Source: an optimization exercise on an open RTL-to-GDS flow (aim: small area). Production flows keep margins and buffers that such runs may drop.
Where RTL was checked, it was by simulation tests only, not by an equivalence proof against the original.
The series may have gaps, and a smaller design here may also do less where the tests do not look.
No functional check of the RTL was part of runs 2 and 4.
Power figures rest on the tool's default switching activity, not on a simulated workload.

==> design/flow/design.v <==
module adder #(parameter WIDTH = 32) (
    input       [WIDTH-1:0] a, b,
    output      [WIDTH-1:0] sum
);
assign sum = a + b;
endmodule
module mux2 #(parameter WIDTH = 8) (
    input       [WIDTH-1:0] d0, d1,
    input       sel,
    output      [WIDTH-1:0] y
);
assign y = sel ? d1 : d0;
endmodule
module mux4 #(parameter WIDTH = 8) (
    input       [WIDTH-1:0] d0, d1, d2, d3,
    input       [1:0] sel,
    output      [WIDTH-1:0] y
);
assign y = sel[1] ? (sel[0] ? d3 : d2) : (sel[0] ? d1 : d0);
endmodule
module reset_ff #(parameter WIDTH = 8) (
    input       clk, rst,
    input       [WIDTH-1:0] d,
    output reg  [WIDTH-1:0] q
);
always @(posedge clk or posedge rst) begin
    if (rst) q <= 0;
    else     q <= d;
end
endmodule
module reg_file #(parameter DATA_WIDTH = 32) (
    input       clk,
    input       wr_en,
    input       [4:0] rd_addr1, rd_addr2, wr_addr,
    input       [DATA_WIDTH-1:0] wr_data,
    output      [DATA_WIDTH-1:0] rd_data1, rd_data2
);
reg [DATA_WIDTH-1:0] reg_file_arr [0:31];
always @(posedge clk) begin
    if (wr_en) reg_file_arr[wr_addr] <= wr_data;
end
assign rd_data1 = ( rd_addr1 != 0 ) ? reg_file_arr[rd_addr1] : 0;
assign rd_data2 = ( rd_addr2 != 0 ) ? reg_file_arr[rd_addr2] : 0;
endmodule
module imm_extend (
    input  [31:7]     instr,
    input  [ 1:0]     immsrc,
    output reg [31:0] immext
);
always @(*) begin
    case(immsrc)
        2'b00:   immext = {{20{instr[31]}}, instr[31:20]};
        2'b01:   immext = {{20{instr[31]}}, instr[31:25], instr[11:7]};
        2'b10:   immext = {{20{instr[31]}}, instr[7], instr[30:25], instr[11:8], 1'b0};
        2'b11:   immext = {{12{instr[31]}}, instr[19:12], instr[20], instr[30:21], 1'b0};
        default: immext = 32'bx;  
    endcase
end
endmodule
module alu #(parameter WIDTH = 32) (
    input       [WIDTH-1:0] a, b,        
    input       [3:0] alu_ctrl,          
    output reg  [WIDTH-1:0] alu_out,     
    output      zero,                     
	 output		 branch_ltu,			 		  
    output      branch_lt                 
);
always @(a, b, alu_ctrl) begin
    case (alu_ctrl)
        4'b0000:  alu_out <= a + b;        
        4'b0001:  alu_out <= a + ~b + 1;   
        4'b0010:  alu_out <= a & b;        
        4'b0011:  alu_out <= a | b;        
		  4'b0100:  alu_out <= a ^ b;			 
        4'b0101:  begin                    
                     if (a[31] != b[31]) alu_out <= a[31] ? 1 : 0;
                     else alu_out <= a < b ? 1 : 0;
        end
		  4'b0110: alu_out <= a << b[4:0];			 
		  4'b0111: alu_out <= a < b ? 1 : 0; 
		  4'b1000: alu_out <= a >> b[4:0];			 
		  4'b1001: alu_out <= $signed(a) >>> b[4:0];	 
        default: alu_out = 0;
    endcase
end
assign zero = (alu_out == 0) ? 1'b1 : 1'b0;
assign branch_ltu = (a < b) ? 1'b1 : 1'b0;
assign branch_lt = ($signed(a) < $signed(b)) ? 1'b1 : 1'b0;
endmodule
module alu_decoder (
    input            opb5,
    input      [2:0] funct3,
    input            funct7b5,
    input      [1:0] ALUOp,
    output reg [3:0] ALUControl
);
always @(*) begin
    case (ALUOp)
        2'b00: ALUControl = 4'b0000;              
        2'b01: ALUControl = 4'b0001;              
        2'b10: case (funct3)                      
                   3'b000: ALUControl = (opb5 & funct7b5) ? 4'b0001 : 4'b0000;  
                   3'b001: ALUControl = 4'b0110;  
                   3'b010: ALUControl = 4'b0101;  
                   3'b011: ALUControl = 4'b0111;  
                   3'b100: ALUControl = 4'b0100;  
                   3'b101: ALUControl = funct7b5 ? 4'b1001 : 4'b1000;  
                   3'b110: ALUControl = 4'b0011;  
                   default: ALUControl = 4'b0010;  
               endcase
        default: ALUControl = 4'b0000;
    endcase
end
endmodule
module main_decoder (
    input  [6:0] op,
	 input  [2:0] funct3,
	 input 		  Zero, ALUR31, branch_ltu,
    output [1:0] ResultSrc,
    output       MemWrite, Branch, ALUSrc,
    output       RegWrite, Jump, Jalr,
    output [1:0] ImmSrc,
    output [1:0] ALUOp
);
reg [10:0] controls;
reg TakeBranch;
always @(*) begin
	 TakeBranch = 0;
    controls = 11'b0_00_0_0_00_00_0_0;
    casez (op)
        7'b0000011: controls = 11'b1_00_1_0_01_00_0_0;  
        7'b0100011: controls = 11'b0_01_1_1_00_00_0_0;  
        7'b0110011: controls = 11'b1_00_0_0_00_10_0_0;  
        7'b1100011: begin	 
				controls = 11'b0_10_0_0_00_01_0_0;  
				case (funct3)
					3'b000: TakeBranch = Zero;			 
					3'b001: TakeBranch = !Zero;		 
					3'b101: TakeBranch = !ALUR31;		 
					3'b100: TakeBranch = ALUR31;		 
					3'b110: TakeBranch = branch_ltu;	 
					3'b111: TakeBranch = !branch_ltu; 
				endcase
			end
        7'b0010011: controls = 11'b1_00_1_0_00_10_0_0;  
        7'b1101111: controls = 11'b1_11_0_0_10_00_1_0;  
		  7'b0?10111: controls = 11'b1_00_0_0_11_00_0_0;  
		  7'b1100111: controls = 11'b1_00_1_0_10_00_0_1;  
        default:    controls = 11'b0_00_0_0_00_00_0_0;  
    endcase
end
assign {RegWrite, ImmSrc, ALUSrc, MemWrite, ResultSrc, ALUOp, Jump, Jalr} = controls;
assign Branch = TakeBranch;
endmodule
module controller (
    input [6:0]  op,
    input [2:0]  funct3,
    input        funct7b5,
    input        Zero, ALUR31, branch_ltu,
    output       [1:0] ResultSrc,
    output       MemWrite,
    output       PCSrc, ALUSrc,
    output       RegWrite, Jump, Jalr,
    output [1:0] ImmSrc,
    output [3:0] ALUControl
);
wire [1:0] ALUOp;
wire       Branch;
main_decoder    md (op, funct3, Zero, ALUR31, branch_ltu, ResultSrc, MemWrite, Branch,
                    ALUSrc, RegWrite, Jump, Jalr, ImmSrc, ALUOp);
alu_decoder     ad (op[5], funct3, funct7b5, ALUOp, ALUControl);
assign PCSrc = Branch | Jump;
endmodule
module datapath (
    input         clk, reset,
    input [1:0]   ResultSrc,
    input         PCSrc, ALUSrc,
    input         RegWrite,
    input [1:0]   ImmSrc,
    input [3:0]   ALUControl,
	 input			Jalr,
    output        Zero, ALUR31, branch_ltu,
    output [31:0] PC,
    input  [31:0] Instr,
    output [31:0] Mem_WrAddr, Mem_WrData,
    input  [31:0] ReadData,
    output [31:0] Result
);
wire [31:0] PCNext, PCJalr, PCPlus4, PCTarget;
wire [31:0] ImmExt, SrcA, SrcB, WriteData, ALUResult, auiPC, lAuiPCResult;
mux2 #(32)     pcmux(PCPlus4, PCTarget, PCSrc, PCNext);
mux2 #(32)		jalrmux(PCNext, ALUResult, Jalr, PCJalr);
reset_ff #(32) pcreg(clk, reset, PCJalr, PC);
adder          pcadd4(PC, 32'd4, PCPlus4);
adder          pcaddbranch(PC, ImmExt, PCTarget);
reg_file       rf (clk, RegWrite, Instr[19:15], Instr[24:20], Instr[11:7], Result, SrcA, WriteData);
imm_extend     ext (Instr[31:7], ImmSrc, ImmExt);
mux2 #(32)     srcbmux(WriteData, ImmExt, ALUSrc, SrcB);
alu            alu (SrcA, SrcB, ALUControl, ALUResult, Zero, branch_ltu, ALUR31);
adder #(32)		auipc_adder ({Instr[31: 12], 12'b0}, PC, auiPC);
mux2 #(32)		auipc_mux (auiPC, {Instr[31: 12], 12'b0}, Instr[5], lAuiPCResult);
mux4 #(32)     resultmux(ALUResult, ReadData, PCPlus4, lAuiPCResult, ResultSrc, Result);
assign Mem_WrData = WriteData;
assign Mem_WrAddr = ALUResult;
endmodule
module riscv_cpu (
    input         clk, reset,
    output [31:0] PC,
    input  [31:0] Instr,
    output        MemWrite,
    output [31:0] Mem_WrAddr, Mem_WrData,
    input  [31:0] ReadData,
    output [31:0] Result
);
wire        ALUSrc, RegWrite, Jump, Jalr, Zero, ALUR31, branch_ltu;
wire [1:0]  ResultSrc, ImmSrc;
wire [3:0]  ALUControl;
controller  c   (Instr[6:0], Instr[14:12], Instr[30], Zero, ALUR31, branch_ltu,
                ResultSrc, MemWrite, PCSrc, ALUSrc, RegWrite, Jump, Jalr,
                ImmSrc, ALUControl);
datapath    dp  (clk, reset, ResultSrc, PCSrc,
                ALUSrc, RegWrite, ImmSrc, ALUControl, Jalr,
                Zero, ALUR31, branch_ltu, PC, Instr, Mem_WrAddr, Mem_WrData, ReadData, Result);
endmodule
==> design/flow/run.sh <==
#!/bin/bash
# synth_recipe.tcl (not shown) runs the flow's synth.tcl, then flattens the netlist and writes it again
# the make line also repeats each setting of config.mk as NAME=value (left out here)
make -C /OpenROAD-flow-scripts/flow DESIGN_CONFIG=/design/flow/config.mk WORK_HOME=/design/flow/orfs CLKGATE_MAP_FILE= SYNTH_SCRIPT=/design/flow/synth_recipe.tcl finish
==> design/flow/config.mk <==
export PLATFORM = sky130hd
export DESIGN_NAME = riscv_cpu
export DESIGN_NICKNAME = riscv_cpu
export VERILOG_FILES = /design/flow/design.v
export SDC_FILE = /design/flow/constraint.sdc
export NUM_CORES = 4
export LEC_CHECK = 0
export CAP_MARGIN = 20
export CORE_MARGIN = 2
export CORE_UTILIZATION = 40
export SETUP_SLACK_MARGIN = 0.3
export SLEW_MARGIN = 20
==> design/flow/constraint.sdc <==
create_clock -name core_clock -period 12.0 [get_ports {clk}]
set_input_delay 2.4000 -clock core_clock [delete_from_list [all_inputs] [get_ports {clk}]]
set_output_delay 2.4000 -clock core_clock [all_outputs]
set_load 0.01 [all_outputs]
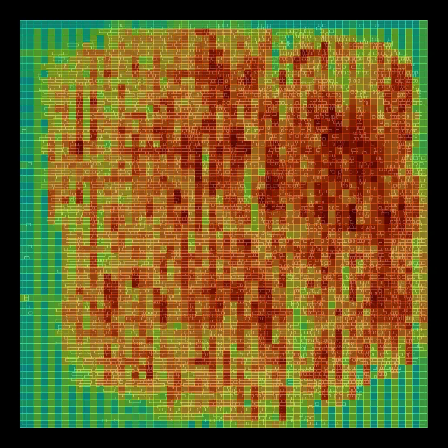
(run_1/congestion_map.png)
GRT met2 Usage: 0.535
Finished Core Util: 0.487

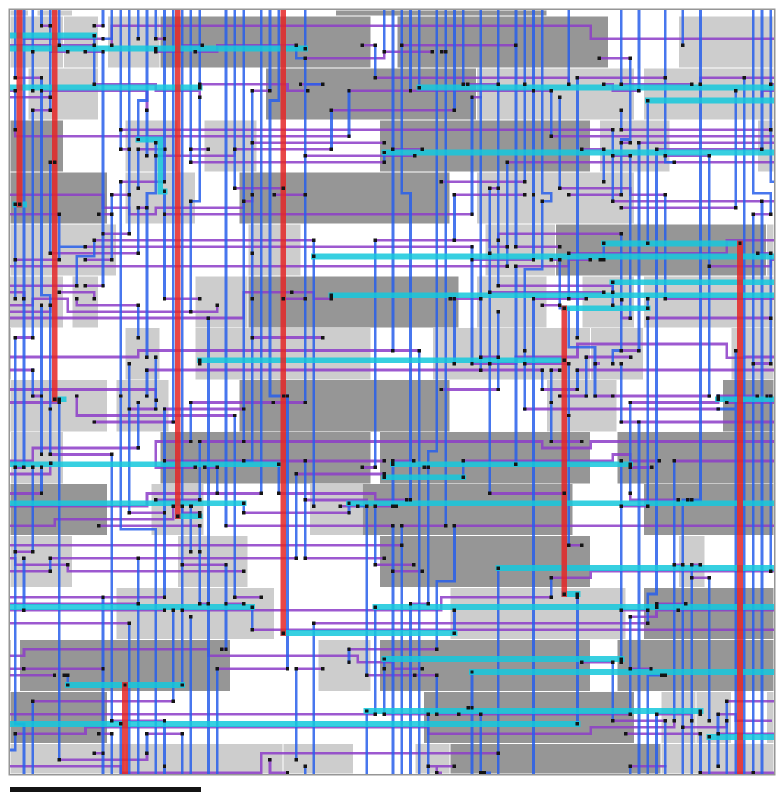
(run_1/closeup.png)
The bar under the picture is 10 µm long. Window x 80 to 120, y 80 to 120 µm. Cells in grey, sequential cells in the stronger grey; small squares are vias.
M1 -> purple
M3 -> cyan
M4 -> red
M2 -> blue
cells with their middle in the window = 63
sequential cells in the window = 20
netlist names of flops here include = dp.rf.reg_file_arr (20)
most frequent = edfxtp_1 (20), mux4_2 (9), mux2i_1 (9)

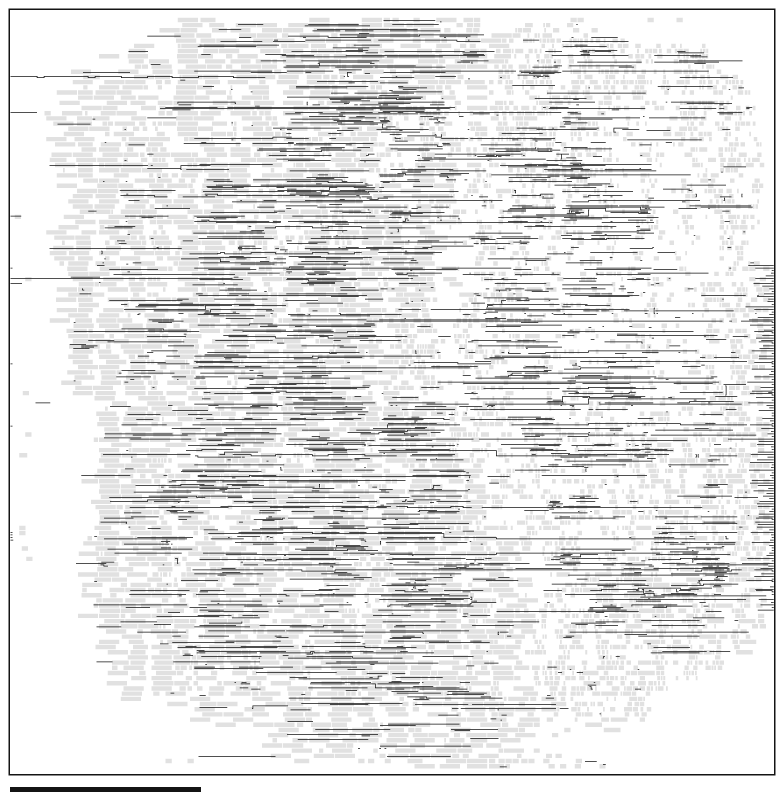
(run_1/m3.png)
The bar under the picture is 100 µm long.
longest straight run = 187 µm
nets with wire on the layer = 976
main direction = horizontal

==> results.ini, run 1 <==
[power]
p_sw_mw=4.57
seq_power_mw=4.73
p_sw_frac=0.352
comb_power_mw=4.58
power.total_mw=13.0
pwr-share-seq=0.364
clkPwrFrac=0.283
power_density_nw_per_um2=171
p_leak_nw=27.2

[synthesis]
yosys-mux-area-fraction=0.219
yosysTopAreaCell=edfxtp_1
synth_warnings=7
synth_top_family_by_area=multiplexers
yosys_most_used_dff=edfxtp_1
syn_avg_cell_area_um2=13.3
synth_most_common_cell=edfxtp_1
synth_commonest_cells=edfxtp_1 (1024), mux4_2 (442), mux2i_1 (368)
netlist_area_um2=63000

[grt]
grt.met1_usage=0.458
grt_pass1_wl_mm=394
gr-usage-all-layers=0.350
grt_overflow=0

[status]
status=no timing/DRC/antenna violations

[clocking]
clk_latency_ps=760
cts_buffers=108
cts_tree=built
cts_sinks=1056
htree_levels=3
cts_max_path_buffers=3
path_clk_slew_ps=60

[layout]
num-nonclk-inverters=128
largest_register_ffs=1024
mostFrequentLayoutCells=edfxtp_1 (1024), buf_4 (608), mux4_2 (442), mux2i_1 (363), nand2_1 (268)
postLayoutCellArea_um2=76100
multi_input_area_um2=30000
multi_input_area_share=0.395
largest_register=dp.rf.reg_file_arr
final_common_cell=edfxtp_1
regArea_um2=31600
n_fill_cell=13600

[placed_design]
place_area_um2=72000
portBuffers=194
gp_congestion=1.08
dp_cells=7309

[die]
die_h_um=401
coreArea_um2=156000
fp.dieW_um=401
io_pins=195
tapCellCount=2058

[detailed_routing]
routed_wl_mm=288
viasPerCell=6.72
dr_wl_met3_mm=31.5
drcViolationCount=0
avgRoutedWirePerCell_um=38.3
ant_nets=0

[setup_path]
critPathTopFamily=buffers and inverters
critPathLaunch=Instr[21]
cp_common_cell=buf_4
r2r_setup_slack_ps=4130
crit_buf_inv=10
cp-start-kind=primary input
r2r_end=dp.pcreg.q[12]
crit_arrival_ps=9210
endpoint=Result[30]
worst-path-max-fanout=58

[sta]
rsz0062_at_grt=no
finalWorstSetupSlack_ps=391
setup_viol=0
drv_slew=0
clock.fmax_mhz=86.1
hold_viol_final=0

[worst_hold_path]
worstHoldPathType=reg -> reg

--- run 2 (changed files replaced; the others as in run 1) ---
==> design/flow/design.v <==
module sk_carry #(parameter N = 32) (
    input  [N-1:0] p, g,
    input          ci,
    output [N:0]   c
);
localparam M = N + 1;                
localparam L = $clog2(M);
wire [M*(L+1)-1:0] GG, PP;
genvar l, k;
generate
    for (k = 0; k < M; k = k + 1) begin : init
        if (k == 0) begin : c0
            assign GG[k] = ci;
            assign PP[k] = 1'b0;
        end else begin : b
            assign GG[k] = g[k-1];
            assign PP[k] = p[k-1];
        end
    end
    for (l = 0; l < L; l = l + 1) begin : lv
        for (k = 0; k < M; k = k + 1) begin : n
            if (((k >> l) & 1) == 1) begin : comb
                assign GG[(l+1)*M + k] = GG[l*M + k] | (PP[l*M + k] & GG[l*M + ((k >> l) << l) - 1]);
                assign PP[(l+1)*M + k] = PP[l*M + k] & PP[l*M + ((k >> l) << l) - 1];
            end else begin : pass
                assign GG[(l+1)*M + k] = GG[l*M + k];
                assign PP[(l+1)*M + k] = PP[l*M + k];
            end
        end
    end
endgenerate
assign c = GG[L*M +: M];
endmodule
module rc_carry #(parameter N = 30) (
    input  [N-1:0] p, g,
    input          ci,
    output [N:0]   c
);
assign c[0] = ci;
genvar k;
generate
    for (k = 0; k < N; k = k + 1) begin : r
        assign c[k+1] = g[k] | (p[k] & c[k]);
    end
endgenerate
endmodule
module adder #(parameter WIDTH = 30) (
    input  [WIDTH-1:0] a,
    output [WIDTH-1:0] sum
);
wire [WIDTH:0] c;
assign c[0] = 1'b1;
genvar k;
generate
    for (k = 0; k < WIDTH; k = k + 1) begin : h
        u_ha ha (a[k], c[k], sum[k], c[k+1]);
    end
endgenerate
endmodule
module u_mux2i (input a, b, s, output y);       
assign y = ~(s ? b : a);
endmodule
module u_aoi222 (input a1, a2, b1, b2, c1, c2, output y);
assign y = ~((a1 & a2) | (b1 & b2) | (c1 & c2));
endmodule
module u_ha (input a, b, output s, c);           
assign s = a ^ b;
assign c = a & b;
endmodule
module u_xor2 (input a, b, output y);
assign y = a ^ b;
endmodule
module u_hold (input wd, q, we, wen, output d);   
assign d = (wd & we) | (q & wen);
endmodule
module u_andor #(parameter N = 3) (
    input  [N-1:0] d, s,
    output         y
);
localparam G = (N + 2) / 3;
wire [G-1:0] t;
genvar i;
generate
    for (i = 0; i < N / 3; i = i + 1) begin : g
        u_aoi222 a (d[3*i], s[3*i], d[3*i+1], s[3*i+1], d[3*i+2], s[3*i+2], t[i]);
    end
    if (N % 3 == 1) begin : r1
        assign t[G-1] = ~(d[N-1] & s[N-1]);
    end
    if (N % 3 == 2) begin : r2
        assign t[G-1] = ~((d[N-2] & s[N-2]) | (d[N-1] & s[N-1]));
    end
endgenerate
assign y = ~&t;
endmodule
module rf_wdec (
    input         wr_en,
    input  [4:0]  wr_addr,
    output [31:1] we, wen
);
genvar i;
generate
    for (i = 1; i < 32; i = i + 1) begin : d
        assign we[i]  = wr_en & (wr_addr == i);
        assign wen[i] = ~we[i];
    end
endgenerate
endmodule
module rf_rdec (
    input  [4:0]  addr,
    output [31:1] sel
);
genvar i;
generate
    for (i = 1; i < 32; i = i + 1) begin : d
        assign sel[i] = (addr == i);
    end
endgenerate
endmodule
module reg_file (
    input         clk,
    input         wr_en,
    input  [4:0]  rd_addr1, rd_addr2, wr_addr,
    input  [31:0] wr_data,
    output [31:0] rd_data1, rd_data2
);
wire [31:1] we, wen, sel1, sel2;
wire [32*31-1:0] bits;          
rf_wdec wdec (wr_en, wr_addr, we, wen);
rf_rdec rdec1 (rd_addr1, sel1);
rf_rdec rdec2 (rd_addr2, sel2);
genvar i, j;
generate
    for (i = 1; i < 32; i = i + 1) begin : r
        reg  [31:0] q;
        wire [31:0] d;
        always @(posedge clk) q <= d;
        for (j = 0; j < 32; j = j + 1) begin : b
            u_hold h (wr_data[j], q[j], we[i], wen[i], d[j]);
            assign bits[31*j + i-1] = q[j];
        end
    end
    for (j = 0; j < 32; j = j + 1) begin : p
        u_andor #(31) p1 (bits[31*j +: 31], sel1[31:1], rd_data1[j]);
        u_andor #(31) p2 (bits[31*j +: 31], sel2[31:1], rd_data2[j]);
    end
endgenerate
endmodule
module u_bsel32 (input [31:0] rs2, imm, input use_rs2, sub, output [31:0] bx);
assign bx = (use_rs2 ? rs2 : imm) ^ {32{sub}};
endmodule
module u_and32 (input [31:0] a, output y);
assign y = &a;
endmodule
module shifter (
    input  [31:0] a,
    input  [4:0]  n,
    input         left,      
    input         arith,     
    output [31:0] y          
);
wire fill = arith & a[31] & ~left;
wire fn   = ~fill;
wire [31:0] l0, l1, l2, l3, l4, l5;      
genvar i;
generate
    for (i = 0; i < 32; i = i + 1) begin : b
        u_mux2i m0 (a[i], a[31-i], left, l0[i]);
        if (i + 1 < 32)  begin : s1 u_mux2i m (l0[i], l0[i+1],  n[0], l1[i]); end
        else             begin : f1 u_mux2i m (l0[i], fn,       n[0], l1[i]); end
        if (i + 2 < 32)  begin : s2 u_mux2i m (l1[i], l1[i+2],  n[1], l2[i]); end
        else             begin : f2 u_mux2i m (l1[i], fill,     n[1], l2[i]); end
        if (i + 4 < 32)  begin : s3 u_mux2i m (l2[i], l2[i+4],  n[2], l3[i]); end
        else             begin : f3 u_mux2i m (l2[i], fn,       n[2], l3[i]); end
        if (i + 8 < 32)  begin : s4 u_mux2i m (l3[i], l3[i+8],  n[3], l4[i]); end
        else             begin : f4 u_mux2i m (l3[i], fill,     n[3], l4[i]); end
        if (i + 16 < 32) begin : s5 u_mux2i m (l4[i], l4[i+16], n[4], l5[i]); end
        else             begin : f5 u_mux2i m (l4[i], fn,       n[4], l5[i]); end
    end
endgenerate
assign y = l5;
endmodule
module alu (
    input  [31:0] a,           
    input  [31:0] rs2, imm,
    input         use_rs2,
    input         sub,
    input         left, arith,
    output [31:0] sum,         
    output [31:0] p, g,        
    output [31:0] shr,         
    output        eq, lt, ltu  
);
wire [31:0] bx;
wire [32:0] c;
u_bsel32 bs (rs2, imm, use_rs2, sub, bx);
genvar i;
generate
    for (i = 0; i < 32; i = i + 1) begin : pg
        u_ha h (a[i], bx[i], p[i], g[i]);
    end
endgenerate
sk_carry #(32) cy (p, g, sub, c);
generate
    for (i = 0; i < 32; i = i + 1) begin : sm
        u_xor2 x (p[i], c[i], sum[i]);
    end
endgenerate
u_and32 ae (p, eq);
assign ltu = ~c[32];
assign lt  = p[31] ? ~c[32] : a[31];
shifter sh (a, bx[4:0], left, arith, shr);
endmodule
module riscv_cpu (
    input         clk, reset,
    output [31:0] PC,
    input  [31:0] Instr,
    output        MemWrite,
    output [31:0] Mem_WrAddr, Mem_WrData,
    input  [31:0] ReadData,
    output [31:0] Result
);
wire b6 = Instr[6], b5 = Instr[5], b4 = Instr[4], b3 = Instr[3], b2 = Instr[2];
wire [2:0] f3 = Instr[14:12];
wire i30 = Instr[30], i31 = Instr[31];
wire is_store = ~b6 & b5 & ~b4;           
wire is_br    = b6 & ~b2;                 
wire is_jump  = b6 & b2;                  
wire is_jal   = b6 & b3;
wire is_jalr  = b6 & ~b3 & b2;
wire is_load  = ~b6 & ~b5 & ~b4;          
wire is_lui   = ~b6 & b5 & b2;            
wire is_auipc = ~b6 & ~b5 & b2;           
wire is_arith = ~b6 & b4 & ~b2;           
wire is_op    = ~b6 & b5 & b4 & ~b2;
wire reg_wr   = ~(b5 & ~b4 & ~b2);        
reg  [31:2] pcr;
wire [31:2] pc_next;
always @(posedge clk or posedge reset) begin
    if (reset) pcr <= 30'b0;
    else       pcr <= pc_next;
end
assign PC = {pcr, 2'b00};
wire [31:0] rs1, rs2;
reg_file rf (clk, reg_wr, Instr[19:15], Instr[24:20], Instr[11:7], Result, rs1, rs2);
genvar k;
wire [31:0] imm_is  = {{21{i31}}, Instr[30:25], is_store ? Instr[11:7] : Instr[24:20]};
wire        use_rs2 = b5 & ~b2 & (b4 | b6);    
wire        sub     = is_br | (is_arith & ~f3[2] & f3[1]) | (is_op & (f3 == 3'b000) & i30);
wire [31:0] sum, p, g, shr, shl;
wire        eq, lt, ltu;
alu alu (rs1, rs2, imm_is, use_rs2, sub, ~f3[2], i30, sum, p, g, shr, eq, lt, ltu);
generate
    for (k = 0; k < 32; k = k + 1) begin : rv
        assign shl[k] = shr[31-k];
    end
endgenerate
wire        imm_u = ~b6, imm_b = ~b2;
wire [31:2] imm_pc;
assign imm_pc[31]    = i31;
assign imm_pc[30:20] = imm_u ? Instr[30:20] : {11{i31}};
assign imm_pc[19:12] = imm_b ? {8{i31}} : Instr[19:12];
assign imm_pc[11]    = ~imm_u & (imm_b ? Instr[7] : Instr[20]);
assign imm_pc[10:5]  = {6{~imm_u}} & Instr[30:25];
assign imm_pc[4:2]   = {3{~imm_u}} & (imm_b ? Instr[11:9] : Instr[24:22]);
wire [31:2] pp, pg, pc_imm, pc4;
wire [30:0] pcy;
generate
    for (k = 2; k < 32; k = k + 1) begin : pa
        u_ha h (pcr[k], imm_pc[k], pp[k], pg[k]);
    end
endgenerate
sk_carry #(30) pcc (pp, pg, 1'b0, pcy);
assign pc_imm = pp ^ pcy[29:0];
adder #(30) inc (pcr, pc4);
wire taken = f3[0] ^ (f3[2] ? (f3[1] ? ltu : lt) : eq);
wire s_jalr = is_jalr;
wire s_imm  = is_jal | (is_br & taken);
wire s_4    = ~(s_jalr | s_imm);
generate
    for (k = 2; k < 32; k = k + 1) begin : np
        u_andor #(3) m ({sum[k], pc_imm[k], pc4[k]}, {s_jalr, s_imm, s_4}, pc_next[k]);
    end
endgenerate
wire s_ld  = is_load;
wire s_j   = is_jump;
wire s_auipc = is_auipc;
wire s_sum = is_arith & (f3 == 3'b000);
wire s_p   = is_arith & f3[2] & ~f3[0];           
wire s_g   = is_arith & f3[2] & f3[1];            
wire s_sr  = is_arith & (f3 == 3'b101);
wire s_sl  = is_arith & (f3 == 3'b001);
wire s_lt  = is_arith & (f3 == 3'b010);
wire s_ltu = is_arith & (f3 == 3'b011);
u_andor #(8) r0 ({ReadData[0], sum[0], p[0], g[0], shr[0], shl[0], lt, ltu},
                 {s_ld, s_sum, s_p, s_g, s_sr, s_sl, s_lt, s_ltu}, Result[0]);
u_andor #(6) r1 ({ReadData[1], sum[1], p[1], g[1], shr[1], shl[1]},
                 {s_ld, s_sum, s_p, s_g, s_sr, s_sl}, Result[1]);
generate
    for (k = 2; k < 12; k = k + 1) begin : rl
        u_andor #(8) r ({ReadData[k], sum[k], p[k], g[k], shr[k], shl[k], pc4[k], pc_imm[k]},
                        {s_ld, s_sum, s_p, s_g, s_sr, s_sl, s_j, s_auipc}, Result[k]);
    end
    for (k = 12; k < 32; k = k + 1) begin : rh
        u_andor #(9) r ({ReadData[k], sum[k], p[k], g[k], shr[k], shl[k], pc4[k], pc_imm[k], Instr[k]},
                        {s_ld, s_sum, s_p, s_g, s_sr, s_sl, s_j, s_auipc, is_lui}, Result[k]);
    end
endgenerate
assign MemWrite   = is_store;
assign Mem_WrAddr = sum;
assign Mem_WrData = rs2;
endmodule
==> design/flow/config.mk <==
export PLATFORM = sky130hd
export DESIGN_NAME = riscv_cpu
export DESIGN_NICKNAME = riscv_cpu
export VERILOG_FILES = /design/flow/design.v
export SDC_FILE = /design/flow/constraint.sdc
export NUM_CORES = 4
export LEC_CHECK = 0
export CAP_MARGIN = 20
export CORE_MARGIN = 2
export CORE_UTILIZATION = 40
export SETUP_SLACK_MARGIN = 0.3
export SLEW_MARGIN = 20
export SYNTH_HIERARCHICAL = 1
==> results.ini, run 2 <==
[setup_path]
critPathTopFamily=buffers and inverters
worstRegToRegCells=31
critPathLaunch=Instr[22]
r2r_start=pcr[2]
path_cells=clkdlybuf4s50_1 -> nand3b_1 -> buf_4 -> nor2_4 -> buf_4 -> a222oi_1 -> nand4_1 -> a2111o_1 -> mux2i_1 -> xnor2_1 -> ha_1 -> nand4_1 -> nor4_1 -> o31ai_2 -> a41oi_1 -> inv_1 -> mux2_4 -> a222oi_1 -> buf_4 -> nand3_2 -> clkdlybuf4s50_1
crit_arrival_ps=9440
worst_setup_path_end_kind=output port
endpoint=Result[0]
r2r_setup_slack_ps=4200
r2r_end=rf.r[1].q[28]
crit_buf_inv=6
worstSetupPathDepth=21
cp-start-kind=primary input
cp_common_cell=buf_4
cp_slowest_cell=clkdlybuf4s50_1
worst-path-max-fanout=15

[clocking]
cts_max_path_buffers=3
postCtsSetupBuffers=0
path_clk_slew_ps=50
cts_buffers=107
root_buffer=clkbuf_16
htree_levels=3
cts_sinks=1022
cts_tree=built
hold_buffers=0
clk_latency_ps=730

[layout]
regArea_um2=20600
seq_area_frac=0.362
stdcell_count=6198
mostFrequentLayoutCells=a22o_1 (992), dfxtp_1 (992), a222oi_1 (754), buf_4 (265), mux2i_1 (228)
largest_register=rf.r.q
postLayoutCellArea_um2=56900
multi_input_area_share=0.460
clk_share=0.0622
flops_and_latches=1022
buffer_area_frac=0.0782
top_regs=rf.r.q: 992 flops, pcr: 30 flops
largest_register_ffs=992
multi_input_area_um2=26100
final_util=0.497
num-nonclk-inverters=56
drive_gt1_frac=0.139
final_nets=4751
n_fill_cell=10400

[sta]
clock.fmax_mhz=84.4
layout_min_cycle_time_ps=11840
hold_viol_final=0
rsz0062_at_grt=no
drv_slew=0
setup_viol=0
finalWorstSetupSlack_ps=156
skew_ps=44.4
setup-tns-final_ps=0
worstMarginPinSlew_ps=1290
fin_crit_sh=0.987

[power]
clkPwrFrac=0.267
top_power_group=registers
comb_power_mw=4.19
p_leak_nw=23.3
p_sw_mw=4.76
power_density_nw_per_um2=226
p_int_mw=8.11
seq_power_mw=5.25
pwr-share-seq=0.408
p_sw_frac=0.370
combPwrFrac=0.326
vdd.ir_drop.worst_mv=0.123
power.total_mw=12.9
clock_power_mw=3.43

[placed_design]
dp_cells=5991
place_area_um2=53200
place_ws_ps=434
portBuffers=190
dp_hpwl_mm=156
gp_congestion=1.00

[die]
coreArea_um2=115000
tapCellCount=1512
die-area_um2=118000
initial_core_util=0.404
fp.dieW_um=344
io_pins=195
die_h_um=344

[synthesis]
syn_inst=4036
netlist_area_um2=46300
synth_warnings=8
syn_avg_cell_area_um2=11.5

[grt]
met3_usage=0.144
grt_overflow=0
grt.met1_usage=0.504
grt_pass1_wl_mm=343
gr-usage-all-layers=0.400
grt_max_degree=36
grt_pass1_vias=45000
globalRouteMet2Util=0.564

[detailed_routing]
ant_nets=0
avgRoutedWirePerCell_um=40.2
vias=48800
dr_wl_met3_mm=37.5
drt_iter0_drc=13200
routed_wl_mm=249
drcViolationCount=0
viasPerCell=7.87
m1WireLength_mm=90.4
wl_met2_mm=101

[job]
drv_cap=0

[worst_hold_path]
hold_depth=1
hold_end=rf.r[14].q[10]
worstHoldPathType=reg -> reg

[status]
status=no timing/DRC/antenna violations

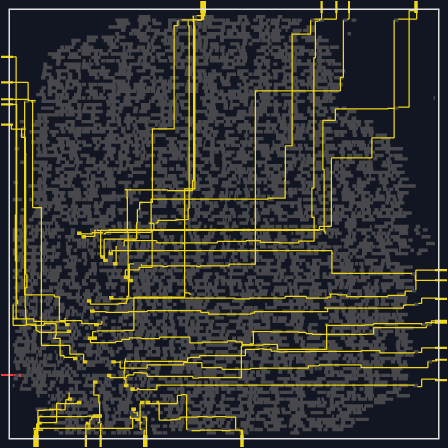
(run_2/port_trees.png)
reset -> red  # bits 1, direction input, edge left, end cells 1, buffers 1, wire 4.30 µm
Result -> yellow  # bits 32, direction output, edge 10 bottom, 9 top, 8 right, 5 left, end cells 32, buffers 41, wire 7580 µm

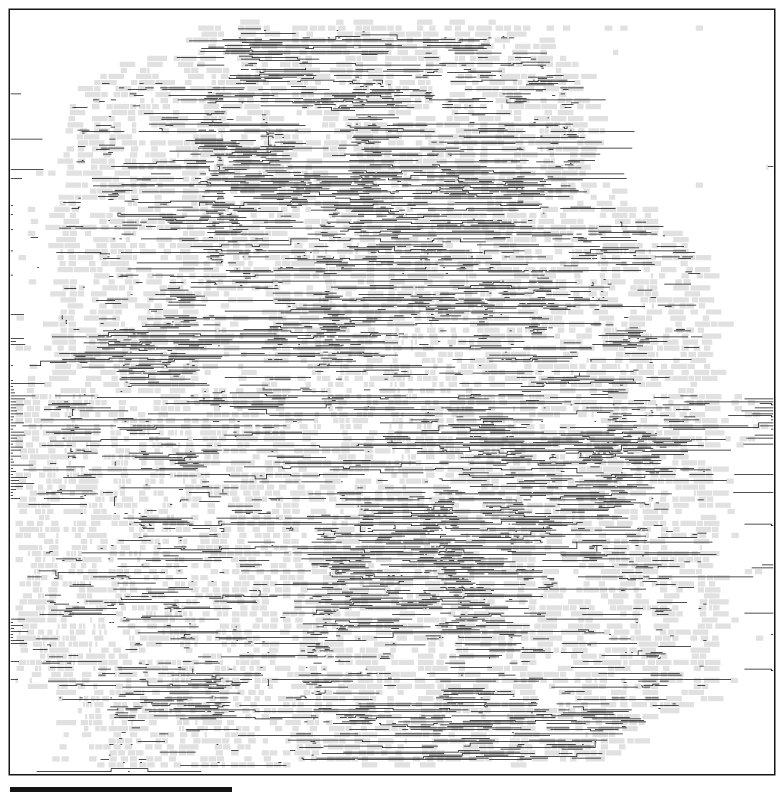
(run_2/m3.png)
The bar under the picture is 100 µm long.
share of all routed wire = 15%
main direction = horizontal
longest straight run = 207 µm
wire length on this layer = 37.5 mm
nets with wire on the layer = 1115

==> run 2 -> run 3 <==
--- a/design/flow/design.v
+++ b/design/flow/design.v
@@ -1,10 +1,9 @@
-module sk_carry #(parameter N = 32) (
+module sk_carry #(parameter N = 32, parameter L = 6) (    
     input  [N-1:0] p, g,
     input          ci,
     output [N:0]   c
 );
 localparam M = N + 1;                
-localparam L = $clog2(M);
 wire [M*(L+1)-1:0] GG, PP;
 genvar l, k;
 generate
@@ -200,7 +199,7 @@
         u_ha h (a[i], bx[i], p[i], g[i]);
     end
 endgenerate
-sk_carry #(32) cy (p, g, sub, c);
+sk_carry #(32, 6) cy (p, g, sub, c);
 generate
     for (i = 0; i < 32; i = i + 1) begin : sm
         u_xor2 x (p[i], c[i], sum[i]);
@@ -270,7 +269,7 @@
         u_ha h (pcr[k], imm_pc[k], pp[k], pg[k]);
     end
 endgenerate
-sk_carry #(30) pcc (pp, pg, 1'b0, pcy);
+sk_carry #(30, 5) pcc (pp, pg, 1'b0, pcy);
 assign pc_imm = pp ^ pcy[29:0];
 adder #(30) inc (pcr, pc4);
 wire taken = f3[0] ^ (f3[2] ? (f3[1] ? ltu : lt) : eq);
==> results.ini, run 3 <==
[placed_design]
dp_cells=5991
portBuffers=190
place_area_um2=53200
gp_congestion=1.00

[setup_path]
worstSetupPathDepth=21
critPathTopFamily=buffers and inverters
r2r_setup_slack_ps=4200
endpoint=Result[0]
cp-start-kind=primary input
cp_slowest_cell=clkdlybuf4s50_1
crit_arrival_ps=9440
path_cells=clkdlybuf4s50_1 -> nand3b_1 -> buf_4 -> nor2_4 -> buf_4 -> a222oi_1 -> nand4_1 -> a2111o_1 -> mux2i_1 -> xnor2_1 -> ha_1 -> nand4_1 -> nor4_1 -> o31ai_2 -> a41oi_1 -> inv_1 -> mux2_4 -> a222oi_1 -> buf_4 -> nand3_2 -> clkdlybuf4s50_1
r2r_end=rf.r[1].q[28]
cp_common_cell=buf_4

[grt]
grt_overflow=0
grt_max_degree=36
globalRouteMet2Util=0.564
gr-usage-all-layers=0.400
grt_pass1_vias=45000

[die]
tapCellCount=1512
die-area_um2=118000
io_pins=195

[layout]
mostFrequentLayoutCells=a22o_1 (992), dfxtp_1 (992), a222oi_1 (754), buf_4 (265), mux2i_1 (228)
multi_input_area_um2=26100
stdcell_count=6198
drive_gt1_frac=0.139
final_util=0.497
regArea_um2=20600
multi_input_area_share=0.460
seq_area_frac=0.362
top_regs=rf.r.q: 992 flops, pcr: 30 flops
postLayoutCellArea_um2=56900
final_nets=4751
num-nonclk-inverters=56
buffer_area_frac=0.0782
largest_register=rf.r.q

[detailed_routing]
drcViolationCount=0
vias=48800
ant_nets=0
drt_iter0_drc=13200
wl_met2_mm=101

[clocking]
cts_max_path_buffers=3
hold_buffers=0
clk_latency_ps=730
cts_sinks=1022
cts_tree=built
cts_buffers=107
path_clk_slew_ps=50
postCtsSetupBuffers=0
root_buffer=clkbuf_16

[synthesis]
synth_warnings=8
netlist_area_um2=46300
syn_avg_cell_area_um2=11.5

[power]
clkPwrFrac=0.267
clock_power_mw=3.43
p_int_mw=8.11
power_density_nw_per_um2=226
seq_power_mw=5.25
top_power_group=registers
vdd.ir_drop.worst_mv=0.123
p_sw_mw=4.76
pwr-share-seq=0.408

[status]
status=no timing/DRC/antenna violations

[sta]
clock.fmax_mhz=84.4
layout_min_cycle_time_ps=11840
rsz0062_at_grt=no
hold_viol_final=0
setup-tns-final_ps=0
worstMarginPinSlew_ps=1290

[job]
drv_cap=0

[worst_hold_path]
worstHoldPathType=reg -> reg
hold_end=rf.r[14].q[10]

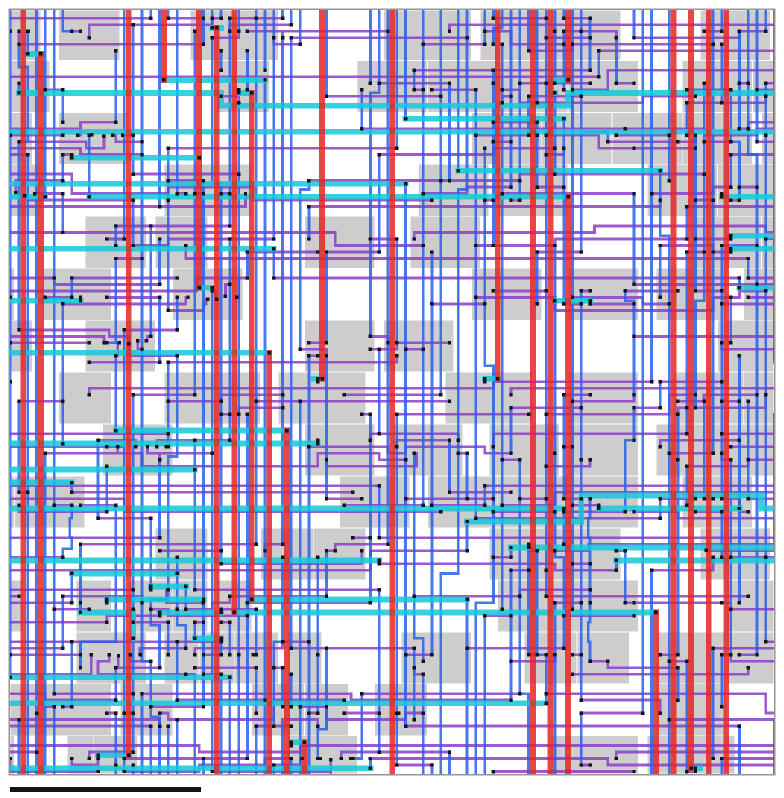
(run_3/closeup.png)
The bar under the picture is 10 µm long. Window x 66 to 106, y 66 to 106 µm. Cells in grey, sequential cells in the stronger grey; small squares are vias.
M1 -> purple
M4 -> red
M2 -> blue
M3 -> cyan
most frequent = mux2i_1 (47), a222oi_1 (6), buf_4 (6)
sequential cells in the window = 0
cells with their middle in the window = 94

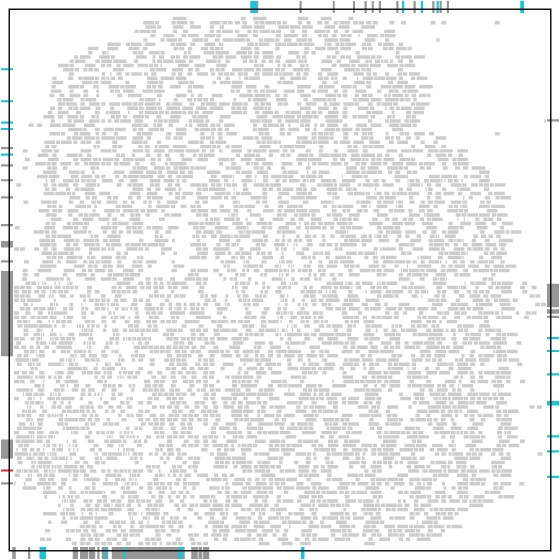
(run_3/pinout.png)
Pins as bars across the die edge, other pins in grey.
reset -> red  # pins 1, direction input, edge left
Result -> cyan  # pins 32, direction output, edge 10 bottom, 9 top, 8 right, 5 left
all pins by edge = 86 bottom, 65 left, 23 right, 21 top

==> run_3/congestion_map.png <==
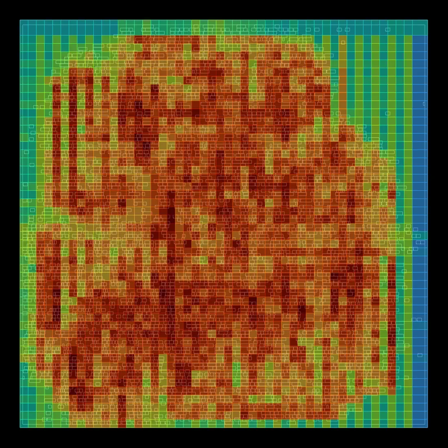

==> run 3 -> run 4 <==
--- a/design/flow/design.v
+++ b/design/flow/design.v
@@ -1,9 +1,10 @@
-module sk_carry #(parameter N = 32, parameter L = 6) (    
+module sk_carry #(parameter N = 32) (
     input  [N-1:0] p, g,
     input          ci,
     output [N:0]   c
 );
 localparam M = N + 1;                
+localparam L = $clog2(M);
 wire [M*(L+1)-1:0] GG, PP;
 genvar l, k;
 generate
@@ -199,7 +200,7 @@
         u_ha h (a[i], bx[i], p[i], g[i]);
     end
 endgenerate
-sk_carry #(32, 6) cy (p, g, sub, c);
+sk_carry #(32) cy (p, g, sub, c);
 generate
     for (i = 0; i < 32; i = i + 1) begin : sm
         u_xor2 x (p[i], c[i], sum[i]);
@@ -269,7 +270,7 @@
         u_ha h (pcr[k], imm_pc[k], pp[k], pg[k]);
     end
 endgenerate
-sk_carry #(30, 5) pcc (pp, pg, 1'b0, pcy);
+sk_carry #(30) pcc (pp, pg, 1'b0, pcy);
 assign pc_imm = pp ^ pcy[29:0];
 adder #(30) inc (pcr, pc4);
 wire taken = f3[0] ^ (f3[2] ? (f3[1] ? ltu : lt) : eq);
==> design/flow/flow/run.sh (new file) <==
#!/bin/bash
# Own layout flow: the standard ORFS flow (standard.sh, unchanged synthesis,
# floorplan, power grid and routing) with three changes:
#  - ports are buffered with buf_1 instead of the default delay cell,
#  - clock tree synthesis inserts no dummy loads,
#  - after global routing, gates off the critical paths are downsized
#    (ORFS's power recovery), which also recovers cell area.
# Each tool's full output stays in ORFS's own logs under orfs/logs; the
# make output of the whole run is in standard_flow.log here.
set -euo pipefail
export BUFFER_PORTS_ARGS="-buffer_cell sky130_fd_sc_hd__buf_1"
export CTS_ARGS="-sink_clustering_enable -repair_clock_nets -dont_use_dummy_load"
export RECOVER_POWER=100
bash standard.sh > standard_flow.log 2>&1
==> design/flow/standard.sh (new file) <==
#!/bin/bash
# synth_recipe.tcl (not shown) runs the flow's synth.tcl, then flattens the netlist and writes it again
# the make line also repeats each setting of config.mk as NAME=value (left out here)
make -C /OpenROAD-flow-scripts/flow DESIGN_CONFIG=/design/flow/config.mk WORK_HOME=/design/flow/orfs CLKGATE_MAP_FILE= SYNTH_SCRIPT=/design/flow/synth_recipe.tcl "${@:-finish}"
removed: design/flow/run.sh
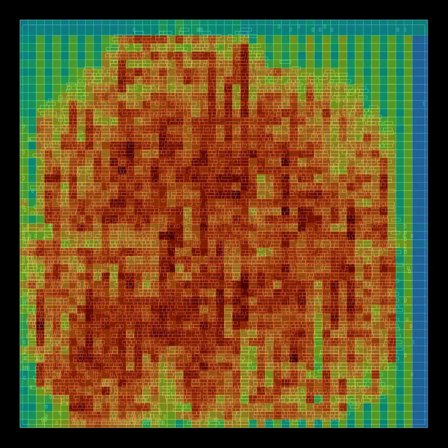
(run_4/congestion_map.png)
Finished Core Util: 0.470
GRT Util Overall: 0.400
GRT met2 Usage: 0.562
wire per inst: 41.4 µm
Global Route met3 Usage: 0.166

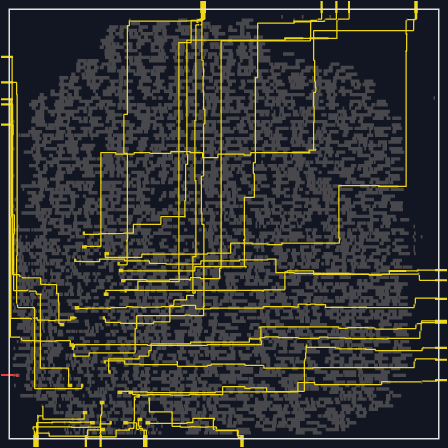
(run_4/port_trees.png)
Result -> yellow  # bits 32, direction output, edge 10 bottom, 9 top, 8 right, 5 left, end cells 32, buffers 32, wire 7710 µm
reset -> red  # bits 1, direction input, edge left, end cells 1, buffers 1, wire 4.90 µm

==> results.ini, run 4 <==
[grt]
grt_pass1_vias=44200
grt_max_degree=36
busiest_layer=met2
grt_pass1_wl_mm=341
grt.met1_usage=0.499

[sta]
layout_min_cycle_time_ps=11830
rsz0062_at_grt=no
setup_viol=0
worstMarginPinSlew_ps=2630
finalWorstSetupSlack_ps=169
setup-tns-final_ps=0
hold_viol_final=0
clock.fmax_mhz=84.5
drv_slew=1069

[placed_design]
place_ws_ps=1060
dp_hpwl_mm=159
gp_congestion=1.01
portBuffers=190

[power]
p_leak_nw=21.7
clock_power_mw=2.89
pwr-share-seq=0.438
top_power_group=registers
combPwrFrac=0.321
comb_power_mw=3.84
p_sw_frac=0.388
power.total_mw=12.0
power_density_nw_per_um2=223
p_sw_mw=4.65
seq_power_mw=5.25
clkPwrFrac=0.241
p_int_mw=7.33
vdd.ir_drop.worst_mv=0.117

[detailed_routing]
wl_met2_mm=99.9
drcViolationCount=0
m1WireLength_mm=89.4
ant_nets=0
viasPerCell=7.99
drt_iter0_drc=11700
dr_wl_met3_mm=40.3
vias=48200
routed_wl_mm=250

[setup_path]
worstRegToRegCells=34
critPathTopFamily=simple AND/OR/NAND/NOR gates
r2r_setup_slack_ps=3140
crit_arrival_ps=9430
r2r_start=pcr[2]
worstSetupPathDepth=19
path_cells=clkbuf_1 -> nand3b_1 -> nor2_4 -> clkbuf_1 -> a222oi_1 -> nand4_1 -> a2111o_1 -> mux2i_1 -> xnor2_1 -> ha_1 -> a211o_1 -> a21oi_1 -> o21ai_0 -> nor2_1 -> a21oi_1 -> xor2_1 -> a222oi_1 -> nand3_1 -> buf_1
cp-start-kind=primary input
worst_setup_path_end_kind=output port
r2r_end=rf.r[7].q[31]
critPathLaunch=Instr[20]
worst-path-max-fanout=18

[layout]
areaGrowthSynthToFinish_pct=16.3
clk_share=0.0498
largest_register=rf.r.q
buffer_area_frac=0.0425
postLayoutCellArea_um2=53800
final_nets=4664
top_regs=rf.r.q: 992 flops, pcr: 30 flops
drive_gt1_frac=0.100
multi_input_area_um2=26100
stdcell_count=6031
seq_area_frac=0.383
mostFrequentLayoutCells=a22o_1 (992), dfxtp_1 (992), a222oi_1 (754), mux2i_1 (229), buf_1 (176)
multi_input_area_share=0.485
regArea_um2=20600
clkbuf_count=107

[clocking]
cts_buffers=107
hold_buffers=0
postCtsSetupBuffers=0
cts_tree=built
root_buffer=clkbuf_16
clk_latency_ps=740
htree_levels=3
path_clk_slew_ps=60
cts_sinks=1022

[job]
drv_cap=34

[status]
so_faults=max-capacitance violations, max-slew violations
status=complete, but fails checks

[die]
coreArea_um2=115000
initial_core_util=0.404
io_pins=195
die_h_um=344
tapCellCount=1512

[synthesis]
netlist_area_um2=46300
synth_warnings=8
syn_inst=4036

[worst_hold_path]
hold_depth=1
hold_end=rf.r[1].q[25]

==> run 4 -> run 5 <==
--- a/design/flow/design.v
+++ b/design/flow/design.v
@@ -1,10 +1,9 @@
-module sk_carry #(parameter N = 32) (
+module sk_carry #(parameter N = 32, parameter L = 6) (    
     input  [N-1:0] p, g,
     input          ci,
     output [N:0]   c
 );
 localparam M = N + 1;                
-localparam L = $clog2(M);
 wire [M*(L+1)-1:0] GG, PP;
 genvar l, k;
 generate
@@ -31,16 +30,27 @@
 endgenerate
 assign c = GG[L*M +: M];
 endmodule
-module rc_carry #(parameter N = 30) (
-    input  [N-1:0] p, g,
-    input          ci,
-    output [N:0]   c
+module rc_add #(parameter N = 30) (
+    input  [N-1:0] a, b,
+    output [N-1:0] s
 );
-assign c[0] = ci;
+wire [N:0] c;                     
+assign c[0] = 1'b0;
 genvar k;
 generate
     for (k = 0; k < N; k = k + 1) begin : r
-        assign c[k+1] = g[k] | (p[k] & c[k]);
+        if (k % 2 == 0) begin : e
+            wire p, g;
+            u_ha    h  (a[k], b[k], p, g);
+            u_aoi21 cy (p, c[k], g, c[k+1]);
+            u_xor2  x  (p, c[k], s[k]);
+        end else begin : o
+            wire np, ng;
+            u_xnor2 h1 (a[k], b[k], np);
+            u_nand2 h2 (a[k], b[k], ng);
+            u_oai21 cy (np, c[k], ng, c[k+1]);
+            u_xor2  x  (np, c[k], s[k]);
+        end
     end
 endgenerate
 endmodule
@@ -67,6 +77,18 @@
 assign s = a ^ b;
 assign c = a & b;
 endmodule
+module u_xnor2 (input a, b, output y);
+assign y = ~(a ^ b);
+endmodule
+module u_nand2 (input a, b, output y);
+assign y = ~(a & b);
+endmodule
+module u_aoi21 (input a1, a2, b1, output y);
+assign y = ~((a1 & a2) | b1);
+endmodule
+module u_oai21 (input a1, a2, b1, output y);
+assign y = ~((a1 | a2) & b1);
+endmodule
 module u_xor2 (input a, b, output y);
 assign y = a ^ b;
 endmodule
@@ -200,7 +222,7 @@
         u_ha h (a[i], bx[i], p[i], g[i]);
     end
 endgenerate
-sk_carry #(32) cy (p, g, sub, c);
+sk_carry #(32, 6) cy (p, g, sub, c);
 generate
     for (i = 0; i < 32; i = i + 1) begin : sm
         u_xor2 x (p[i], c[i], sum[i]);
@@ -263,15 +285,8 @@
 assign imm_pc[11]    = ~imm_u & (imm_b ? Instr[7] : Instr[20]);
 assign imm_pc[10:5]  = {6{~imm_u}} & Instr[30:25];
 assign imm_pc[4:2]   = {3{~imm_u}} & (imm_b ? Instr[11:9] : Instr[24:22]);
-wire [31:2] pp, pg, pc_imm, pc4;
-wire [30:0] pcy;
-generate
-    for (k = 2; k < 32; k = k + 1) begin : pa
-        u_ha h (pcr[k], imm_pc[k], pp[k], pg[k]);
-    end
-endgenerate
-sk_carry #(30) pcc (pp, pg, 1'b0, pcy);
-assign pc_imm = pp ^ pcy[29:0];
+wire [31:2] pc_imm, pc4;
+rc_add #(30) pca (pcr, imm_pc, pc_imm);
 adder #(30) inc (pcr, pc4);
 wire taken = f3[0] ^ (f3[2] ? (f3[1] ? ltu : lt) : eq);
 wire s_jalr = is_jalr;
==> design/flow/flow/run.sh (replaced) <==
#!/bin/bash
# Own layout flow: the standard ORFS flow (standard.sh, unchanged synthesis,
# floorplan, power grid and routing) with two changes:
#  - ports are buffered with buf_1 instead of the default delay cell,
#  - clock tree synthesis inserts no dummy loads and clusters up to 14
#    flip-flops per leaf clkbuf_8.
# Each tool's full output stays in ORFS's own logs under orfs/logs; the
# make output of the whole run is in standard_flow.log here.
set -euo pipefail
export BUFFER_PORTS_ARGS="-buffer_cell sky130_fd_sc_hd__buf_1"
export CTS_ARGS="-sink_clustering_enable -repair_clock_nets -dont_use_dummy_load -sink_clustering_size 14 -sink_clustering_max_diameter 80 -buf_list sky130_fd_sc_hd__clkbuf_8"
bash standard.sh > standard_flow.log 2>&1
==> results.ini, run 5 <==
[setup_path]
crit_buf_inv=5
r2r_start=pcr[2]
worstSetupPathDepth=20
endpoint=Result[0]
critPathLaunch=Instr[21]
worst-path-max-fanout=27
worstRegToRegCells=35
cp-start-kind=primary input
r2r_setup_slack_ps=4190
r2r_end=rf.r[17].q[31]
path_cells=buf_1 -> nand3b_1 -> nor2_4 -> buf_4 -> a222oi_1 -> nand4_1 -> a2111o_1 -> mux2i_1 -> xnor2_1 -> ha_1 -> nand4_1 -> nor4_1 -> o31ai_2 -> a41oi_1 -> inv_1 -> mux2_4 -> a222oi_1 -> buf_4 -> nand3_2 -> buf_1

[die]
io_pins=195
fp.dieW_um=343
die-area_um2=118000
die_h_um=343
coreArea_um2=114000
tapCellCount=1512

[synthesis]
synth_warnings=8
synth_commonest_cells=a22o_1 (992), dfxtp_1 (992), a222oi_1 (754)
netlist_area_um2=45900
syn_inst=3992
synth_top_family_by_area=compound AO/OA/AOI/OAI gates
yosysTopAreaCell=dfxtp_1
yosys-mux-area-fraction=0.0515
yosys_most_used_dff=dfxtp_1
syn_avg_cell_area_um2=11.5

[detailed_routing]
m1WireLength_mm=89.1
wl_met2_mm=96.2
dr_wl_met3_mm=36.9
routed_wl_mm=238
vias=47500
drt_iter0_drc=12300

[layout]
num-nonclk-inverters=53
largest_register_ffs=992
postLayoutCellArea_um2=52200
multi_input_area_um2=25800
regArea_um2=20600
mostFrequentLayoutCells=a22o_1 (992), dfxtp_1 (992), a222oi_1 (754), mux2i_1 (229), buf_4 (202)
multi_input_area_share=0.495
flops_and_latches=1022
clkbuf_count=84
seq_area_frac=0.395
n_fill_cell=10600
top_regs=rf.r.q: 992 flops, pcr: 30 flops
areaGrowthSynthToFinish_pct=13.7
buffer_area_frac=0.0482
largest_register=rf.r.q

[sta]
skew_ps=65.8
rsz0062_at_grt=no
hold_viol_final=0
drv_slew=0
fin_crit_sh=0.970
finalWorstSetupSlack_ps=362
setup-tns-final_ps=0
worstMarginPinSlew_ps=1280
setup_viol=0

[power]
p_int_mw=6.40
p_leak_nw=20.9
power.total_mw=10.7
combPwrFrac=0.342
power_density_nw_per_um2=205
pwr-share-seq=0.490
p_sw_mw=4.30
clkPwrFrac=0.169

[grt]
grt_pass1_vias=43100
busiest_layer=met2
globalRouteMet2Util=0.541
grt_pass1_wl_mm=331
grt_max_degree=36

[clocking]
path_clk_slew_ps=90
root_buffer=clkbuf_8
postCtsSetupBuffers=0
cts_buffers=84
cts_max_path_buffers=3
hold_buffers=0
htree_levels=3

[placed_design]
place_area_um2=50900
gp_congestion=0.971
portBuffers=190
place_ws_ps=233
dp_cells=5868
dp_hpwl_mm=154

[job]
drv_cap=0

[status]
status=no timing/DRC/antenna violations

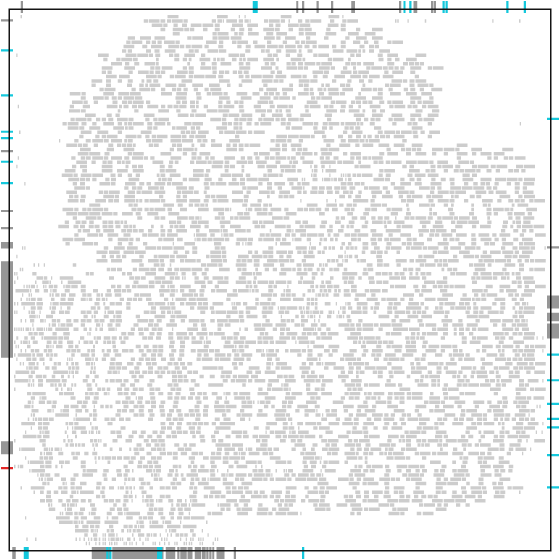
(run_5/pinout.png)
Pins as bars across the die edge, other pins in grey.
reset -> red  # pins 1, direction input, edge left
Result -> cyan  # pins 32, direction output, edge 9 bottom, 9 top, 8 right, 6 left

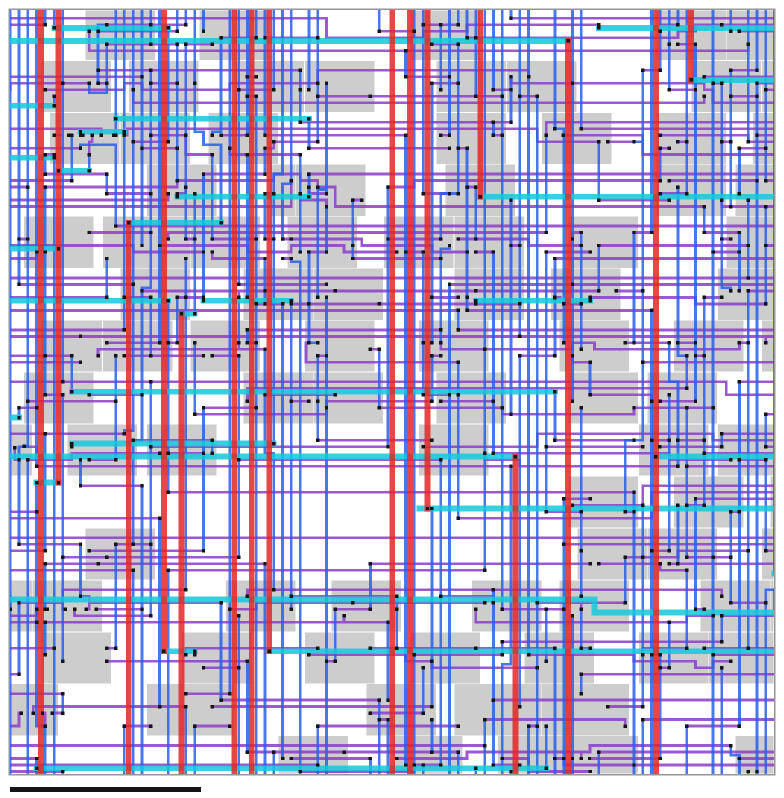
(run_5/closeup.png)
The bar under the picture is 10 µm long. Window x 66 to 106, y 66 to 106 µm. Cells in grey, sequential cells in the stronger grey; small squares are vias.
M4 -> red
M1 -> purple
M2 -> blue
M3 -> cyan
cells with their middle in the window = 84
most frequent = mux2i_1 (74), ha_1 (4), a222oi_1 (3)
sequential cells in the window = 0

==> run_5/m3.png <==
The bar under the picture is 100 µm long.
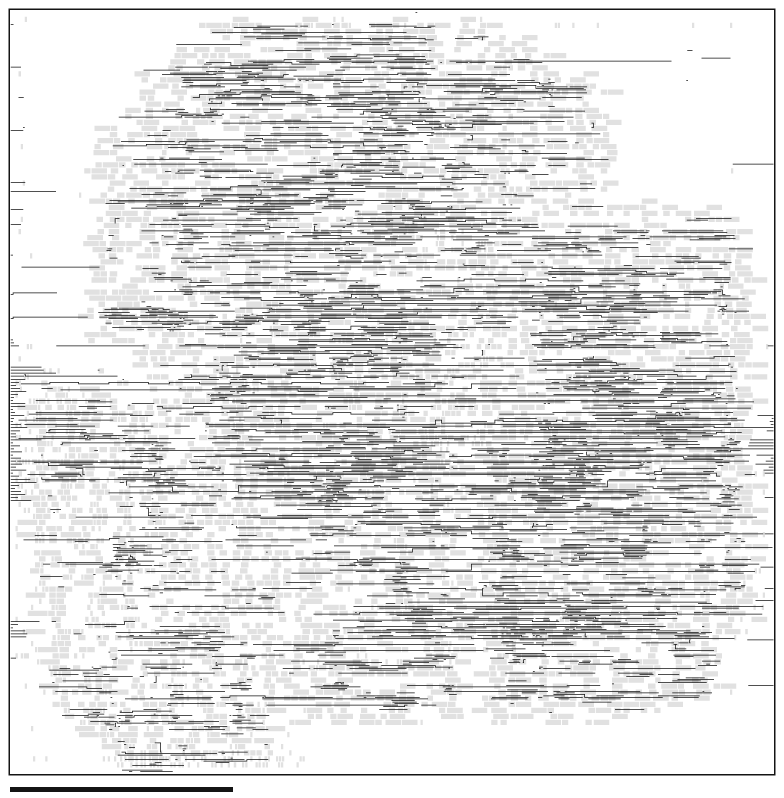

==> run 5 -> run 6 <==
--- a/design/flow/config.mk
+++ b/design/flow/config.mk
@@ -5,9 +5,9 @@
 export SDC_FILE = /design/flow/constraint.sdc
 export NUM_CORES = 4
 export LEC_CHECK = 0
-export CAP_MARGIN = 20
+export CAP_MARGIN = 5
 export CORE_MARGIN = 2
 export CORE_UTILIZATION = 40
 export SETUP_SLACK_MARGIN = 0.3
-export SLEW_MARGIN = 20
+export SLEW_MARGIN = 5
 export SYNTH_HIERARCHICAL = 1
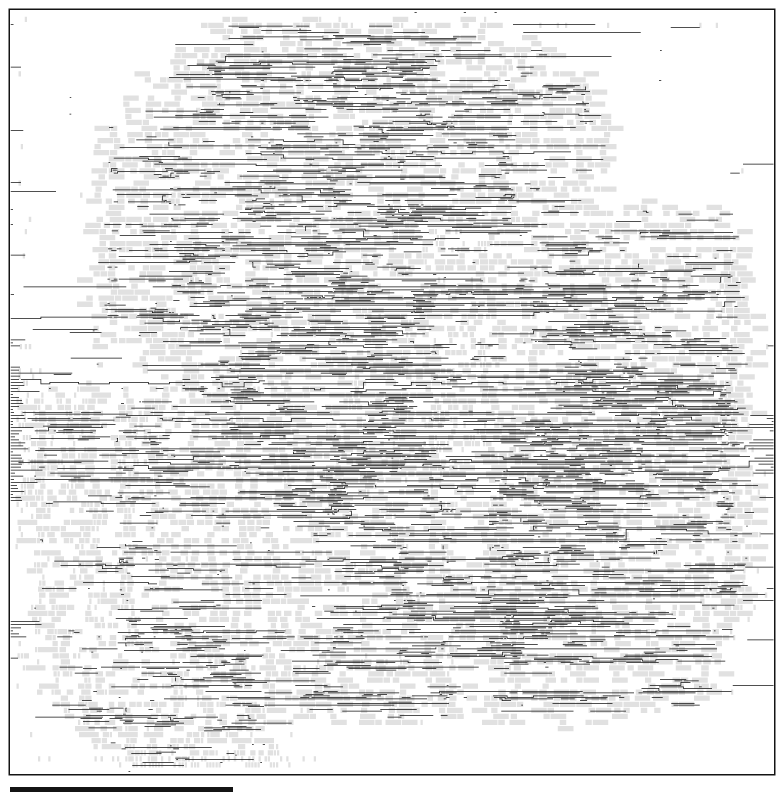
(run_6/m3.png)
The bar under the picture is 100 µm long.
main direction = horizontal
nets with wire on the layer = 1031
share of all routed wire = 16%

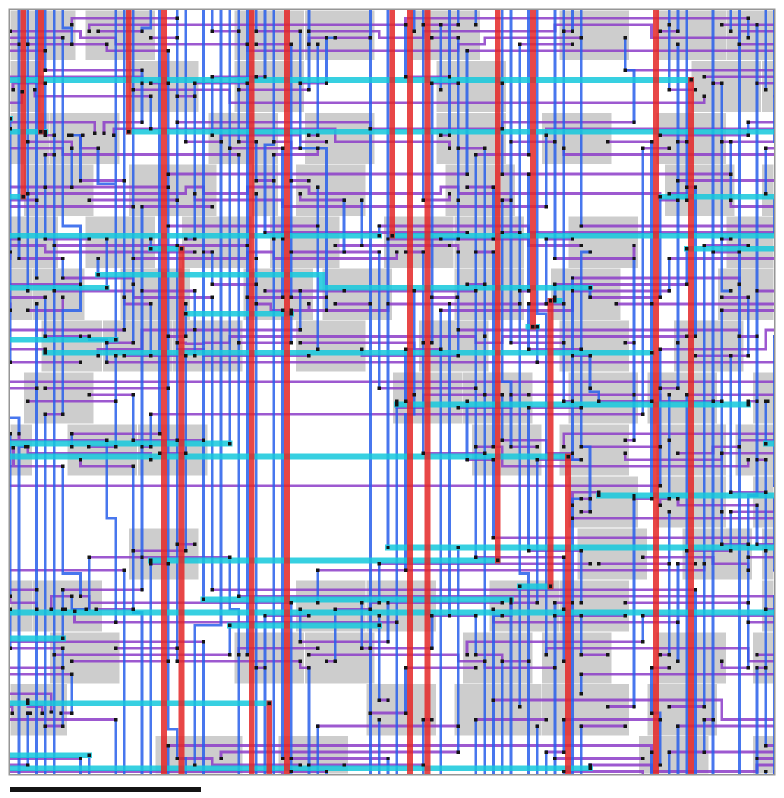
(run_6/closeup.png)
The bar under the picture is 10 µm long. Window x 66 to 106, y 66 to 106 µm. Cells in grey, sequential cells in the stronger grey; small squares are vias.
M1 -> purple
M2 -> blue
M3 -> cyan
M4 -> red
most frequent = mux2i_1 (70), ha_1 (4), a222oi_1 (3)
cells with their middle in the window = 83
sequential cells in the window = 0

==> results.ini, run 6 <==
[status]
status=no timing/DRC/antenna violations

[sta]
setup_viol=0
setup-tns-final_ps=0
finalWorstSetupSlack_ps=458
fin_crit_sh=0.962
skew_ps=118
clock.fmax_mhz=86.6
worstMarginPinSlew_ps=1420
drv_slew=0
hold_viol_final=0

[detailed_routing]
drt_iter0_drc=12600
wl_met2_mm=94.8
viasPerCell=7.90
avgRoutedWirePerCell_um=39.9
dr_wl_met3_mm=37.5
vias=47100
ant_nets=0

[layout]
top_regs=rf.r.q: 992 flops, pcr: 30 flops
final_nets=4585
regArea_um2=20600
stdcell_count=5960
buffer_area_frac=0.0451
postLayoutCellArea_um2=52100
drive_gt1_frac=0.112
largest_register=rf.r.q
mostFrequentLayoutCells=a22o_1 (992), dfxtp_1 (992), a222oi_1 (754), mux2i_1 (229), buf_4 (202)
final_util=0.457
clk_share=0.0225
n_fill_cell=10700
areaGrowthSynthToFinish_pct=13.4
seq_area_frac=0.396
flops_and_latches=1022
multi_input_area_share=0.496
largest_register_ffs=992

[clocking]
root_buffer=clkbuf_8
cts_buffers=85
htree_levels=3
clk_latency_ps=850
postCtsSetupBuffers=0
cts_max_path_buffers=3
cts_sinks=1022
cts_tree=built

[power]
comb_power_mw=3.66
seq_power_mw=5.24
clock_power_mw=1.82
power_density_nw_per_um2=206
power.total_mw=10.7
combPwrFrac=0.342
vdd.ir_drop.worst_mv=0.106
p_leak_nw=20.9
p_int_mw=6.41
top_power_group=registers

[grt]
gr-usage-all-layers=0.383
grt_overflow=0
met3_usage=0.148
globalRouteMet2Util=0.530
grt_pass1_vias=42700
grt.met1_usage=0.503
grt_pass1_wl_mm=329
grt_max_degree=36

[setup_path]
crit_arrival_ps=9140
worst-path-max-fanout=23
crit_buf_inv=3
worst_setup_path_end_kind=output port
cp-start-kind=primary input
cp_slowest_cell=nor2_4
r2r_end=rf.r[24].q[31]
r2r_setup_slack_ps=4170
worstSetupPathDepth=19
r2r_start=pcr[2]

[worst_hold_path]
hold_end=rf.r[2].q[25]

[synthesis]
netlist_area_um2=45900
yosysTopAreaCell=dfxtp_1
syn_inst=3992
synth_top_family_by_area=compound AO/OA/AOI/OAI gates
yosys-mux-area-fraction=0.0515
yosys_most_used_dff=dfxtp_1
syn_avg_cell_area_um2=11.5

[placed_design]
place_area_um2=50900
portBuffers=190
dp_hpwl_mm=154
place_ws_ps=260
dp_cells=5867
gp_congestion=0.971

[die]
die-area_um2=118000

-- re-timing with driven ports --
The results above use ideal ports. As a check the final layouts listed here were re-extracted and re-timed, cells and wires unchanged. Step 1 sets driving cells, clkbuf_16 on the clock port and buf_2 on the other inputs (assumed; they add their load-dependent delay and slew). Step 2, shift: input delay + t, output delay - t, t = (earliest + latest rising clock arrival at the registers) / 2. This alone moves slack from input paths to output paths. Slacks: no drivers / after step 1 / after step 2; pairs: no drivers / after step 1.
| run | t (ns) | setup WS [ns] | worst setup path at the end | slew at the worst register clock pin (ns) | pins driven straight from the clock port |
|---|---|---|---|---|---|
| run 1 | 0.828 | 0.391 / 0.212 / 0.212 | input to output | 0.07 / 0.07 | 1 |
| run 2 | 0.796 | 0.156 / 0.133 / 0.133 | input to output | 0.07 / 0.07 | 1 |
| run 3 | 0.796 | 0.156 / 0.133 / 0.133 | input to output | 0.07 / 0.07 | 1 |
| run 4 | 0.793 | 0.169 / 0.126 / -0.191 | input to register | 0.07 / 0.07 | 1 |
| run 5 | 0.857 | 0.362 / 0.335 / 0.335 | input to output | 0.11 / 0.11 | 1 |
| run 6 | 0.867 | 0.458 / 0.428 / 0.428 | input to output | 0.11 / 0.11 | 1 |
The setup slack of run 4, which loses most, moves by -0.043 ns with the drivers and by -0.360 ns with both steps.
